This design comes from an exercise in tuning for small area and a short achievable clock period on the open sky130 flow, not from production work. Function was checked by simulation only, so behaviour that the tests miss may differ from the original. Some runs may be left out. An edit can pass the tests and still lose a function that they never use. Power and IR drop assume default switching activity.

`flow/design.v`:
```
module processelement #(
parameter data_size = 8
)
(
  input  wire clk,
  input  wire reset,
  input  wire cal_ele_cho_in,
  input  wire mem_ele_cho,
  input  wire mem_change,
  input  wire [data_size - 1:0] MUL_A_in,
  input  wire [data_size - 1:0] MUL_B_in,
  output reg  [data_size - 1:0] MUL_A_out,
  output reg  [data_size - 1:0] MUL_B_out,  
  output reg  [data_size - 1:0] MEM_out,
  output reg  [data_size - 1:0] MUL_C_out,
  output reg cal_ele_cho_out,
  input  wire [data_size - 1:0] MEM_in
);
  wire [data_size - 1:0] RESULT;
  wire [data_size - 1:0] NEXT_RESULT;
  wire [data_size - 1:0] Meminput;
  assign RESULT 		= MUL_A_in * MUL_B_in;
  assign NEXT_RESULT = cal_ele_cho_in ? RESULT : RESULT + MUL_C_out;
  assign Meminput 	= mem_ele_cho ? MEM_in : NEXT_RESULT;
  always @( posedge clk ) begin
    if ( reset ) begin
      MUL_C_out <= 'b0;
		MEM_out <= 'b0;
		MUL_A_out <= 'b0;
		MUL_B_out <= 'b0;
		cal_ele_cho_out <= 0;
	 end
    else begin
      MUL_C_out <= NEXT_RESULT;
		MUL_A_out <= MUL_A_in;
		MUL_B_out <= MUL_B_in;
		cal_ele_cho_out <= cal_ele_cho_in;
		if (mem_change) begin
			MEM_out <= Meminput;
		end
	 end
   end
endmodule
module systolicDPcol
#(
	parameter data_size = 8, systolic_size = 2, memory_data_size = 16
)
(
 input wire  clk,reset,
 input wire  [systolic_size * data_size - 1:0] in_a,
 output wire [systolic_size * data_size - 1:0] out_a,
 input wire  [data_size - 1:0] memory_in_b,
 output wire [systolic_size * data_size - 1:0] result_out,
 input wire  [systolic_size * data_size - 1:0] result_in,
 input wire  					mem_ele_cho,
 input wire  					mem_change,
 input wire  [systolic_size - 1:0]		cal_ele_cho_array_in,
 output wire [systolic_size - 1:0]		cal_ele_cho_array_out
);
wire	 [(systolic_size + 1) * data_size - 1:0] in_b;
assign in_b[data_size - 1:0] = memory_in_b;
	genvar i;
	generate
	for(i = 0; i < systolic_size; i = i + 1) begin: generate_pe
		processelement #(
			.data_size(data_size)
		)pe(
			.clk(clk), 
			.reset(reset), 
			.cal_ele_cho_in(cal_ele_cho_array_in[i]), 
			.cal_ele_cho_out(cal_ele_cho_array_out[i]), 
			.mem_ele_cho(mem_ele_cho), 
			.mem_change(mem_change),
			.MEM_in(result_in[i * data_size +: data_size]), 
			.MEM_out(result_out[i * data_size +: data_size]), 
			.MUL_A_in(in_a[i * data_size +: data_size]),  
			.MUL_B_in(in_b[i * data_size +: data_size]),  
			.MUL_A_out(out_a[i * data_size +: data_size]), 
			.MUL_B_out(in_b[(i + 1) * data_size +: data_size]), 
			.MUL_C_out()
		);
	end
	endgenerate
endmodule
module systolicDP
#(
	parameter data_size = 8, systolic_size = 2, memory_data_size = 16
)
(
 input wire  clk,reset,
 input wire  [systolic_size * data_size - 1:0] memory_in_a,
 input wire  [systolic_size * data_size - 1:0] memory_in_b,
 output wire [systolic_size * data_size - 1:0] memory_out,
 input wire  [systolic_size - 1:0] cal_ele_cho_array,
 input wire  mem_ele_cho,
 input wire  mem_change
);
 localparam VW = systolic_size * data_size;
 wire [(systolic_size + 1) * VW - 1:0]            in_a;
 wire [(systolic_size + 1) * VW - 1:0]            result;
 wire [(systolic_size + 1) * systolic_size - 1:0] cal_ele_cho_array_block;
 assign in_a [VW - 1:0] = memory_in_a;
 assign cal_ele_cho_array_block [systolic_size - 1:0] = cal_ele_cho_array;
 assign memory_out = result [VW - 1:0];
 assign result [(systolic_size + 1) * VW - 1 : systolic_size * VW] = 'b0;
genvar i;
generate
for(i = 0; i < systolic_size; i = i + 1) begin: generate_DP_col
	systolicDPcol #(
		.data_size(data_size), .systolic_size(systolic_size), .memory_data_size(memory_data_size)
	)col(
		.clk(clk),
		.reset(reset),
		.in_a( in_a [i * VW +: VW]),
		.out_a( in_a [(i + 1) * VW +: VW]),
		.memory_in_b(memory_in_b [i * data_size +: data_size]),
		.result_out(result[i * VW +: VW]),
		.result_in(result[(i + 1) * VW +: VW]),
		.mem_ele_cho(mem_ele_cho),
		.mem_change(mem_change),
		.cal_ele_cho_array_in(cal_ele_cho_array_block[i * systolic_size +: systolic_size]),
		.cal_ele_cho_array_out(cal_ele_cho_array_block[(i + 1) * systolic_size +: systolic_size])
	);
end
endgenerate
endmodule
module systolicFIFO
#(
	parameter data_size = 8, systolic_size = 2, memory_data_size = 16, ADDR_W = 1
)
(
			output   reg 		[data_size   	:	0]						data_out,
			input		wire		[data_size  	:	0]	    				data_in,
			input		wire														RD_EN,
			input		wire														WR_EN,
			input		wire 														reset,
			input		wire														clk
);
			reg					[ADDR_W			: 0]						count;
			reg 				   [data_size     : 0] 						mem_array [0 : (2**(ADDR_W + 1) - 1)];
			reg					[ADDR_W  		: 0]		  				rd_ptr, wr_ptr;
			wire																	empty,full;
assign full = (count == (2**(ADDR_W + 1) - 1));
assign empty = (count == 0);
always @ (posedge clk)
begin
	if (reset) begin
		rd_ptr <= 0;
		wr_ptr <= 0;
		count <= 0;
	end
	else if (WR_EN == 1'b1 && (!full) && (RD_EN == 1'b0)) begin
		mem_array[wr_ptr]  <= data_in;
		wr_ptr <= wr_ptr + 1;
		count <= count + 1;
	end
	else if (WR_EN == 1'b0 && (!empty) && (RD_EN == 1'b1)) begin
		data_out  <= mem_array[rd_ptr];
		rd_ptr <= rd_ptr + 1;
		count <= count - 1;
	end
	else if (WR_EN == 1'b1 && (empty) && (RD_EN == 1'b1)) begin
		mem_array[wr_ptr]  <= data_in;
		wr_ptr <= wr_ptr + 1;
		count <= count + 1;
	end
	else if (WR_EN == 1'b1 && (full) && (RD_EN == 1'b1)) begin
		data_out  <= mem_array[rd_ptr];
		rd_ptr <= rd_ptr + 1;
		count <= count - 1;
	end
	else if ((WR_EN == 1'b1) && (!full) && (!empty) && (RD_EN == 1'b1)) begin
		mem_array[wr_ptr]  <= data_in;
		data_out  <= mem_array[rd_ptr];
		rd_ptr <= rd_ptr + 1;
		wr_ptr <= wr_ptr + 1;
	end
	else if (WR_EN == 1'b0 && (empty) && (RD_EN == 1'b1)) begin
		data_out  <= 0;
	end
end
endmodule
module systolicCU
#(
	parameter data_size = 8, systolic_size = 4, memory_data_size = 32, ADDR_W = 2, 
	baseaddr_A = 32'h00000000, baseaddr_B = 32'h40000000, baseaddr_C = 32'h80000000
)
(
 input  wire  clk,
 input  wire  reset,
 input  wire  [31:0] matrix_size,
 input  wire  go,
 output reg  done,
 output reg  mem_ele_cho,
 output reg  mem_change,
 output reg  [31:0] memory_address_A,
 output reg  [31:0] memory_address_B,
 output reg  [31:0] memory_address_OUT,
 output reg  in_out,
 output reg  out_in,
 output reg  [systolic_size - 1 :0] FIFO_rd,
 output reg  [systolic_size - 1 :0] FIFO_wr,
 output reg  [systolic_size - 1 :0] clear_cal_ele_cho
);
	reg [28 : 0] A_round;       
	reg [28 : 0] B_round;	    
	reg [28 : 0] in_round;		 
	reg [28 : 0] A_count;
	reg [28 : 0] B_count;
	reg [28 : 0] in_count;
	reg [28 : 0] flush_count;	 
	reg [28 : 0] load_count;	 
reg [systolic_size - 1 : 0] FIFO_rd_O;
reg [4:0] state_reg,state_next;
localparam IDLE  = 0;
localparam WAIT  = 1;
localparam LOAD  = 2;
localparam CALC  = 3;
localparam CHANGE= 4;
localparam FLUSH = 5;
localparam UPDATE= 6;
localparam DONE  = 7;
always @(posedge clk) begin
    if (reset) begin
        state_reg <= IDLE;
    end
    else begin
        state_reg <= state_next;
    end
end 
always @(*) begin 
    case (state_reg)
	   IDLE: begin
			if(go)
				state_next <= WAIT;
			else
				state_next <= IDLE;
		end
		WAIT:
			state_next <= LOAD;
		LOAD:
			state_next <= CALC;
		CALC:
			if(in_count == in_round - 1 + matrix_size)
				state_next <= CHANGE;
			else
				state_next <= CALC;
		CHANGE:
			state_next <= FLUSH;
		FLUSH:
			if(flush_count == systolic_size - 1)
				state_next <= UPDATE;
			else
				state_next <= FLUSH;
		UPDATE:
			if((A_count == A_round - 1)&& (B_count == B_round - 1))
				state_next <= DONE;
			else
				state_next <= WAIT;
		DONE:
			state_next <= DONE;
		default:
			state_next <= IDLE;
    endcase
end 
always @(posedge clk) begin
    case (state_reg)  
        IDLE: begin
				load_count <= 0;
				FIFO_rd_O  <= 0;
				memory_address_A <= baseaddr_A;
				memory_address_B <= baseaddr_B;
				memory_address_OUT <= baseaddr_C;
				A_round  <= matrix_size >> ADDR_W;
				B_round  <= matrix_size >> ADDR_W;
				in_round <= 2 * systolic_size - 1;
				A_count <= 0;
				B_count <= 0;
				in_count <= 0;
				flush_count <= 0;
				load_count <= 0;
				mem_ele_cho <= 0;
				mem_change <= 0;
				FIFO_wr <= 'b0;
				done <= 0;
				clear_cal_ele_cho <= 0;
				in_out <= 0;
				out_in <= 0;
				FIFO_rd <= 0;
        end
		  WAIT: begin
				memory_address_A <= baseaddr_A + A_count;
				memory_address_B <= baseaddr_B + B_count;
				out_in <= 1;
				in_count <= 0;
				mem_ele_cho <= 0;
				mem_change <= 0;
				flush_count <= 0;
				clear_cal_ele_cho <= 0;
				in_out <= 0;
				FIFO_rd <= FIFO_rd_O;
		  end
		  LOAD: begin
		      FIFO_wr <= ~0;
				load_count <= load_count + 1;				
				memory_address_OUT <= memory_address_A + baseaddr_C - baseaddr_A + B_count * matrix_size;
				memory_address_A <= memory_address_A + (matrix_size >> (ADDR_W));
				memory_address_B <= memory_address_B + (matrix_size >> (ADDR_W));
		  end
		  CALC: begin
		  		FIFO_rd <= (FIFO_rd << 1) + 1;
				in_count <= in_count + 1;
				if(in_count == 1)
					clear_cal_ele_cho <= 1;
				else
					clear_cal_ele_cho <= clear_cal_ele_cho << 1;
				if(load_count < matrix_size  ) begin    
					load_count <= load_count + 1;
					FIFO_wr <= ~0;
					memory_address_A <= memory_address_A + (matrix_size >> (ADDR_W));
					memory_address_B <= memory_address_B + (matrix_size >> (ADDR_W));
				end
				else if (load_count == matrix_size  ) begin
					FIFO_wr <= 0;
					out_in <= 0;
				end
		  end
		  CHANGE:begin
				mem_ele_cho <= 0;
				mem_change <= 1;
				load_count <= 0;
				in_out <= 1;
			end
		  FLUSH: begin
				mem_ele_cho <= 1;
				mem_change <= 1;
				if( flush_count == 0)
					memory_address_OUT <= memory_address_OUT;
				else
					memory_address_OUT <= memory_address_OUT + (matrix_size >> (ADDR_W));
				flush_count <= flush_count + 1;
		  end
		  UPDATE:begin
				if(A_count < A_round - 1) begin
					A_count <= A_count + 1;
				end
				else if(A_count == A_round - 1) begin
					A_count <= 0;
					B_count <= B_count + 1;
				end				
				in_out <= 0;
		  end
		  DONE:begin
		      done <= 1;
				load_count <= 0;
				FIFO_rd_O  <= 0;
				A_count <= 0;
				B_count <= 0;
				in_count <= 0;
				flush_count <= 0;
				load_count <= 0;
				mem_ele_cho <= 0;
				mem_change <= 0;
				FIFO_wr <= 'b0;
				clear_cal_ele_cho <= 0;
				in_out <= 0;
		  end
		  default: begin
		  end
    endcase
end
endmodule
module systolictop
#(
	parameter data_size = 8, systolic_size = 8, memory_data_size = 64, ADDR_W = 3, 
	baseaddr_A = 32'h00000000, baseaddr_B = 32'h40000000, baseaddr_C = 32'h80000000
)
(
 input  wire  clk,reset,
 input  wire  [memory_data_size - 1:0] memory_in_a,
 input  wire  [memory_data_size - 1:0] memory_in_b,
 output wire  [memory_data_size - 1:0] memory_out,
 output wire  [31:0] memory_address_A,
 output wire  [31:0] memory_address_B,
 output wire  in_out,
 output wire  [31:0] memory_address_OUT,
 output wire  out_in,
 input  wire  [31:0] matrix_size,
 input  wire  go,
 output wire  done 
);
 wire					    			mem_ele_cho;
 wire					    			mem_change;
 wire [ data_size - 1:0 ] 		memory_input_a [0 : systolic_size - 1];
 wire [ data_size - 1:0 ] 		memory_input_b [0 : systolic_size - 1];
 wire [ systolic_size * data_size - 1:0 ]	FIFO_input_a;
 wire [ systolic_size * data_size - 1:0 ] 	FIFO_input_b;
 wire [ systolic_size * data_size - 1:0 ]	memory_output;
 wire [ systolic_size - 1:0] 	FIFO_rd;
 wire [ systolic_size - 1:0] 	FIFO_wr;
 wire [ systolic_size - 1:0]    	clear_cal_ele_cho;
 wire [ systolic_size - 1:0]		cal_ele_cho_array;
 genvar i;
 generate
 for(i = 0; i < systolic_size; i = i + 1) begin: generate_seperate_wire
	assign memory_input_a[i] = memory_in_a[ data_size * i + data_size - 1: data_size * i ];
	assign memory_input_b[i] = memory_in_b[ data_size * i + data_size - 1: data_size * i ];
	assign memory_out[ data_size * i + data_size - 1 : data_size * i ] = memory_output [ data_size * i + data_size - 1 : data_size * i ];
	assign cal_ele_cho_array[i] = clear_cal_ele_cho[i];
 end
 endgenerate
 systolicDP #(
		.data_size(data_size),
		.systolic_size(systolic_size),
		.memory_data_size(memory_data_size)
	)DP(
		.clk(clk),
		.reset(reset),
		.memory_in_a(FIFO_input_a),
		.memory_in_b(FIFO_input_b),
		.memory_out(memory_output),
		.mem_ele_cho(mem_ele_cho),
		.mem_change(mem_change),
		.cal_ele_cho_array(cal_ele_cho_array)
	);
 genvar j;
 generate
 for(j = 0; j < systolic_size; j = j + 1) begin: generate_FIFO_a
 systolicFIFO #(
 		.data_size(data_size),
		.systolic_size(systolic_size),
		.memory_data_size(memory_data_size),
		.ADDR_W(ADDR_W)
	) FIFO_a(
		.data_out(FIFO_input_a[data_size * j +: data_size]),
		.data_in (memory_input_a[j]),
		.RD_EN	(FIFO_rd[j]),
		.WR_EN	(FIFO_wr[j]),
		.clk(clk),
		.reset(reset)
	);
 end
endgenerate
 genvar k;
 generate
 for(k = 0; k < systolic_size; k = k + 1) begin: generate_FIFO_b
 systolicFIFO #(
 		.data_size(data_size),
		.systolic_size(systolic_size),
		.memory_data_size(memory_data_size),
		.ADDR_W(ADDR_W)
	) FIFO_b(
		.data_out(FIFO_input_b[data_size * k +: data_size]),
		.data_in (memory_input_b[k]),
		.RD_EN	(FIFO_rd[k]),
		.WR_EN	(FIFO_wr[k]),
		.clk(clk),
		.reset(reset)
	);
 end
endgenerate
 systolicCU #(
		.data_size(data_size),
		.systolic_size(systolic_size),
		.memory_data_size(memory_data_size),
		.ADDR_W(ADDR_W),
		.baseaddr_A(baseaddr_A), 
		.baseaddr_B(baseaddr_B),  
		.baseaddr_C(baseaddr_C)
	) CTRL(
		.clk(clk), 
		.reset(reset),
		.go(go),
		.done(done),
		.mem_ele_cho(mem_ele_cho),
		.mem_change(mem_change),
		.memory_address_A(memory_address_A),
		.memory_address_B(memory_address_B),
		.memory_address_OUT(memory_address_OUT),
		.matrix_size(matrix_size),
		.in_out(in_out),
		.FIFO_rd(FIFO_rd),
		.FIFO_wr(FIFO_wr),
		.clear_cal_ele_cho(clear_cal_ele_cho),
		.out_in(out_in)
	);
endmodule
```
`flow/constraint.sdc`:
```
create_clock -name core_clock -period 10.0 [get_ports {clk}]
set_input_delay 2.0000 -clock core_clock [delete_from_list [all_inputs] [get_ports {clk}]]
set_output_delay 2.0000 -clock core_clock [all_outputs]
set_load 0.01 [all_outputs]
```
`flow/config.mk`:
```
export PLATFORM = sky130hd
export DESIGN_NAME = systolictop
export DESIGN_NICKNAME = systolictop
export VERILOG_FILES = /design/flow/design.v
export SDC_FILE = /design/flow/constraint.sdc
export NUM_CORES = 4
export LEC_CHECK = 0
export CAP_MARGIN = 20
export CORE_MARGIN = 2
export CORE_UTILIZATION = 45
export PLACE_DENSITY = 0.6
export SLEW_MARGIN = 20
```
`flow/run.sh`:
```
#!/bin/bash
# synth_recipe.tcl (not shown) runs the flow's synth.tcl, then flattens the netlist and writes it again
# the make line also repeats each setting of config.mk as NAME=value (left out here)
make -C /OpenROAD-flow-scripts/flow DESIGN_CONFIG=/design/flow/config.mk WORK_HOME=/design/flow/orfs CLKGATE_MAP_FILE= SYNTH_SCRIPT=/design/flow/synth_recipe.tcl finish
```
==> run_1/ff_map.png <==
Drawn at 1 px/um. Other sequential cells in the stronger grey, the rest of the logic in the fainter grey.
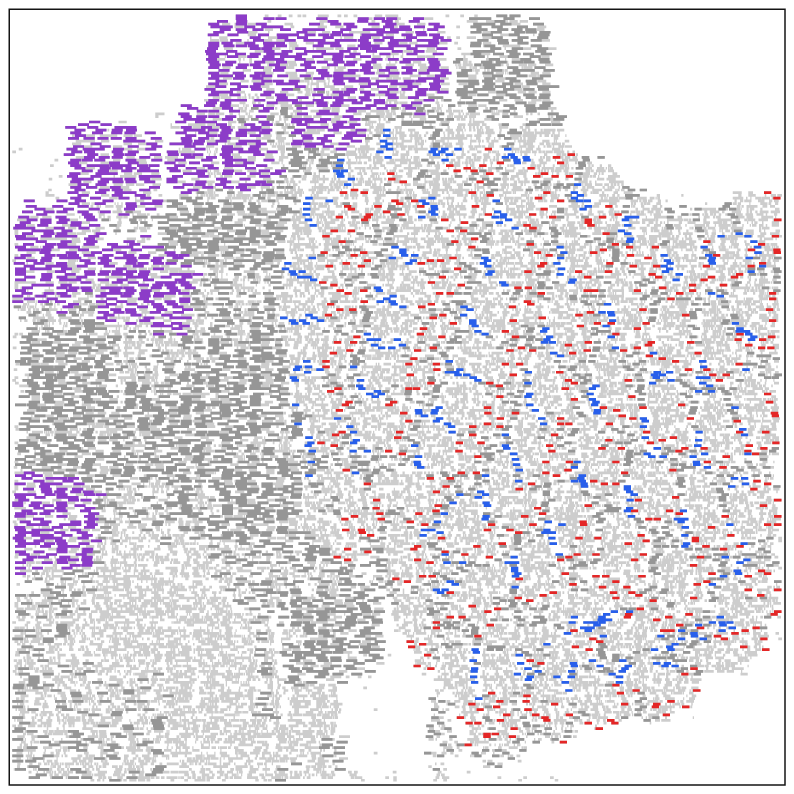
| signal | colour | flops |
|---|---|---|
| DP.generate_DP_col.col.generate_pe.pe.MUL_A_out | blue | 448 |
| generate_FIFO_b.FIFO_b.mem_array | purple | 1024 |
| DP.generate_DP_col.col.generate_pe.pe.MUL_C_out | red | 512 |

==> run_1/placed.png <==
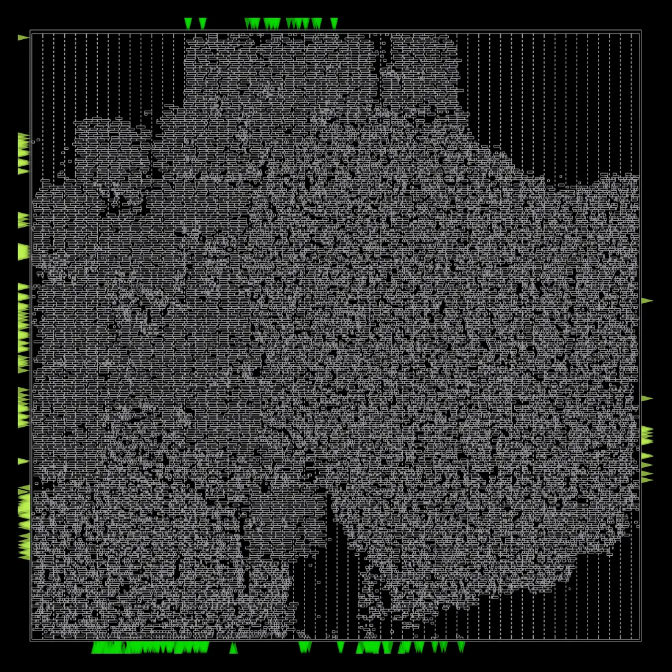
core utilization of the finished layout: 50.25%
register share of the cell area: 40.08%

==> run_1/clock_wires.png <==
Drawn at 1 px/um.
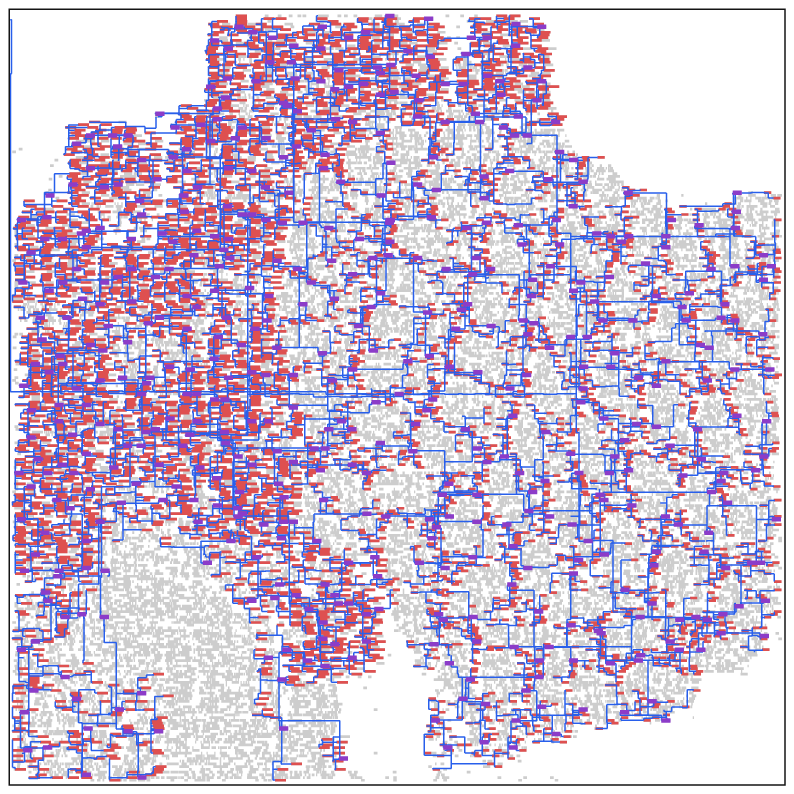
[clock wires] blue | length: 61.8 mm
[clock-net drivers] purple | count: 538
[flip-flops] red | count: 4703
routed clock nets: 539

==> impl_summary.txt, run 1 <==
----------------------------------------------------
[Run status]
  Outcome ... timing/DRC/antenna clean

[STA]
  Setup skew after layout ... 0.06614 ns
  Final min period ... approximately 9 ns
  Hold slack final ... between 0.4 and 0.5 ns
  Post-route setup TNS ... 0 ns
  RSZ-0062 raised after global routing ... no
  Worst path setup slack after routing ... 1.134 ns
  Slew margin rel. ... between 10% and 20%
  Period Utilization, post-route ... 88.66%
  Slew Viols, Final ... 0
  Final number of hold-violating endpoints ... 0
  Final setup fails ... 0
  Fmax ... around 110 MHz
  Transition time at the pin with the least slew margin ... between 1 and 1.5 ns

[Global route]
  GRT Util Overall ... 21.98%
  Antenna violations before repair ... 58
  Total overflow reported by the global router ... 0
  Vias in the first global route ... between 150k and 200k
  Global-route wire length before repair ... 1038 mm
  Maximum number of pins on one net before global-route repair ... roughly 200

[Clock tree]
  CTS H-Tree Depth ... 6
  Master cell of the clock root buffer ... sky130_fd_sc_hd__clkbuf_16
  Number of hold buffers added after CTS ... 0
  Number of buffers added by the clock tree synthesis step ... 538
  CTS sink cnt ... 4703
  Maximum count of clock buffers along a single path ... 4
  Setup repair bufs after CTS ... 0
  Clock slew seen by the registers of the worst setup and hold paths ... roughly 0.060 ns
  Later-pin clock latency in the skew report ... approximately 1.1 ns
  Clock tree from TritonCTS ... built
  CTS-repair resized insts ... 0

[Synth]
  Netlist cell types ... about 90
  Number of warning messages in the yosys log ... 4
  Post-synthesis average cell area ... 11.24 sq um
  Post-synthesis register bit count ... between 4000 and 5000
  Portion of the post-synthesis area used by sequential elements ... between 40 and 50%
  Cell with the most instances after synthesis ... sky130_fd_sc_hd__edfxtp_1
  Post-synth top area share ... roughly 28%
  Leading register cell type out of synthesis ... sky130_fd_sc_hd__edfxtp_1
  Netlist area before placement ... around 270000 sq um
  Number of flops mapped to enable cells by yosys ... about 2500
  Number of cells produced by synthesis ... ~24000
  Largest area contributor in the netlist ... sky130_fd_sc_hd__edfxtp_1
  List of most frequent post-synthesis cells ... sky130_fd_sc_hd__edfxtp_1 (2468), sky130_fd_sc_hd__dfxtp_1 (2235), sky130_fd_sc_hd__nand2_1 (2024)
  Cell types occupying the most area after synthesis ... sky130_fd_sc_hd__edfxtp_1 (28%), sky130_fd_sc_hd__dfxtp_1 (17%), sky130_fd_sc_hd__fa_1 (9.5%)
  Async SR Flop Fraction ... 0%

[Power]
  Max IR drop VDD ... roughly 1.2 mV
  Logic pwr share ... between 30% and 40%
  Leakage ... roughly 120 nW
  Int Power ... 42.72 mW
  Net switching component of the power ... about 22 mW
  Total power ... between 60 and 70 mW
  Power density over cell area ... roughly 220 nW/um^2
  Switching share of power ... 34.43%
  Clock network power share ... between 30% and 40%
  Portion of total power attributed to sequential cells ... between 30 and 40%

[Worst setup path]
  Startpoint Class ... primary input
  Data arrival time at the worst-slack endpoint ... around 9.7 ns
  CP max-delay cell ... sky130_fd_sc_hd__clkdlybuf4s50_1
  Library cell appearing most often on the critical path ... sky130_fd_sc_hd__fa_1
  Kind of end point of the critical path ... flop
  Biggest fanout along the worst timing path ... 23
  Required time of the worst setup path ... about 11 ns
  Worst Path Class, Setup ... primary input to flop
  Slowest stage delay, CP ... around 0.7 ns

[Drt]
  Remaining DRCs ... 0
  Routed vias ... approximately 170k
  Total length of routed wires ... about 670 mm
  Average wire length per cell after detail routing ... 20.79 um
  Residual antenna-violating net count after detailed routing ... 0
  Via-per-instance ratio ... 5.254
  Number of search-and-repair iterations in the first detailed-routing pass ... 6
  Number of DRC violations after detailed-routing iteration 0 ... around 11000

[Cells and area]
  Post-layout nets ... 27270
  Finished Layout Cells ... between 30000 and 40000
  Growth of design area from synthesis to finish ... 11.09%
  Proportion of layout cells with a drive suffix above 1 ... 7.191%
  Cell area after layout ... between 200000 and 300000 sq um
  Registers with the most flip-flops ... generate_FIFO_a.FIFO_a.mem_array x1024, generate_FIFO_b.FIFO_b.mem_array x1024

[Place]
  Setup Slack @ Placement ... approximately 0.12 ns
  Gp weighted congestion ... between 0.8 and 0.9
  Sum of net half-perimeters after detailed placement ... 499.0 mm
  Total cell area at the placement stage ... roughly 280000 sq um
  Cell count after placement ... ~31000
  IO buf count ... between 300 and 400

[Die]
  Top-level I/O count ... 326
  Number of rows created at floorplan ... roughly 280
  Y dimension of the die ... 774.3 um
  X dimension of the die ... just under 800 um
  Die area ... 599600 sq um
  Placeable core area ... approximately 590000 sq um
  Initial standard-cell utilization of the core ... 45.24%

[Flow run]
  Maximum Capacitance Violations ... 0

[Worst hold path]
  Min-delay worst type ... flop to flop

----------------------------------------------------
-- run 1: routing by layer --
layer | GRT usage (%) | routed length (um)
met5 | 0 | 187
met4 | 6.081 | 19710
met3 | 2.973 | 33820
met2 | 36.81 | 319600
met1 | 30.01 | 296600
-- run 1: power by group through the flow --
stage | logic [mW] | clock network (mW) | registers [mW]
floorplan | 17.6 | 0 | 21.9
global placement | 22.8 | 0 | 22.3
detailed placement | 23.2 | 0 | 22.3
CTS | 23.3 | 20.4 | 21.9
global route | 26.1 | 21.1 | 22.0
finish | 23.3 | 19.9 | 21.9
-- run 1: critical path, delay by kind of cell --
kind	cells	cell delay (ns)
xor+xnor	1	0.14
compound gates	8	1.71
fa+ha+maj	9	4.11
simple gates	1	0.14
buf+inv	8	1.58
-- run 1: area by class of cell --
type	instances	area [sq um]
Inverter	1863	6994
Sequential cell	4703	118900
Clock buffer	740	15090
Tap cell	7810	9772
Antenna cell	24	60.06
Fill cell	52520	293600
Clock inverter	238	2850
Timing Repair Buffer	528	4947
Multi-Input combinational cell	16320	138000
-- run 1: kinds of logic (layout without fill, tap and decap cells) --
| family | count (synthesis) | count (layout) | share of synthesized area [%] |
|---|---|---|---|
| xor+xnor | 1904 | 1904 | 6.245 |
| flops | 4703 | 4703 | 44.51 |
| mux | 1184 | 1184 | 7.442 |
| compound gates | 2591 | 2591 | 5.756 |
| simple gates | 7485 | 7485 | 13.84 |
| other cells | 0 | 24 | 0 |
| buf+inv | 2730 | 3369 | 3.841 |
| fa+ha+maj | 3156 | 3156 | 18.36 |
-- run 1: cells in the final DEF, fill, tap and decap left out, drive strengths merged, types with 24 or more instances in the layout --
cell type and instances:
a21o 321, a21oi 942, a22o 79, a31oi 29, and2 1843, and3 103, buf 210, bufinv 35
clkbuf 740, clkdlybuf4s50 318, clkinv 154, dfxtp 2235, diode 24, edfxtp 2468, fa 1272, ha 1884
inv 1899, mux2i 534, mux4 640, nand2 2025, nand2b 55, nand3 121, nand4 76, nor2 1887
nor2b 1080, nor3 116, nor4 28, o211ai 70, o21a 36, o21ai 765, o21bai 140, o22ai 28
o31ai 65, or3 59, xnor2 1236, xor2 668
-- run 1: worst paths after layout --
| kind | start | slack (ns) | to | depth (start not counted) |
|---|---|---|---|---|
| setup / recovery | matrix_size[10] | 1.13 | CTRL.memory_address_OUT[31] | 27 |
| hold / removal | flop | 0.46 | flop | 2 |
| setup reg to reg | CTRL.B_count[2] | 1.84 | CTRL.memory_address_OUT[31] | 25 |
| hold reg to reg | flop | 0.46 | flop | 2 |
==> run_1/port_trees.png <==
Drawn at 1 px/um.
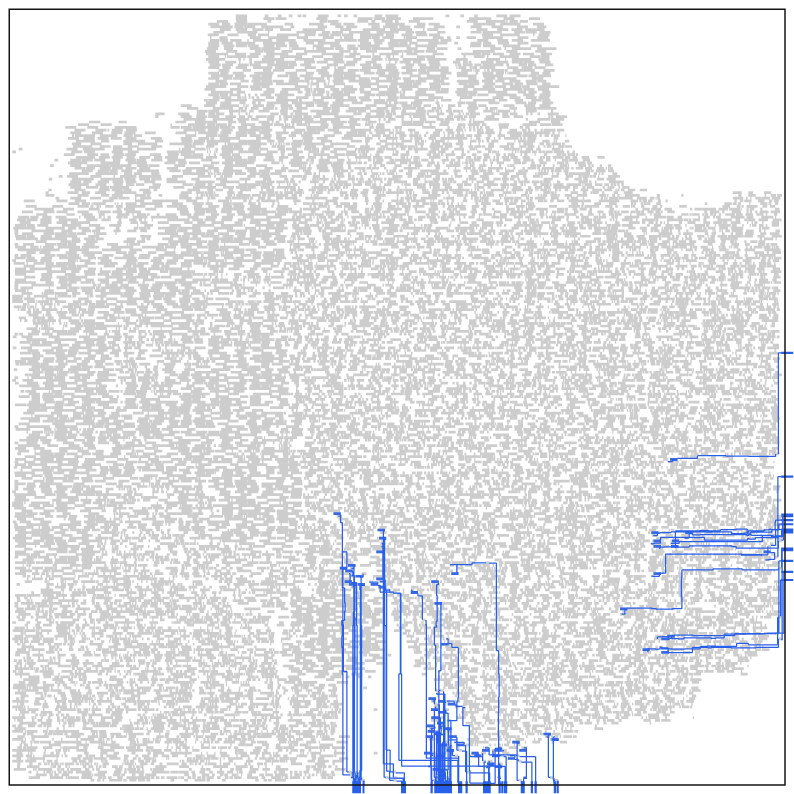

==> run 2: a larger rewrite; changed files in full <==
removed: flow/run.sh
==> flow/design.v <==
module processelement (
  input  wire       clk,
  input  wire       clr,
  input  wire [7:0] a,
  input  wire [7:0] a3,
  input  wire [2:0] sel1,
  input  wire [2:0] sel2,
  input  wire [2:0] sel3,
  input  wire       b6,
  input  wire       b7,
  output wire [7:0] acc_n
);
  reg  [7:0] S_n;
  reg  [7:0] C_n;
  wire [7:0] sg_n = S_n | {8{clr}};
  wire [7:0] cg_n = {C_n[7:1], 1'b1};
  assign acc_n = S_n;
  wire p0_0_n = ~((sel1[0] | sel3[0]) & a[0]);
  wire p0_1_n = ~((sel1[0] & a[1]) | (sel2[0] & a[0]) | (sel3[0] & a3[1]));
  wire p0_2_n = ~((sel1[0] & a[2]) | (sel2[0] & a[1]) | (sel3[0] & a3[2]));
  wire p0_3_n = ~((sel1[0] & a[3]) | (sel2[0] & a[2]) | (sel3[0] & a3[3]));
  wire p0_4_n = ~((sel1[0] & a[4]) | (sel2[0] & a[3]) | (sel3[0] & a3[4]));
  wire p0_5_n = ~((sel1[0] & a[5]) | (sel2[0] & a[4]) | (sel3[0] & a3[5]));
  wire p0_6_n = ~((sel1[0] & a[6]) | (sel2[0] & a[5]) | (sel3[0] & a3[6]));
  wire p0_7_n = ~((sel1[0] & a[7]) | (sel2[0] & a[6]) | (sel3[0] & a3[7]));
  wire p1_0_n = ~((sel1[1] | sel3[1]) & a[0]);
  wire p1_1_n = ~((sel1[1] & a[1]) | (sel2[1] & a[0]) | (sel3[1] & a3[1]));
  wire p1_2_n = ~((sel1[1] & a[2]) | (sel2[1] & a[1]) | (sel3[1] & a3[2]));
  wire p1_3_n = ~((sel1[1] & a[3]) | (sel2[1] & a[2]) | (sel3[1] & a3[3]));
  wire p1_4_n = ~((sel1[1] & a[4]) | (sel2[1] & a[3]) | (sel3[1] & a3[4]));
  wire p1_5_n = ~((sel1[1] & a[5]) | (sel2[1] & a[4]) | (sel3[1] & a3[5]));
  wire p2_0_n = ~((sel1[2] | sel3[2]) & a[0]);
  wire p2_1_n = ~((sel1[2] & a[1]) | (sel2[2] & a[0]) | (sel3[2] & a3[1]));
  wire p2_2_n = ~((sel1[2] & a[2]) | (sel2[2] & a[1]) | (sel3[2] & a3[2]));
  wire p2_3_n = ~((sel1[2] & a[3]) | (sel2[2] & a[2]) | (sel3[2] & a3[3]));
  wire p3_0_n = ~(b6 & a[0]);
  wire p3_1_n = ~((b6 & a[1]) ^ (b7 & a[0]));
  wire t1_n, t2_n;
  pe_fa u_t1 (.a(sg_n[4]), .b(cg_n[4]), .c(1'b1), .s(t1_n), .co(t2_n));
  wire t3_n, t4_n;
  pe_fa u_t3 (.a(sg_n[5]), .b(cg_n[5]), .c(p0_5_n), .s(t3_n), .co(t4_n));
  wire t5_n, t6_n;
  pe_fa u_t5 (.a(sg_n[6]), .b(cg_n[6]), .c(p0_6_n), .s(t5_n), .co(t6_n));
  wire t7_n, t8_n;
  pe_fa u_t7 (.a(p1_4_n), .b(p2_2_n), .c(1'b1), .s(t7_n), .co(t8_n));
  wire t9_n = sg_n[7] ^ cg_n[7] ^ p0_7_n;
  wire t10_n = p1_5_n ^ p2_3_n ^ p3_1_n;
  wire t11_n, t12_n;
  pe_fa u_t11 (.a(sg_n[2]), .b(cg_n[2]), .c(1'b1), .s(t11_n), .co(t12_n));
  wire t13_n, t14_n;
  pe_fa u_t13 (.a(sg_n[3]), .b(cg_n[3]), .c(p0_3_n), .s(t13_n), .co(t14_n));
  wire t15_n, t16_n;
  pe_fa u_t15 (.a(t1_n), .b(p0_4_n), .c(p1_2_n), .s(t15_n), .co(t16_n));
  wire t17_n, t18_n;
  pe_fa u_t17 (.a(t3_n), .b(t2_n), .c(p1_3_n), .s(t17_n), .co(t18_n));
  wire t19_n, t20_n;
  pe_fa u_t19 (.a(t7_n), .b(t5_n), .c(t4_n), .s(t19_n), .co(t20_n));
  wire t21_n = t10_n ^ t9_n ^ t6_n;
  wire t22_n, t23_n;
  pe_fa u_t22 (.a(sg_n[0]), .b(p0_0_n), .c(1'b1), .s(t22_n), .co(t23_n));
  wire t24_n, t25_n;
  pe_fa u_t24 (.a(sg_n[1]), .b(cg_n[1]), .c(p0_1_n), .s(t24_n), .co(t25_n));
  wire t26_n, t27_n;
  pe_fa u_t26 (.a(t11_n), .b(p0_2_n), .c(p1_0_n), .s(t26_n), .co(t27_n));
  wire t28_n, t29_n;
  pe_fa u_t28 (.a(t13_n), .b(t12_n), .c(p1_1_n), .s(t28_n), .co(t29_n));
  wire t30_n, t31_n;
  pe_fa u_t30 (.a(t15_n), .b(t14_n), .c(p2_0_n), .s(t30_n), .co(t31_n));
  wire t32_n, t33_n;
  pe_fa u_t32 (.a(t17_n), .b(t16_n), .c(p2_1_n), .s(t32_n), .co(t33_n));
  wire t34_n, t35_n;
  pe_fa u_t34 (.a(t19_n), .b(t18_n), .c(p3_0_n), .s(t34_n), .co(t35_n));
  wire t36_n = t21_n ^ t20_n ^ t8_n;
  always @(posedge clk) begin
    S_n <= {t36_n, t34_n, t32_n, t30_n, t28_n, t26_n, t24_n, t22_n};
    C_n <= {t35_n, t33_n, t31_n, t29_n, t27_n, t25_n, t23_n, 1'b1};
  end
endmodule
module pe_fa (input wire a, input wire b, input wire c, output wire s, output wire co);
  assign s  = a ^ b ^ c;
  assign co = (a & b) | (a & c) | (b & c);
endmodule
module systolicDPcol (
  input  wire        clk,
  input  wire        clr_pre,   
  input  wire [7:0]  a,
  input  wire [7:0]  a3,
  input  wire [23:0] sel1,    
  input  wire [23:0] sel2,
  input  wire [23:0] sel3,
  input  wire [7:0]  b6,
  input  wire [7:0]  b7,
  input  wire [7:0]  rsel,
  output reg  [7:0]  dout
);
  wire [63:0] acc_n;
  reg clr;
  always @(posedge clk) clr <= clr_pre;
  genvar r;
  generate
    for (r = 0; r < 8; r = r + 1) begin : row
      processelement pe (
        .clk(clk), .clr(clr), .a(a), .a3(a3),
        .sel1(sel1[3*r +: 3]), .sel2(sel2[3*r +: 3]), .sel3(sel3[3*r +: 3]),
        .b6(b6[r]), .b7(b7[r]), .acc_n(acc_n[8*r +: 8]));
    end
  endgenerate
  integer i;
  reg [7:0] m;
  always @(*) begin
    m = 8'd0;
    for (i = 0; i < 8; i = i + 1)
      m = m | (~acc_n[8*i +: 8] & {8{rsel[i]}});
  end
  always @(posedge clk) dout <= m;
endmodule
module systolicDP (
  input  wire        clk,
  input  wire        clr_pre,
  input  wire        v,
  input  wire [63:0] memory_in_a,
  input  wire [63:0] memory_in_b,
  input  wire [7:0]  rsel,
  output wire [63:0] memory_out
);
  wire [63:0] a, a3;
  wire [23:0] sel1, sel2, sel3;
  wire [7:0]  b6, b7;
  genvar i;
  generate
    for (i = 0; i < 8; i = i + 1) begin : lane
      systolicFIFO fa (.clk(clk), .din(memory_in_a[8*i +: 8]), .a(a[8*i +: 8]), .a3(a3[8*i +: 8]));
      systolicFIFO_b fb (.clk(clk), .v(v), .din(memory_in_b[8*i +: 8]),
        .sel1(sel1[3*i +: 3]), .sel2(sel2[3*i +: 3]), .sel3(sel3[3*i +: 3]), .b6(b6[i]), .b7(b7[i]));
      systolicDPcol col (.clk(clk), .clr_pre(clr_pre), .a(a[8*i +: 8]), .a3(a3[8*i +: 8]),
        .sel1(sel1), .sel2(sel2), .sel3(sel3), .b6(b6), .b7(b7), .rsel(rsel),
        .dout(memory_out[8*i +: 8]));
    end
  endgenerate
endmodule
module systolicFIFO (
  input  wire       clk,
  input  wire [7:0] din,
  output reg  [7:0] a,
  output reg  [7:0] a3
);
  always @(posedge clk) begin
    a  <= din;
    a3 <= din + {din[6:0], 1'b0};
  end
endmodule
module systolicFIFO_b (
  input  wire       clk,
  input  wire       v,
  input  wire [7:0] din,
  output reg  [2:0] sel1,
  output reg  [2:0] sel2,
  output reg  [2:0] sel3,
  output reg        b6,
  output reg        b7
);
  integer i;
  always @(posedge clk) begin
    for (i = 0; i < 3; i = i + 1) begin
      sel1[i] <= v &  din[2*i] & ~din[2*i+1];
      sel2[i] <= v & ~din[2*i] &  din[2*i+1];
      sel3[i] <= v &  din[2*i] &  din[2*i+1];
    end
    b6 <= v & din[6];
    b7 <= v & din[7];
  end
endmodule
module systolicCU (
  input  wire        clk,
  input  wire        reset,
  input  wire [31:0] matrix_size,
  input  wire        go,
  output reg         done,
  output reg         out_in,
  output reg         in_out,
  output reg  [11:0] addr_a,
  output reg  [11:0] addr_b,
  output reg  [10:0] addr_o,
  output reg         v,        
  output reg         clr_pre,  
  output reg  [7:0]  rsel      
);
  localparam IDLE = 3'd0, WAIT = 3'd1, BODY = 3'd2, TAIL = 3'd3, FIN = 3'd4;
  reg [2:0] state;
  reg [4:0] nb;         
  reg [3:0] ac, bc;     
  reg [7:0] cnt;
  wire [4:0] ac1 = {1'b0, ac} + 5'd1;
  wire [4:0] bc1 = {1'b0, bc} + 5'd1;
  wire last_a   = (ac1 == nb);
  wire last_b   = (bc1 == nb);
  wire body_end = (cnt == {nb, 3'b000});
  wire tail_end = (cnt[4:0] == 5'd24);
  wire next_tile = (state == TAIL) && tail_end && !(last_a && last_b);
  wire start     = (state == IDLE) && go;
  always @(posedge clk) begin
    if (reset) begin
      state   <= IDLE;
      done    <= 1'b0;
      out_in  <= 1'b0;
      in_out  <= 1'b0;
      v       <= 1'b0;
      clr_pre <= 1'b0;
    end else begin
      v       <= (state == BODY) && !body_end;
      clr_pre <= (state == WAIT) || start || next_tile;
      in_out  <= (state == TAIL) && (cnt[4:0] >= 5'd15) && !tail_end;
      done    <= (state == FIN);
      case (state)
        IDLE: if (go) state <= WAIT;
        WAIT: begin
          state  <= BODY;
          out_in <= 1'b1;
        end
        BODY: if (body_end) begin
          state  <= TAIL;
          out_in <= 1'b0;
        end
        TAIL: if (tail_end) state <= (last_a && last_b) ? FIN : WAIT;
        default: ;
      endcase
    end
  end
  always @(posedge clk) begin
    cnt <= (state == BODY && !body_end) || (state == TAIL) ? cnt + 8'd1 : 8'd0;
    if (state == IDLE) begin
      nb <= matrix_size[7:3];
      ac <= 4'd0;
      bc <= 4'd0;
    end else if (next_tile) begin
      ac <= last_a ? 4'd0 : ac1[3:0];
      if (last_a) bc <= bc1[3:0];
    end
    addr_a <= (state == WAIT) ? {8'd0, ac} : addr_a + {7'd0, nb};
    addr_b <= (state == WAIT) ? {8'd0, bc} : addr_b + {7'd0, nb};
    if (state == BODY && cnt[2:0] == 3'd0 && cnt[7:3] == {1'b0, bc})
      addr_o <= addr_a[10:0];
    else if (state == TAIL && cnt[4:0] >= 5'd17)
      addr_o <= addr_o + {6'd0, nb};
    rsel <= {rsel[6:0], (state == TAIL) && (cnt[4:0] == 5'd15)};
  end
endmodule
module systolictop (
  input  wire        clk, reset,
  input  wire [63:0] memory_in_a,
  input  wire [63:0] memory_in_b,
  output wire [63:0] memory_out,
  output wire [31:0] memory_address_A,
  output wire [31:0] memory_address_B,
  output wire        in_out,
  output wire [31:0] memory_address_OUT,
  output wire        out_in,
  input  wire [31:0] matrix_size,
  input  wire        go,
  output wire        done
);
  wire [11:0] addr_a, addr_b;
  wire [10:0] addr_o;
  wire        v, clr_pre;
  wire [7:0]  rsel;
  assign memory_address_A   = {20'h00000, addr_a};
  assign memory_address_B   = {20'h40000, addr_b};
  assign memory_address_OUT = {21'h100000, addr_o};
  systolicCU CTRL (
    .clk(clk), .reset(reset), .matrix_size(matrix_size), .go(go), .done(done),
    .out_in(out_in), .in_out(in_out), .addr_a(addr_a), .addr_b(addr_b), .addr_o(addr_o),
    .v(v), .clr_pre(clr_pre), .rsel(rsel));
  systolicDP DP (
    .clk(clk), .clr_pre(clr_pre), .v(v), .memory_in_a(memory_in_a), .memory_in_b(memory_in_b),
    .rsel(rsel), .memory_out(memory_out));
endmodule
==> flow/flow/run.sh <==
#!/bin/bash
# The standard layout, with the port buffers made of buf_4 cells instead
# of the slow delay buffers buffer_ports picks by default.
set -euo pipefail
export BUFFER_PORTS_ARGS="-buffer_cell sky130_fd_sc_hd__buf_4"
bash standard.sh > standard_flow.log 2>&1
==> flow/standard.sh <==
#!/bin/bash
# synth_recipe.tcl (not shown) runs the flow's synth.tcl, then flattens the netlist and writes it again
# the make line also repeats each setting of config.mk as NAME=value (left out here)
make -C /OpenROAD-flow-scripts/flow DESIGN_CONFIG=/design/flow/config.mk WORK_HOME=/design/flow/orfs CLKGATE_MAP_FILE= SYNTH_SCRIPT=/design/flow/synth_recipe.tcl "${@:-finish}"
==> flow/config.mk <==
export PLATFORM = sky130hd
export DESIGN_NAME = systolictop
export DESIGN_NICKNAME = systolictop
export VERILOG_FILES = /design/flow/design.v
export SDC_FILE = /design/flow/constraint.sdc
export NUM_CORES = 4
export LEC_CHECK = 0
export CAP_MARGIN = 20
export CORE_MARGIN = 2
export CORE_UTILIZATION = 45
export PLACE_DENSITY = 0.6
export SLEW_MARGIN = 20
export SYNTH_HIERARCHICAL = 1
==> run_2/port_trees.png <==
Drawn at 1.5 px/um.
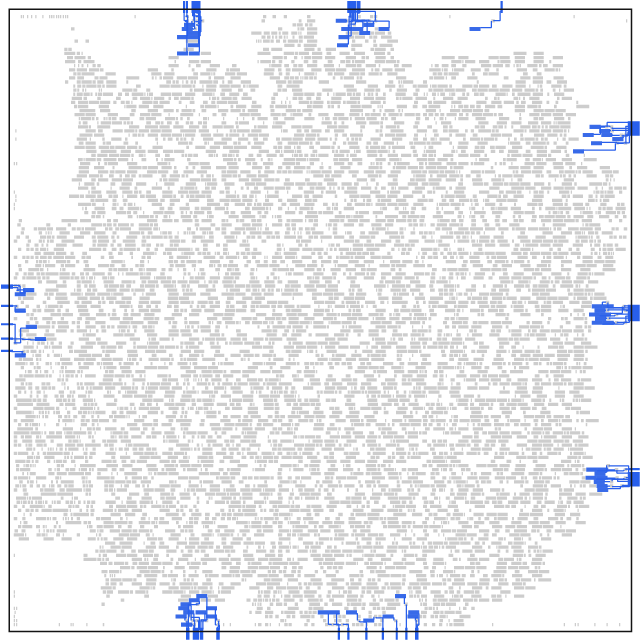
| port | colour | bits | direction | edge | end cells | buffers | wire |
|---|---|---|---|---|---|---|---|
| memory_out | blue | 64 | output | 23 right, 18 bottom, 17 top, 6 left | 64 | 64 | 1240 um |

==> run_2/route_heat.png <==
Drawn at 1 px/um. The die is cut into 21 by 21 equal tiles; dark purple is low, yellow is high, scaled to the fullest tile. Values are wire area over tile area, all layers added.
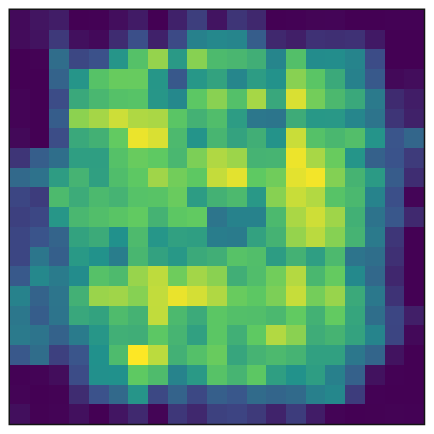
nearly empty tiles: 11%
mean over tiles: 0.29
tiles over half the peak: 52%
densest ninth of the die: centre
fullest tile: 0.64

==> run_2/ff_map.png <==
Drawn at 1 px/um. Other sequential cells in the stronger grey, the rest of the logic in the fainter grey.
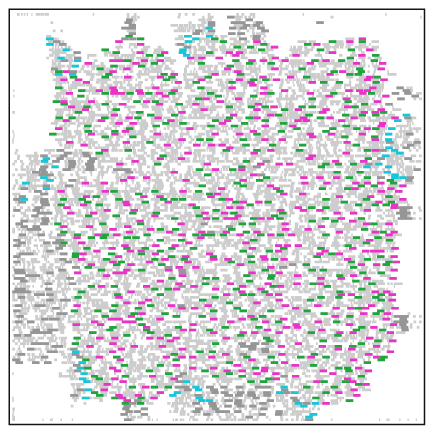
| signal | colour | flops | where |
|---|---|---|---|
| DP.lane.col.row.pe.C_n | green | 448 | all over the die |
| DP.lane.col.row.pe.S_n | magenta | 512 | all over the die |
| DP.lane.fa.a3 | cyan | 64 | all over the die |
not coloured: 288
sequential-cell power consumption: 7.96 mW
register share of the cell area: 30.78%
Sequential cell area: 26590 sq um
core utilization of the finished layout: 51.72%

==> impl_summary.txt, run 2 <==
----------------------------------------------------
[Synth]
  Post-synthesis average cell area ... 12.65 sq um (+13%)
  Number of cells produced by synthesis ... 5976 (-75%)
  Number of warning messages in the yosys log ... 11 (+7)
  Netlist area before placement ... 75590 sq um (-72%)

[Power]
  Leakage ... 29.35 nW (-76%)
  Total power ... 20.79 mW (-68%)
  Power density over cell area ... 240.6 nW/um^2 (+9.5%)
  Max IR drop VDD ... 0.2083 mV (-82%)

[Clock tree]
  Clock tree from TritonCTS ... built
  CTS-repair resized insts ... 0 (unchanged)
  CTS sink cnt ... 1312 (-72%)
  Number of hold buffers added after CTS ... 0 (unchanged)
  Setup repair bufs after CTS ... 0 (unchanged)
  CTS H-Tree Depth ... 4 (-2)
  Number of buffers added by the clock tree synthesis step ... 155 (-71%)
  Maximum count of clock buffers along a single path ... 3 (-1)
  Clock slew seen by the registers of the worst setup and hold paths ... 0.06 ns (about the same)
  Master cell of the clock root buffer ... sky130_fd_sc_hd__clkbuf_16
  Later-pin clock latency in the skew report ... 0.83 ns (-0.25 ns)

[STA]
  Worst path setup slack after routing ... 6.454 ns (+5.319 ns)
  Fmax ... 282.0 MHz (+150%)
  Period Utilization, post-route ... 35.46% (-53 points)
  Post-route setup TNS ... 0 ns (unchanged)
  Final min period ... 3.546 ns (-5.319 ns)
  Slew Viols, Final ... 0 (unchanged)
  Final setup fails ... 0 (unchanged)
  Setup skew after layout ... 0.03899 ns (-0.02715 ns)
  RSZ-0062 raised after global routing ... no
  Slew margin rel. ... 15.51% (+0.29 points)
  Final number of hold-violating endpoints ... 0 (unchanged)
  Transition time at the pin with the least slew margin ... 1.266 ns (+0.007259 ns)

[Global route]
  GRT Util Overall ... 32.83% (+11 points)
  Vias in the first global route ... 64630 (-63%)
  Maximum number of pins on one net before global-route repair ... 65 (-67%)
  Global-route wire length before repair ... 420.4 mm (-60%)
  Antenna violations before repair ... 13 (-78%)
  Total overflow reported by the global router ... 0 (unchanged)

[Worst setup path]
  Worst flop-to-flop path startpoint ... DP.lane[3].fb.sel2[0]
  Cells on worst reg2reg path ... 8 (-68%)
  Destination of the worst register-to-register timing path ... DP.lane[2].col.row[3].pe.S_n[7]
  Startpoint Class ... flop
  Worst Path Class, Setup ... flop to flop
  Required time of the worst setup path ... 10.75 ns (-0.06 ns)
  Worst setup path endpoint ... DP.lane[2].col.row[3].pe.S_n[7]
  Biggest fanout along the worst timing path ... 33 (+43%)
  R2r setup slk ... 6.45 ns (+4.61 ns)
  Kind of end point of the critical path ... flop
  Worst setup path startpoint ... DP.lane[3].fb.sel2[0]
  Data arrival time at the worst-slack endpoint ... 4.29 ns (-5.39 ns)

[Cells and area]
  Proportion of layout cells with a drive suffix above 1 ... 19.56% (+12 points)
  Commonest non-fill, non-tap cell in the layout ... sky130_fd_sc_hd__dfxtp_1
  Growth of design area from synthesis to finish ... 14.30%
  Fillcell total ... 14700 (-72%)
  Max FFs per register ... about 510
  Leading cell types in the layout, fill and taps excluded ... sky130_fd_sc_hd__dfxtp_1 (1194), sky130_fd_sc_hd__fa_1 (1035), sky130_fd_sc_hd__a222oi_1 (960)
  Post-layout nets ... 7918 (-71%)
  Registers with the most flip-flops ... DP.lane.col.row.pe.S_n x512, DP.lane.col.row.pe.C_n x448
  Most flops, register ... DP.lane.col.row.pe.S_n

[Worst hold path]
  Min-delay worst type ... flop to flop

[Drt]
  Total length of routed wires ... 279.3 mm (-58%)
  Residual antenna-violating net count after detailed routing ... 0 (unchanged)
  Average wire length per cell after detail routing ... 31.06 um (+49%)
  Number of DRC violations after detailed-routing iteration 0 ... 12580 (+13%)
  Number of search-and-repair iterations in the first detailed-routing pass ... 13 (+7)
  Via-per-instance ratio ... 6.652 (+27%)
  Routed vias ... 59820 (-65%)
  Remaining DRCs ... 0 (unchanged)

[Die]
  Initial standard-cell utilization of the core ... 45.25% (about the same)
  Number of rows created at floorplan ... 150 (-47%)
  Die area ... 171300 sq um (-71%)
  Top-level I/O count ... 326 (unchanged)
  Y dimension of the die ... 413.8 um (-47%)
  X dimension of the die ... 413.8 um (-47%)
  Placeable core area ... 167000 sq um (-72%)

[Flow run]
  Maximum Capacitance Violations ... 0 (unchanged)

[Run status]
  Outcome ... timing/DRC/antenna clean

[Place]
  IO buf count ... 237 (-27%)
  Setup Slack @ Placement ... 6.463 ns (+6.344 ns)
  Gp weighted congestion ... 0.8939 (+1.1%)
  Sum of net half-perimeters after detailed placement ... 163.9 mm (-67%)

----------------------------------------------------
-- run 2: how the worst min path moves through the flow --
stage,start,end,slack [ns],depth (start not counted)
2_1_floorplan,CTRL.clr_pre,DP.lane[0].col.clr,0.39,0
3_3_place_gp,CTRL.rsel[6],CTRL.rsel[7],0.43,0
3_5_place_dp,CTRL.rsel[6],CTRL.rsel[7],0.43,0
4_1_cts,CTRL.rsel[6],CTRL.rsel[7],0.45,0
5_1_grt,CTRL.rsel[6],CTRL.rsel[7],0.45,0
6_report,CTRL.rsel[6],CTRL.rsel[7],0.46,0
-- run 2: metal layers --
| layer | share of wire, % | track usage (%) |
|---|---|---|
| met1 | 36 | 42.36 |
| met2 | 43 | 47.87 |
| met3 | 15 | 11.95 |
| met4 | 5.6 | 17.62 |
| met5 | 0.060 | 0.7914 |
-- run 2: final cells by class --
| type | count | area, sq um | area share, % |
|---|---|---|---|
| Multi-Input combinational cell | 4652 | 48320 | 55.93 |
| Sequential cell | 1312 | 26590 | 30.78 |
| Clock buffer | 226 | 4501 | 5.209 |
| Timing Repair Buffer | 415 | 3115 | 3.606 |
| Tap cell | 2204 | 2758 | 3.192 |
| Clock inverter | 58 | 631.9 | 0.7314 |
| Inverter | 115 | 451.7 | 0.5228 |
| Antenna cell | 10 | 25.02 | 0.02896 |
-- run 2: report_power, final --
group	switching [mW]	internal (mW)	total [mW]
sequential	1.08	6.88	7.96
clock	2.42	3.35	5.77
combinational	3.64	3.42	7.06
total	7.14	13.6	20.8
-- run 2: critical path: stages (launching register included) --
cell	delay, ns
sky130_fd_sc_hd__dfxtp_2	0.89
sky130_fd_sc_hd__buf_4	0.62
sky130_fd_sc_hd__a222oi_1	0.25
sky130_fd_sc_hd__fa_1	0.53
sky130_fd_sc_hd__fa_1	0.42
sky130_fd_sc_hd__xor2_1	0.18
sky130_fd_sc_hd__xnor2_1	0.21
sky130_fd_sc_hd__xnor2_1	0.16
sky130_fd_sc_hd__xnor2_1	0.14
-- run 2: metrics by stage --
stage / utilization (%) / cell area, sq um / cells / hold slack, ns
global placement: 48.64 / 81240 / 8698 / 0.4271
floorplan: - / 76530 / 6227 / 0.3909
global route: 51.71 / 86370 / 8982 / 0.4505
detailed placement: 48.64 / 81240 / 8698 / 0.4275
CTS: 51.71 / 86370 / 8982 / 0.4475
finish: 51.72 / 86400 / 8992 / 0.4603
==> run_2/congestion_map.png <==
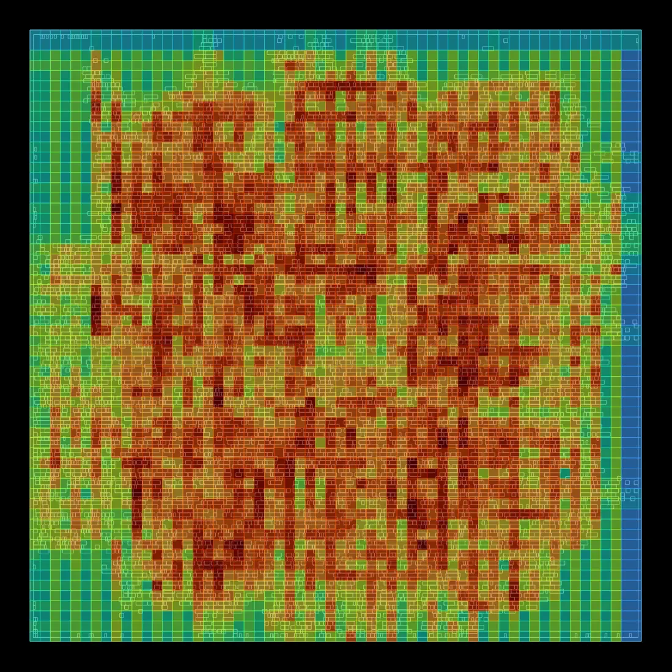

## Run 3: what changed since run 2
--- a/flow/design.v
+++ b/flow/design.v
@@ -179,7 +179,7 @@
   output reg         out_in,
   output reg         in_out,
-  output reg  [11:0] addr_a,
-  output reg  [11:0] addr_b,
-  output reg  [10:0] addr_o,
+  output wire [11:0] addr_a_q,
+  output wire [11:0] addr_b_q,
+  output wire [10:0] addr_o_q,
   output reg         v,        
   output reg         clr_pre,  
@@ -191,4 +191,6 @@
   reg [3:0] ac, bc;     
   reg [7:0] cnt;
+  reg [11:0] addr_a, addr_b;
+  reg [10:0] addr_o;
   wire [4:0] ac1 = {1'b0, ac} + 5'd1;
   wire [4:0] bc1 = {1'b0, bc} + 5'd1;
@@ -227,4 +229,11 @@
     end
   end
+  wire [11:0] addr_a_d = (state == WAIT) ? {8'd0, ac} : addr_a + {7'd0, nb};
+  wire [11:0] addr_b_d = (state == WAIT) ? {8'd0, bc} : addr_b + {7'd0, nb};
+  wire [10:0] addr_o_d =
+      (state == BODY && cnt[2:0] == 3'd0 && cnt[7:3] == {1'b0, bc}) ? addr_a[10:0] :
+      (state == TAIL && cnt[4:0] >= 5'd17) ? addr_o + {6'd0, nb} : addr_o;
+  systolicCU_outreg #(.W(35)) ports (.clk(clk), .d({addr_a_d, addr_b_d, addr_o_d}),
+                                     .q({addr_a_q, addr_b_q, addr_o_q}));
   always @(posedge clk) begin
     cnt <= (state == BODY && !body_end) || (state == TAIL) ? cnt + 8'd1 : 8'd0;
@@ -237,12 +246,16 @@
       if (last_a) bc <= bc1[3:0];
     end
-    addr_a <= (state == WAIT) ? {8'd0, ac} : addr_a + {7'd0, nb};
-    addr_b <= (state == WAIT) ? {8'd0, bc} : addr_b + {7'd0, nb};
-    if (state == BODY && cnt[2:0] == 3'd0 && cnt[7:3] == {1'b0, bc})
-      addr_o <= addr_a[10:0];
-    else if (state == TAIL && cnt[4:0] >= 5'd17)
-      addr_o <= addr_o + {6'd0, nb};
+    addr_a <= addr_a_d;
+    addr_b <= addr_b_d;
+    addr_o <= addr_o_d;
     rsel <= {rsel[6:0], (state == TAIL) && (cnt[4:0] == 5'd15)};
   end
+endmodule
+module systolicCU_outreg #(parameter W = 1) (
+  input  wire         clk,
+  input  wire [W-1:0] d,
+  output reg  [W-1:0] q
+);
+  always @(posedge clk) q <= d;
 endmodule
 module systolictop (
@@ -269,5 +282,5 @@
   systolicCU CTRL (
     .clk(clk), .reset(reset), .matrix_size(matrix_size), .go(go), .done(done),
-    .out_in(out_in), .in_out(in_out), .addr_a(addr_a), .addr_b(addr_b), .addr_o(addr_o),
+    .out_in(out_in), .in_out(in_out), .addr_a_q(addr_a), .addr_b_q(addr_b), .addr_o_q(addr_o),
     .v(v), .clr_pre(clr_pre), .rsel(rsel));
   systolicDP DP (
==> flow/flow/run.sh (replaced) <==
#!/bin/bash
# The standard layout, with two changes to how it is optimised:
#  - the port buffers are buf_4 cells instead of the slow delay buffers that
#    buffer_ports picks by default;
#  - repair_timing aims for 6.7 ns of setup slack (a 3.3 ns period) instead
#    of 0, so it shortens the internal paths that the 10 ns clock would
#    otherwise leave alone.
set -euo pipefail
export BUFFER_PORTS_ARGS="-buffer_cell sky130_fd_sc_hd__buf_4"
export SETUP_SLACK_MARGIN=6.7
bash standard.sh > standard_flow.log 2>&1
==> run_3/congestion_map.png <==
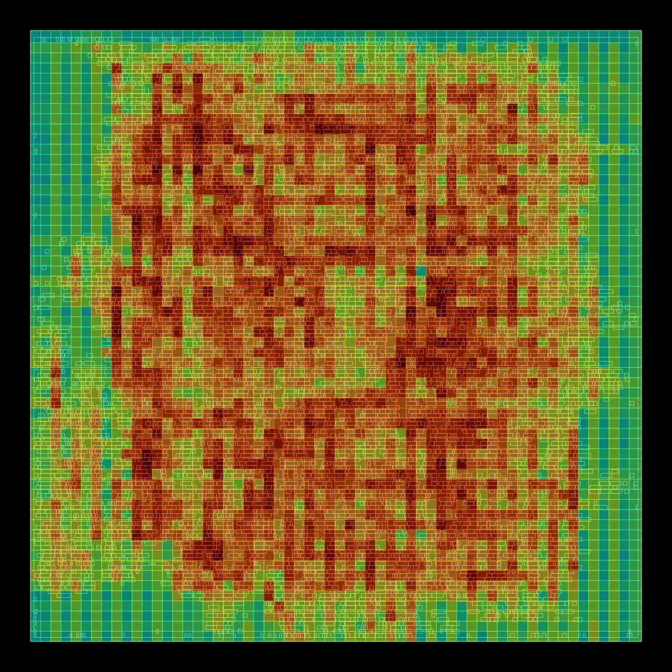
global routing usage on met2: 47.28%
GRT Util Overall: 32.28%
global routing met1 resource utilization: 41.77%
core utilization of the finished layout: 52.19%
average wire length per cell after detail routing: 31.00 um

==> run_3/ff_map.png <==
Drawn at 1 px/um. Other sequential cells in the stronger grey, the rest of the logic in the fainter grey.
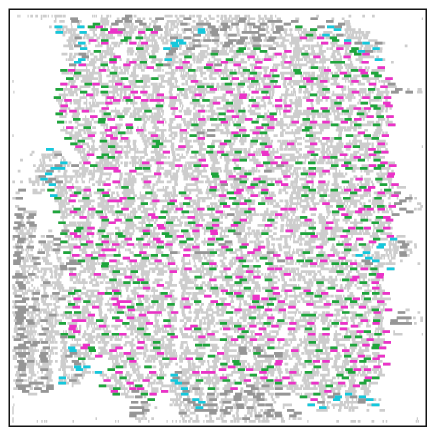
| signal | colour | flops | where |
|---|---|---|---|
| DP.lane.fa.a3 | cyan | 64 | all over the die |
| DP.lane.col.row.pe.C_n | green | 448 | all over the die |
| DP.lane.col.row.pe.S_n | magenta | 512 | all over the die |
not coloured: 323

==> run_3/placed.png <==
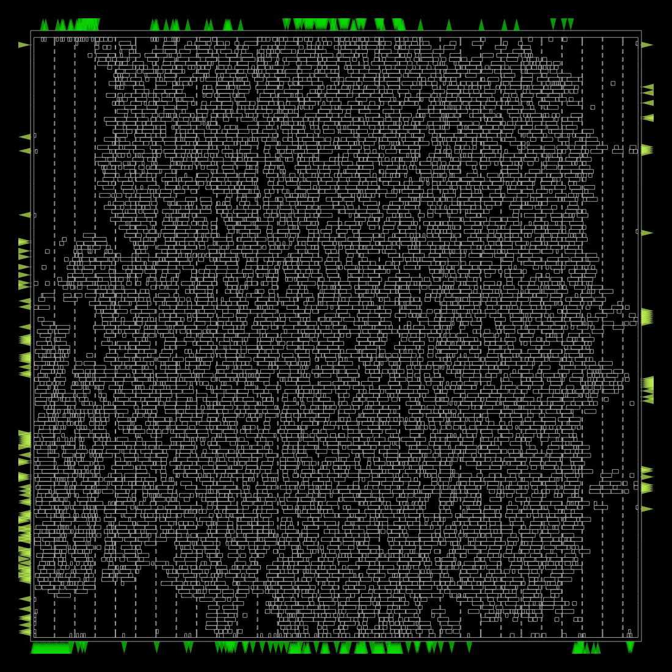
fillcell total: 14580
number of sequential storage elements: 1347
Finished Layout Cells: 9017
number of well taps: 2204
placeable core area: 167600 sq um

==> impl_summary.txt, run 3 <==
----------------------------------------------------
[Run status]
  Outcome ... timing/DRC/antenna clean

[Drt]
  Via-per-instance ratio ... 6.606 (-0.70%)
  Total length of routed wires ... 279.5 mm (about the same)
  Routed vias ... 59560 (-0.42%)
  Residual antenna-violating net count after detailed routing ... 0 (unchanged)
  Number of search-and-repair iterations in the first detailed-routing pass ... 14 (+1)
  Remaining DRCs ... 0 (unchanged)
  Number of DRC violations after detailed-routing iteration 0 ... 11620 (-7.6%)

[Power]
  Power density over cell area ... 240.6 nW/um^2 (about the same)
  Int Power ... 13.95 mW (+2.2%)
  Total power ... 21.04 mW (+1.2%)
  Net switching component of the power ... 7.092 mW (-0.66%)
  Leakage ... 29.82 nW (+1.6%)
  Clock network power share ... 28.6% (+0.9 points)
  Logic pwr share ... 32.8% (-1.2 points)
  Switching share of power ... 33.70% (-0.64 points)
  Max IR drop VDD ... 0.2151 mV (+3.3%)
  Portion of total power attributed to sequential cells ... 38.6% (+0.3 points)

[Worst setup path]
  CP max-delay cell ... sky130_fd_sc_hd__dfxtp_2
  Kind of end point of the critical path ... primary output
  Worst Path Class, Setup ... flop to primary output
  Largest delay share family, worst path ... flip-flops
  Series of cell instances along the critical path ... buf_6
  Bufs and invs on worst path ... 1 (unchanged)
  Startpoint Class ... flop
  Required time of the worst setup path ... 8.00 ns (-2.75 ns)
  Data arrival time at the worst-slack endpoint ... 1.28 ns (-3.01 ns)
  Biggest fanout along the worst timing path ... 3 (-91%)
  Slowest stage delay, CP ... 0.35 ns (-0.54 ns)
  R2r setup slk ... 6.75 ns (+0.30 ns)
  Worst flop-to-flop path startpoint ... DP.lane[1].fb.sel3[2]
  Destination of the worst register-to-register timing path ... DP.lane[3].col.row[1].pe.S_n[7]
  Cells on worst reg2reg path ... 8 (unchanged)

[Clock tree]
  Clock slew seen by the registers of the worst setup and hold paths ... 0.06 ns (about the same)
  Clock tree from TritonCTS ... built
  CTS H-Tree Depth ... 4 (unchanged)
  Maximum count of clock buffers along a single path ... 3 (unchanged)
  Later-pin clock latency in the skew report ... 0.84 ns (about the same)
  Number of buffers added by the clock tree synthesis step ... 156 (+0.65%)
  Number of hold buffers added after CTS ... 0 (unchanged)
  Master cell of the clock root buffer ... sky130_fd_sc_hd__clkbuf_16
  CTS sink cnt ... 1347 (+2.7%)

[STA]
  Worst path setup slack after routing ... 6.720 ns (+0.2656 ns)
  Post-route setup TNS ... 0 ns (unchanged)
  Setup skew after layout ... 0.03436 ns (-0.004631 ns)
  Slew margin rel. ... 22.44% (+6.9 points)
  Fmax ... 304.8 MHz (+8.1%)
  Final min period ... 3.280 ns (-0.2656 ns)
  Slew Viols, Final ... 0 (unchanged)
  Final setup fails ... 0 (unchanged)
  Transition time at the pin with the least slew margin ... 1.162 ns (-0.1037 ns)
  Period Utilization, post-route ... 32.80% (-2.7 points)
  RSZ-0062 raised after global routing ... yes
  Final number of hold-violating endpoints ... 0 (unchanged)

[Cells and area]
  Most flops, register ... DP.lane.col.row.pe.S_n
  Registers with the most flip-flops ... DP.lane.col.row.pe.S_n x512, DP.lane.col.row.pe.C_n x448
  Leading cell types in the layout, fill and taps excluded ... sky130_fd_sc_hd__dfxtp_1 (1200), sky130_fd_sc_hd__fa_1 (1035), sky130_fd_sc_hd__a222oi_1 (960)
  Post-layout nets ... 7947 (+0.37%)
  Growth of design area from synthesis to finish ... 14.85%
  Proportion of layout cells with a drive suffix above 1 ... 20.07% (+0.51 points)
  Max FFs per register ... 512 (unchanged)
  Commonest non-fill, non-tap cell in the layout ... sky130_fd_sc_hd__dfxtp_1

[Die]
  X dimension of the die ... 415.4 um (+0.37%)
  Number of rows created at floorplan ... 150 (unchanged)
  Y dimension of the die ... 415.4 um (+0.37%)
  Top-level I/O count ... 326 (unchanged)
  Initial standard-cell utilization of the core ... 45.44% (+0.19 points)
  Die area ... 172500 sq um (+0.74%)

[Synth]
  Number of cells produced by synthesis ... 6011 (+0.59%)
  Number of warning messages in the yosys log ... 12 (+1)
  Post-synthesis average cell area ... 12.67 sq um (+0.16%)
  Netlist area before placement ... 76160 sq um (+0.75%)

[Worst hold path]
  Worst Hold Depth ... 0 (unchanged)
  Min-delay worst type ... flop to flop
  Hold Startpoint ... CTRL.rsel[4]
  WHS Endpoint ... CTRL.rsel[5]

[Place]
  Gp weighted congestion ... 0.8578 (-4.0%)
  Cell count after placement ... 8724 (+0.30%)
  IO buf count ... 237 (unchanged)
  Sum of net half-perimeters after detailed placement ... 162.8 mm (-0.67%)
  Setup Slack @ Placement ... 6.462 ns (-0.0005400 ns)

[Global route]
  Total overflow reported by the global router ... 0 (unchanged)
  Maximum number of pins on one net before global-route repair ... 89 (+37%)
  Global-route wire length before repair ... 419.3 mm (-0.27%)
  Vias in the first global route ... 63580 (-1.6%)
  Antenna violations before repair ... 11 (-2)

[Flow run]
  Maximum Capacitance Violations ... 0 (unchanged)

----------------------------------------------------
run 3: per-stage QoR:
stage          hold WS (ns)  util (%)  area (sq um)
2_1_floorplan        0.3909         -         77100
3_3_place_gp         0.4390     48.77         81740
3_5_place_dp         0.4236     48.77         81740
4_1_cts              0.4323     52.04         87220
5_1_grt              0.4604     52.18         87450
6_report             0.4383     52.19         87460
run 3: cell type report:
type | count | area [sq um] | area share (%)
diodes | 7 | 17.52 | 0.02003
clock buffers | 224 | 4552 | 5.204
clock inverters | 60 | 785.8 | 0.8984
inverters | 116 | 455.4 | 0.5207
multi-input cells | 4649 | 48290 | 55.21
flip-flops and latches | 1347 | 27250 | 31.15
well taps | 2204 | 2758 | 3.153
repair buffers | 410 | 3362 | 3.844
run 3: power by group through the flow:
stage	registers [mW]	clock network [mW]	logic, mW
final	8.13	6.01	6.91
after detailed placement	8.18	0	6.86
after global placement	8.17	0	6.56
after floorplan	7.98	0	5.17
after CTS	8.11	6.07	6.96
after global routing	8.30	6.30	7.96
run 3: per-layer routing:
layer  GRT usage (%)  share of wire, %  vias up
met5               0             0.025        -
met4           19.39               6.8       10
met3           10.20                14      861
met2           47.28                43     4521
met1           41.77                36    29930
li1                -                 -    24240
run 3: what timing repair did:
item	in CTS	in global routing
gates resized for setup	53	60
endpoints found under the setup margin	64	69
setup buffers	0	2
run 3: worst max-delay path by stage:
stage	start	to	slack, ns	cells after the start
6_report	CTRL.out_in	out_in	6.72	1
2_1_floorplan	memory_in_a[0]	DP.lane[0].fa.a3[7]	6.75	7
5_1_grt	CTRL.out_in	out_in	6.68	1
3_5_place_dp	memory_in_a[1]	DP.lane[0].fa.a3[7]	6.46	8
3_3_place_gp	memory_in_a[1]	DP.lane[0].fa.a3[7]	6.48	8
4_1_cts	CTRL.ports.q[8]	memory_address_OUT[8]	6.69	1
## Run 4: what changed since run 3
--- a/flow/design.v
+++ b/flow/design.v
@@ -4,9 +4,7 @@
   input  wire [7:0] a,
   input  wire [7:0] a3,
-  input  wire [2:0] sel1,
-  input  wire [2:0] sel2,
-  input  wire [2:0] sel3,
-  input  wire       b6,
-  input  wire       b7,
+  input  wire [3:0] sel1,
+  input  wire [3:0] sel2,
+  input  wire [3:0] sel3,
   output wire [7:0] acc_n
 );
@@ -34,6 +32,6 @@
   wire p2_2_n = ~((sel1[2] & a[2]) | (sel2[2] & a[1]) | (sel3[2] & a3[2]));
   wire p2_3_n = ~((sel1[2] & a[3]) | (sel2[2] & a[2]) | (sel3[2] & a3[3]));
-  wire p3_0_n = ~(b6 & a[0]);
-  wire p3_1_n = ~((b6 & a[1]) ^ (b7 & a[0]));
+  wire p3_0_n = ~((sel1[3] | sel3[3]) & a[0]);
+  wire p3_1_n = ~((sel1[3] & a[1]) | (sel2[3] & a[0]) | (sel3[3] & a3[1]));
   wire t1_n, t2_n;
   pe_fa u_t1 (.a(sg_n[4]), .b(cg_n[4]), .c(1'b1), .s(t1_n), .co(t2_n));
@@ -86,9 +84,7 @@
   input  wire [7:0]  a,
   input  wire [7:0]  a3,
-  input  wire [23:0] sel1,    
-  input  wire [23:0] sel2,
-  input  wire [23:0] sel3,
-  input  wire [7:0]  b6,
-  input  wire [7:0]  b7,
+  input  wire [31:0] sel1,    
+  input  wire [31:0] sel2,
+  input  wire [31:0] sel3,
   input  wire [7:0]  rsel,
   output reg  [7:0]  dout
@@ -102,6 +98,6 @@
       processelement pe (
         .clk(clk), .clr(clr), .a(a), .a3(a3),
-        .sel1(sel1[3*r +: 3]), .sel2(sel2[3*r +: 3]), .sel3(sel3[3*r +: 3]),
-        .b6(b6[r]), .b7(b7[r]), .acc_n(acc_n[8*r +: 8]));
+        .sel1(sel1[4*r +: 4]), .sel2(sel2[4*r +: 4]), .sel3(sel3[4*r +: 4]),
+        .acc_n(acc_n[8*r +: 8]));
     end
   endgenerate
@@ -125,6 +121,5 @@
 );
   wire [63:0] a, a3;
-  wire [23:0] sel1, sel2, sel3;
-  wire [7:0]  b6, b7;
+  wire [31:0] sel1, sel2, sel3;
   genvar i;
   generate
@@ -132,7 +127,7 @@
       systolicFIFO fa (.clk(clk), .din(memory_in_a[8*i +: 8]), .a(a[8*i +: 8]), .a3(a3[8*i +: 8]));
       systolicFIFO_b fb (.clk(clk), .v(v), .din(memory_in_b[8*i +: 8]),
-        .sel1(sel1[3*i +: 3]), .sel2(sel2[3*i +: 3]), .sel3(sel3[3*i +: 3]), .b6(b6[i]), .b7(b7[i]));
+        .sel1(sel1[4*i +: 4]), .sel2(sel2[4*i +: 4]), .sel3(sel3[4*i +: 4]));
       systolicDPcol col (.clk(clk), .clr_pre(clr_pre), .a(a[8*i +: 8]), .a3(a3[8*i +: 8]),
-        .sel1(sel1), .sel2(sel2), .sel3(sel3), .b6(b6), .b7(b7), .rsel(rsel),
+        .sel1(sel1), .sel2(sel2), .sel3(sel3), .rsel(rsel),
         .dout(memory_out[8*i +: 8]));
     end
@@ -154,19 +149,15 @@
   input  wire       v,
   input  wire [7:0] din,
-  output reg  [2:0] sel1,
-  output reg  [2:0] sel2,
-  output reg  [2:0] sel3,
-  output reg        b6,
-  output reg        b7
+  output reg  [3:0] sel1,
+  output reg  [3:0] sel2,
+  output reg  [3:0] sel3
 );
   integer i;
   always @(posedge clk) begin
-    for (i = 0; i < 3; i = i + 1) begin
+    for (i = 0; i < 4; i = i + 1) begin
       sel1[i] <= v &  din[2*i] & ~din[2*i+1];
       sel2[i] <= v & ~din[2*i] &  din[2*i+1];
       sel3[i] <= v &  din[2*i] &  din[2*i+1];
     end
-    b6 <= v & din[6];
-    b7 <= v & din[7];
   end
 endmodule
==> flow/flow/run.sh (replaced) <==
#!/bin/bash
# The standard layout, with these changes to how it is optimised:
#  - the port buffers are buf_4 cells instead of the slow delay buffers that
#    buffer_ports picks by default;
#  - repair_timing aims for 7 ns of setup slack (a 3 ns period) instead of 0,
#    so it shortens the internal paths that the 10 ns clock leaves alone;
set -euo pipefail
export BUFFER_PORTS_ARGS="-buffer_cell sky130_fd_sc_hd__buf_4"
export SETUP_SLACK_MARGIN=7.0
export CTS_ARGS="-sink_clustering_enable -repair_clock_nets -dont_use_dummy_load -sink_clustering_size 20 -sink_clustering_max_diameter 80"
bash standard.sh > standard_flow.log 2>&1
==> impl_summary.txt, run 4 <==
----------------------------------------------------
[Cells and area]
  Proportion of layout cells with a drive suffix above 1 ... 20.85% (+0.78 points)
  Post-layout nets ... 7925 (-0.28%)
  Fillcell total ... 14480 (-0.69%)
  Leading cell types in the layout, fill and taps excluded ... sky130_fd_sc_hd__dfxtp_1 (1138), sky130_fd_sc_hd__a222oi_1 (1024), sky130_fd_sc_hd__fa_1 (1023)
  Most flops, register ... DP.lane.col.row.pe.S_n
  Growth of design area from synthesis to finish ... 14.93% (about the same)
  Registers with the most flip-flops ... DP.lane.col.row.pe.S_n x512, DP.lane.col.row.pe.C_n x448
  Max FFs per register ... 512 (unchanged)
  Cell area after layout ... 86520 sq um (-1.1%)
  Commonest non-fill, non-tap cell in the layout ... sky130_fd_sc_hd__dfxtp_1

[STA]
  Transition time at the pin with the least slew margin ... 1.302 ns (+0.1400 ns)
  Setup skew after layout ... 0.08965 ns (+0.05528 ns)
  Hold slack final ... 0.4685 ns (+0.03022 ns)
  Worst path setup slack after routing ... 6.787 ns (+0.06756 ns)
  Final number of hold-violating endpoints ... 0 (unchanged)
  RSZ-0062 raised after global routing ... yes
  Final setup fails ... 0 (unchanged)
  Slew Viols, Final ... 0 (unchanged)
  Fmax ... 311.2 MHz (+2.1%)
  Slew margin rel. ... 13.09% (-9.3 points)
  Post-route setup TNS ... 0 ns (unchanged)
  Final min period ... 3.213 ns (-0.06756 ns)
  Period Utilization, post-route ... 32.13% (-0.68 points)

[Global route]
  Total overflow reported by the global router ... 0 (unchanged)
  Global-route wire length before repair ... 425.6 mm (+1.5%)
  Maximum number of pins on one net before global-route repair ... 82 (-7.9%)
  GRT Util Overall ... 33.44% (+1.2 points)
  Antenna violations before repair ... 16 (+5)
  Vias in the first global route ... 63660 (+0.12%)

[Clock tree]
  Maximum count of clock buffers along a single path ... 3 (unchanged)
  CTS H-Tree Depth ... 3 (-1)
  Number of buffers added by the clock tree synthesis step ... 103 (-34%)
  Later-pin clock latency in the skew report ... 0.78 ns (-0.06 ns)
  CTS sink cnt ... 1355 (+0.59%)
  Clock tree from TritonCTS ... built
  Clock slew seen by the registers of the worst setup and hold paths ... 0.10 ns (+0.04 ns)
  Number of hold buffers added after CTS ... 0 (unchanged)
  Master cell of the clock root buffer ... sky130_fd_sc_hd__clkbuf_16

[Drt]
  Via-per-instance ratio ... 6.944 (+5.1%)
  Average wire length per cell after detail routing ... 34.13 um (+10%)
  Number of DRC violations after detailed-routing iteration 0 ... 12940 (+11%)
  Routed vias ... 61630 (+3.5%)
  Residual antenna-violating net count after detailed routing ... 0 (unchanged)
  Number of search-and-repair iterations in the first detailed-routing pass ... 14 (unchanged)
  Remaining DRCs ... 0 (unchanged)
  Total length of routed wires ... 302.9 mm (+8.4%)

[Synth]
  Number of warning messages in the yosys log ... 12 (unchanged)
  Netlist area before placement ... 75280 sq um (-1.1%)
  Post-synthesis average cell area ... 12.63 sq um (-0.35%)
  Number of cells produced by synthesis ... 5963 (-0.80%)

[Worst setup path]
  Startpoint Class ... flop
  Worst setup path startpoint ... DP.lane[4].col.dout[4]
  Bufs and invs on worst path ... 1 (unchanged)
  Required time of the worst setup path ... 8.00 ns (about the same)
  CP max-delay cell ... sky130_fd_sc_hd__dfxtp_2
  Destination of the worst register-to-register timing path ... DP.lane[0].col.row[3].pe.S_n[5]
  Largest delay share family, worst path ... flip-flops
  Worst setup path endpoint ... memory_out[36]
  Cells on worst reg2reg path ... 6 (-2)
  Kind of end point of the critical path ... primary output
  Worst flop-to-flop path startpoint ... DP.lane[3].fb.sel2[0]
  Slowest stage delay, CP ... 0.33 ns (-0.02 ns)
  Stages on worst setup path ... 1 (unchanged)
  Worst Path Class, Setup ... flop to primary output
  Data arrival time at the worst-slack endpoint ... 1.21 ns (-0.07 ns)
  R2r setup slk ... 7.02 ns (+0.27 ns)
  Series of cell instances along the critical path ... buf_6
  Biggest fanout along the worst timing path ... 1 (-2)

[Place]
  IO buf count ... 237 (unchanged)
  Gp weighted congestion ... 0.8771 (+2.2%)
  Total cell area at the placement stage ... 81460 sq um (-0.35%)
  Setup Slack @ Placement ... 6.487 ns (+0.02482 ns)
  Sum of net half-perimeters after detailed placement ... 168.2 mm (+3.4%)

[Die]
  Number of rows created at floorplan ... 150 (unchanged)
  X dimension of the die ... 413.0 um (-0.57%)
  Placeable core area ... 166700 sq um (-0.56%)
  Initial standard-cell utilization of the core ... 45.17% (-0.27 points)
  Die area ... 170600 sq um (-1.1%)
  Y dimension of the die ... 413.0 um (-0.57%)
  Top-level I/O count ... 326 (unchanged)

[Power]
  Leakage ... 29.00 nW (-2.8%)
  Max IR drop VDD ... 0.1870 mV (-13%)
  Power density over cell area ... 219.3 nW/um^2 (-8.8%)
  Total power ... 18.98 mW (-9.8%)

[Flow run]
  Maximum Capacitance Violations ... 0 (unchanged)

[Worst hold path]
  Min-delay worst type ... flop to flop

[Run status]
  Outcome ... timing/DRC/antenna clean

----------------------------------------------------
[run 4: cell types whose count changed in the layout (fill, tap and decap cells not counted), moves of 37 or more]
| cell | change |
|---|---|
| sky130_fd_sc_hd__nand2_1 | -192 |
| sky130_fd_sc_hd__xnor2_1 | +119 |
| sky130_fd_sc_hd__buf_6 | +89 |
| sky130_fd_sc_hd__buf_4 | -84 |
| sky130_fd_sc_hd__a222oi_1 | +64 |
| sky130_fd_sc_hd__o21ai_0 | +64 |
| sky130_fd_sc_hd__xnor3_1 | -64 |
| sky130_fd_sc_hd__xor2_1 | -64 |
| sky130_fd_sc_hd__dfxtp_1 | -62 |
| sky130_fd_sc_hd__dfxtp_2 | +51 |
| sky130_fd_sc_hd__clkbuf_16 | -45 |
| sky130_fd_sc_hd__buf_12 | +37 |
[run 4: report_power, final]
part	internal [mW]	switching [mW]	leakage, nW	total, mW
clock	1.81	2.04	1.27	3.85
sequential	7.08	1.10	11.3	8.18
combinational	3.33	3.61	16.4	6.95
total	12.2	6.76	29.0	19.0
[run 4: area by class of cell]
cell class	count	area (sq um)	area share [%]
Sequential cell	1355	27540	31.83
Inverter	116	455.4	0.5264
Tap cell	2204	2758	3.187
Clock buffer	103	2577	2.979
Timing Repair Buffer	489	5321	6.150
Multi-Input combinational cell	4593	47830	55.28
Antenna cell	15	37.54	0.04338
[run 4: timing repair]
item,CTS,global route
gates resized for setup,269,128
cloned,1,10
endpoints found under the setup margin,355,250
buffers inserted,7,52
endpoints found under the hold margin,0,0
pin swaps,4,65
[run 4: worst min-delay path by stage]
stage | depth (start not counted) | start | endpoint
floorplan | 0 | CTRL.clr_pre | DP.lane[0].col.clr
global placement | 0 | CTRL.rsel[5] | CTRL.rsel[6]
detailed placement | 0 | CTRL.rsel[5] | CTRL.rsel[6]
CTS | 0 | CTRL.rsel[5] | CTRL.rsel[6]
global route | 0 | CTRL.rsel[5] | CTRL.rsel[6]
finish | 1 | DP.lane[6].col.row[0].pe.C_n[1] | DP.lane[6].col.row[0].pe.C_n[2]
[run 4: through the flow]
stage	utilization [%]	instances
6_report	51.92	8875
5_1_grt	51.89	8860
4_1_cts	50.99	8798
3_5_place_dp	48.88	8687
3_3_place_gp	48.87	8687
2_1_floorplan	-	6214
[run 4: per-layer routing]
metal	share of wire, %	track usage (%)	wire (um)
met1	36	43.54	107800
met2	42	49.25	127500
met3	16	12.76	49800
met4	5.7	14.93	17210
met5	0.19	0.6501	590
==> run_4/congestion_map.png <==
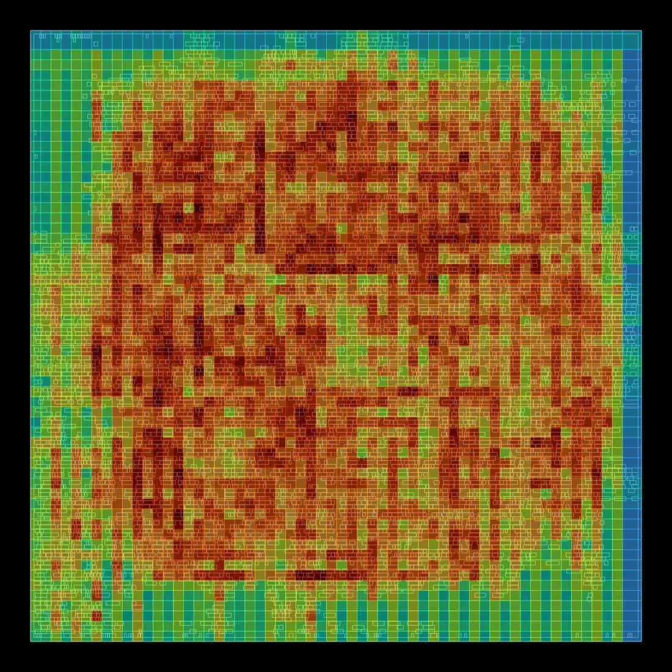
global routing usage on met2: 49.25%
global route hottest layer: met2
core utilization of the finished layout: 51.92%

==> run_4/route_heat.png <==
Drawn at 1 px/um. The die is cut into 21 by 21 equal tiles; dark purple is low, yellow is high, scaled to the fullest tile. Values are wire area over tile area, all layers added.
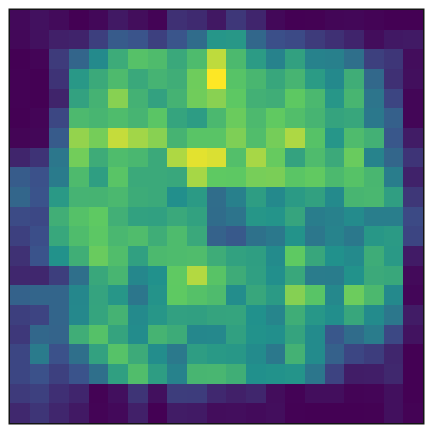
emptiest ninth of the die: lower right
tiles over half the peak: 48%
nearly empty tiles: 8.4%
mean over tiles: 0.33

==> run_4/clock_wires.png <==
Drawn at 2 px/um.
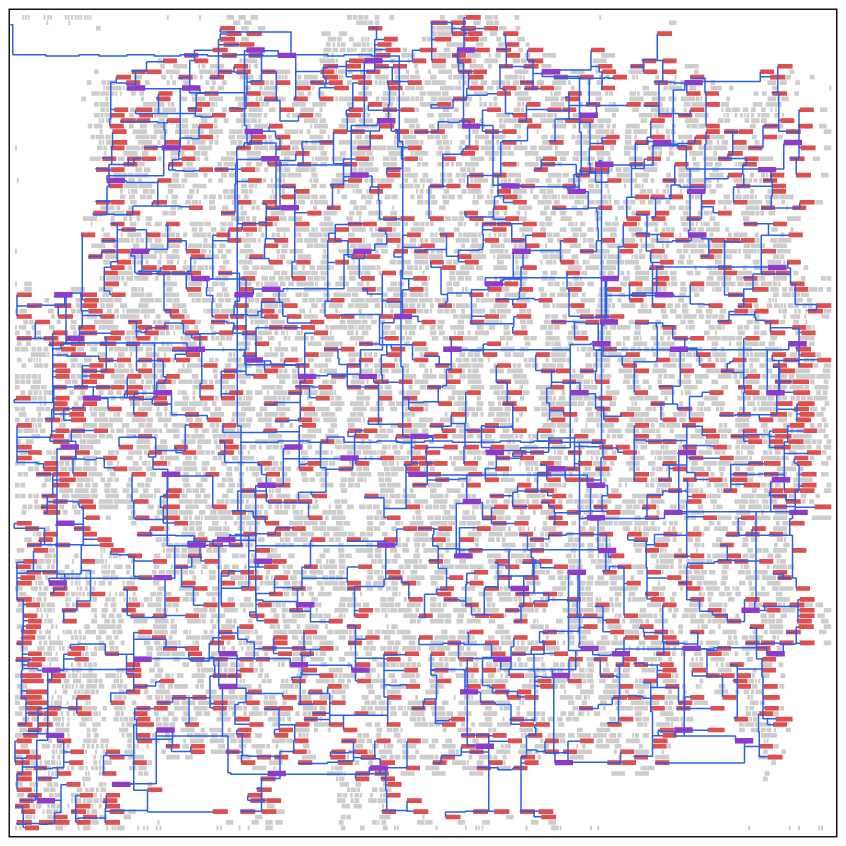
[clock-net drivers] purple | count: 103
[flip-flops] red | count: 1355
[clock wires] blue | length: 18200 um
flops lie: all over the die
routed clock nets: 104

## Run 5: what changed since run 4
==> flow/flow/run.sh (replaced) <==
#!/bin/bash
# The standard layout, with these changes to how it is optimised:
#  - the port buffers are buf_4 cells instead of the slow delay buffers that
#    buffer_ports picks by default;
#  - repair_timing aims for 6.8 ns of setup slack (a 3.2 ns period) instead of 0,
#    so it shortens the internal paths that the 10 ns clock leaves alone;
set -euo pipefail
export BUFFER_PORTS_ARGS="-buffer_cell sky130_fd_sc_hd__buf_4"
export SETUP_SLACK_MARGIN=6.8
export CTS_ARGS="-sink_clustering_enable -repair_clock_nets -dont_use_dummy_load -sink_clustering_size 20 -sink_clustering_max_diameter 80"
bash standard.sh > standard_flow.log 2>&1
==> run_5/ff_map.png <==
Drawn at 1 px/um. Other sequential cells in the stronger grey, the rest of the logic in the fainter grey.
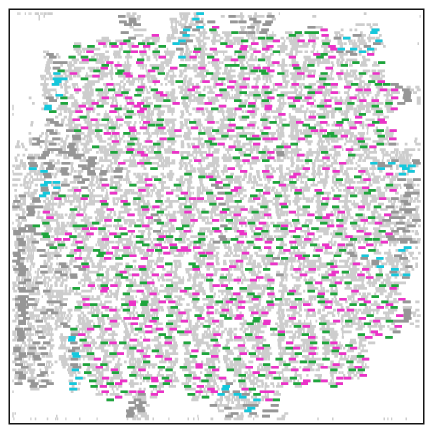
| signal | colour | flops | where |
|---|---|---|---|
| DP.lane.fa.a3 | cyan | 64 | all over the die |
| DP.lane.col.row.pe.S_n | magenta | 512 | all over the die |
| DP.lane.col.row.pe.C_n | green | 448 | all over the die |
Sequential cell area: 27530 sq um
register share of the cell area: 32.54%

==> run_5/clock_wires.png <==
Drawn at 2 px/um.
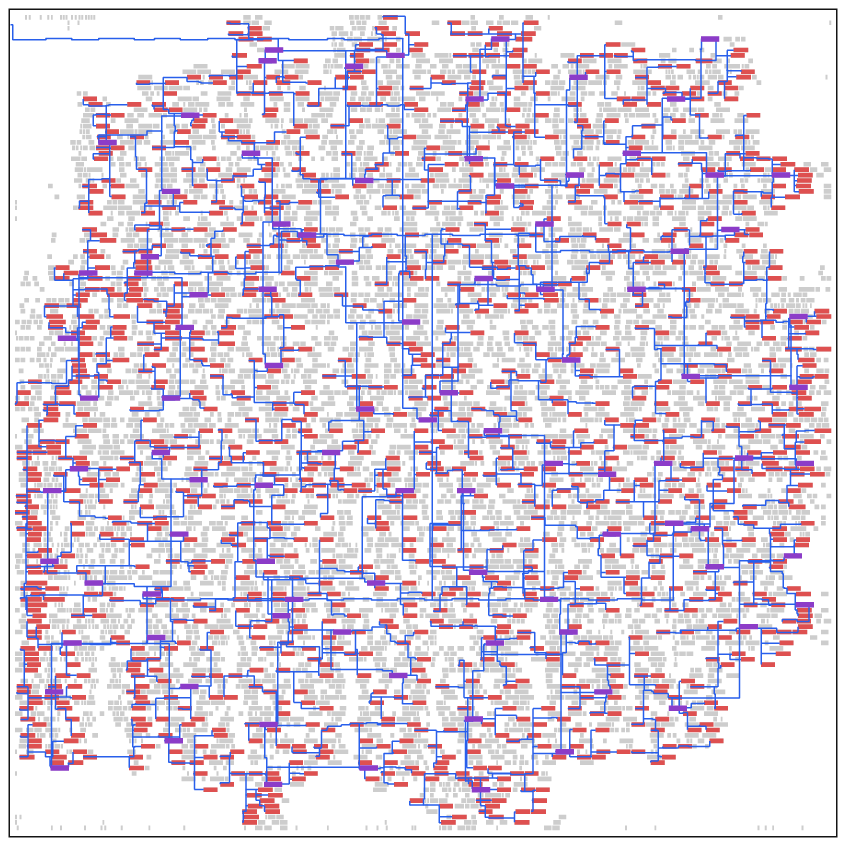
[clock-net drivers] purple | count: 96
[clock wires] blue | length: 17500 um
[flip-flops] red | count: 1355
routed clock nets: 97
setup skew after layout: 0.08013 ns
later-pin clock latency in the skew report: 0.76 ns

==> impl_summary.txt, run 5 <==
----------------------------------------------------
[Clock tree]
  Number of hold buffers added after CTS ... 0 (unchanged)
  Maximum count of clock buffers along a single path ... 3 (unchanged)
  Clock tree from TritonCTS ... built
  Master cell of the clock root buffer ... sky130_fd_sc_hd__clkbuf_16
  Number of buffers added by the clock tree synthesis step ... 96 (-6.8%)
  Clock slew seen by the registers of the worst setup and hold paths ... 0.08 ns (-0.02 ns)
  CTS H-Tree Depth ... 3 (unchanged)
  CTS sink cnt ... 1355 (unchanged)

[Synth]
  Number of cells produced by synthesis ... 5963 (unchanged)
  Netlist area before placement ... 75280 sq um (unchanged)
  Post-synthesis average cell area ... 12.63 sq um (unchanged)
  Number of warning messages in the yosys log ... 12 (unchanged)

[Cells and area]
  Most flops, register ... DP.lane.col.row.pe.S_n
  Core utilization of the finished layout ... 50.77% (-1.1 points)
  Leading cell types in the layout, fill and taps excluded ... sky130_fd_sc_hd__dfxtp_1 (1146), sky130_fd_sc_hd__fa_1 (1027), sky130_fd_sc_hd__a222oi_1 (1024)
  Commonest non-fill, non-tap cell in the layout ... sky130_fd_sc_hd__dfxtp_1
  Post-layout nets ... 7852 (-0.92%)
  Growth of design area from synthesis to finish ... 12.39%
  Registers with the most flip-flops ... DP.lane.col.row.pe.S_n x512, DP.lane.col.row.pe.C_n x448
  Max FFs per register ... 512 (unchanged)
  Proportion of layout cells with a drive suffix above 1 ... 19.66% (-1.2 points)

[Die]
  Number of rows created at floorplan ... 150 (unchanged)
  Die area ... 170600 sq um (unchanged)
  Placeable core area ... 166700 sq um (unchanged)
  X dimension of the die ... 413.0 um (unchanged)
  Top-level I/O count ... 326 (unchanged)
  Y dimension of the die ... 413.0 um (unchanged)
  Initial standard-cell utilization of the core ... 45.17% (unchanged)

[Place]
  IO buf count ... 237 (unchanged)
  Gp weighted congestion ... 0.8883 (+1.3%)
  Sum of net half-perimeters after detailed placement ... 169.7 mm (+0.88%)

[Worst hold path]
  Worst Hold Depth ... 2 (+1)
  WHS Endpoint ... CTRL.ports.q[4]
  Min-delay worst type ... flop to flop
  Hold Startpoint ... CTRL.addr_a[4]

[Power]
  Portion of total power attributed to sequential cells ... 43.8% (+0.7 points)
  Switching share of power ... 35.57% (about the same)
  Power density over cell area ... 221.3 nW/um^2 (+0.90%)
  Int Power ... 12.06 mW (-1.3%)
  Max IR drop VDD ... 0.1782 mV (-4.7%)
  Net switching component of the power ... 6.661 mW (-1.4%)
  Logic pwr share ... 36.6% (about the same)
  Leakage ... 28.21 nW (-2.7%)
  Clock network power share ... 19.6% (-0.7 points)

[Worst setup path]
  Startpoint Class ... flop
  Biggest fanout along the worst timing path ... 2 (+1)
  Cells on worst reg2reg path ... 8 (+2)
  Required time of the worst setup path ... 8.00 ns (about the same)
  Slowest stage delay, CP ... 0.35 ns (+0.02 ns)
  Data arrival time at the worst-slack endpoint ... 1.20 ns (about the same)
  R2r setup slk ... 6.83 ns (-0.19 ns)
  CP max-delay cell ... sky130_fd_sc_hd__dfxtp_2
  Bufs and invs on worst path ... 1 (unchanged)
  Kind of end point of the critical path ... primary output
  Destination of the worst register-to-register timing path ... DP.lane[2].col.row[4].pe.S_n[7]
  Worst flop-to-flop path startpoint ... DP.lane[4].fb.sel2[0]
  Worst Path Class, Setup ... flop to primary output
  Series of cell instances along the critical path ... buf_6
  Largest delay share family, worst path ... flip-flops
  Worst setup path startpoint ... CTRL.out_in

[STA]
  Fmax ... 312.2 MHz (+0.31%)
  Slew margin rel. ... 16.01% (+2.9 points)
  Post-route setup TNS ... 0 ns (unchanged)
  Transition time at the pin with the least slew margin ... 1.258 ns (-0.04370 ns)
  Period Utilization, post-route ... 32.03% (-0.10 points)
  Hold slack final ... 0.4786 ns (+0.01011 ns)
  Final number of hold-violating endpoints ... 0 (unchanged)
  Final min period ... 3.203 ns (-0.009980 ns)
  Final setup fails ... 0 (unchanged)
  Slew Viols, Final ... 0 (unchanged)
  RSZ-0062 raised after global routing ... yes

[Global route]
  Antenna violations before repair ... 17 (+1)
  Vias in the first global route ... 64040 (+0.60%)
  Total overflow reported by the global router ... 0 (unchanged)
  Maximum number of pins on one net before global-route repair ... 97 (+18%)
  Global-route wire length before repair ... 421.0 mm (-1.1%)

[Drt]
  Residual antenna-violating net count after detailed routing ... 0 (unchanged)
  Number of DRC violations after detailed-routing iteration 0 ... 12960 (+0.15%)
  Via-per-instance ratio ... 6.834 (-1.6%)
  Remaining DRCs ... 0 (unchanged)
  Number of search-and-repair iterations in the first detailed-routing pass ... 15 (+1)

[Flow run]
  Maximum Capacitance Violations ... 0 (unchanged)

[Run status]
  Outcome ... timing/DRC/antenna clean

----------------------------------------------------
==> run_5/route_heat.png <==
Drawn at 1 px/um. The die is cut into 21 by 21 equal tiles; dark purple is low, yellow is high, scaled to the fullest tile. Values are wire area over tile area, all layers added.
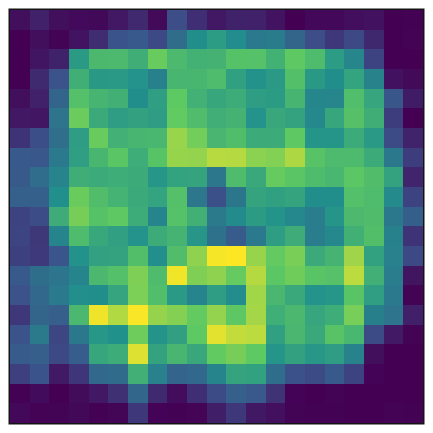
densest ninth of the die: centre
emptiest ninth of the die: lower right
tiles over half the peak: 51%
nearly empty tiles: 9.5%
average wire length per cell after detail routing: 32.32 um
routed vias: 60130
GRT Util Overall: 33.03%
total length of routed wires: 284.3 mm

-- run 5: worst max path at each step --
stage,to,slack [ns],cells after the start
floorplan,DP.lane[0].fa.a3[7],6.82,7
global placement,DP.lane[2].fa.a3[7],6.50,8
detailed placement,DP.lane[6].fa.a3[7],6.44,8
CTS,memory_address_OUT[5],6.75,1
global route,memory_address_OUT[5],6.75,1
finish,out_in,6.80,1
-- run 5: final cells by class --
cell class | instances | area, sq um
flip-flops and latches | 1355 | 27530
repair buffers | 423 | 3686
fillers | 14840 | 82040
inverters | 116 | 455.4
well taps | 2204 | 2758
diodes | 11 | 27.53
clock buffers | 96 | 2402
multi-input cells | 4593 | 47750
-- run 5: power groups by stage --
stage          Clock [mW]  Combinational (mW)  Sequential [mW]
4_1_cts              3.73                6.89             8.17
3_5_place_dp            0                6.79             8.24
2_1_floorplan           0                5.09             8.02
6_report             3.67                6.85             8.20
5_1_grt              3.90                7.90             8.35
3_3_place_gp            0                6.48             8.24
-- run 5: repair_timing --
item | 4_1_cts | 5_1_grt
buffers inserted | 1 | 3
resized for setup | 193 | 52
endpoints found under the setup margin | 168 | 214
pin swaps | 0 | 0
-- run 5: metal layers --
layer / track usage, % / vias to the layer above / wire length (um)
li1: - / 24140 / -
met1: 42.82 / 30520 / 103800
met2: 48.32 / 4646 / 122000
met3: 13.18 / 799 / 43880
met4: 15.10 / 14 / 14490
met5: 0.08479 / - / 205
-- run 5: per-stage QoR --
stage | area, sq um | cells | total power [mW] | worst slack [ns]
5_1_grt | 84590 | 8788 | 20.15 | 6.751
2_1_floorplan | 76250 | 6214 | 13.11 | 6.820
3_5_place_dp | 81460 | 8687 | 15.02 | 6.437
3_3_place_gp | 81460 | 8687 | 14.72 | 6.503
4_1_cts | 84380 | 8784 | 18.79 | 6.752
6_report | 84610 | 8798 | 18.73 | 6.797

afterwards: timing with drivers on the ports:
The flow's constraints put no driver on any port. The routed layouts listed below were extracted and timed again, unchanged, in two steps. Step 1 sets driving cells, clkbuf_16 on the clock port and buf_2 on the other inputs (assumed; they add their load-dependent delay and slew). Step 2 adds t to the input delays and takes it off the output delays; t is the mean of the earliest and latest rising clock arrival at the registers after step 1. Input paths then give back, and output paths get back, about the clock's delay inside the block. a / b / c = ideal ports / drivers / drivers and shift; a / b = the first two.
run | t (ns) | setup slack, ns | worst setup path at the end
run 1 | 1.175 | 1.134 / 1.234 / 0.059 | input to register
run 2 | 0.896 | 6.454 / 6.454 / 6.422 | input to register
run 3 | 0.912 | 6.720 / 6.631 / 6.423 | input to register
run 4 | 0.819 | 6.787 / 6.700 / 6.467 | input to register
run 5 | 0.809 | 6.797 / 6.708 / 6.447 | input to register
After both steps every run listed still meets setup and hold. For run 1, which loses most, drivers alone change the setup slack by +0.100 ns; drivers and shift together by -1.075 ns.
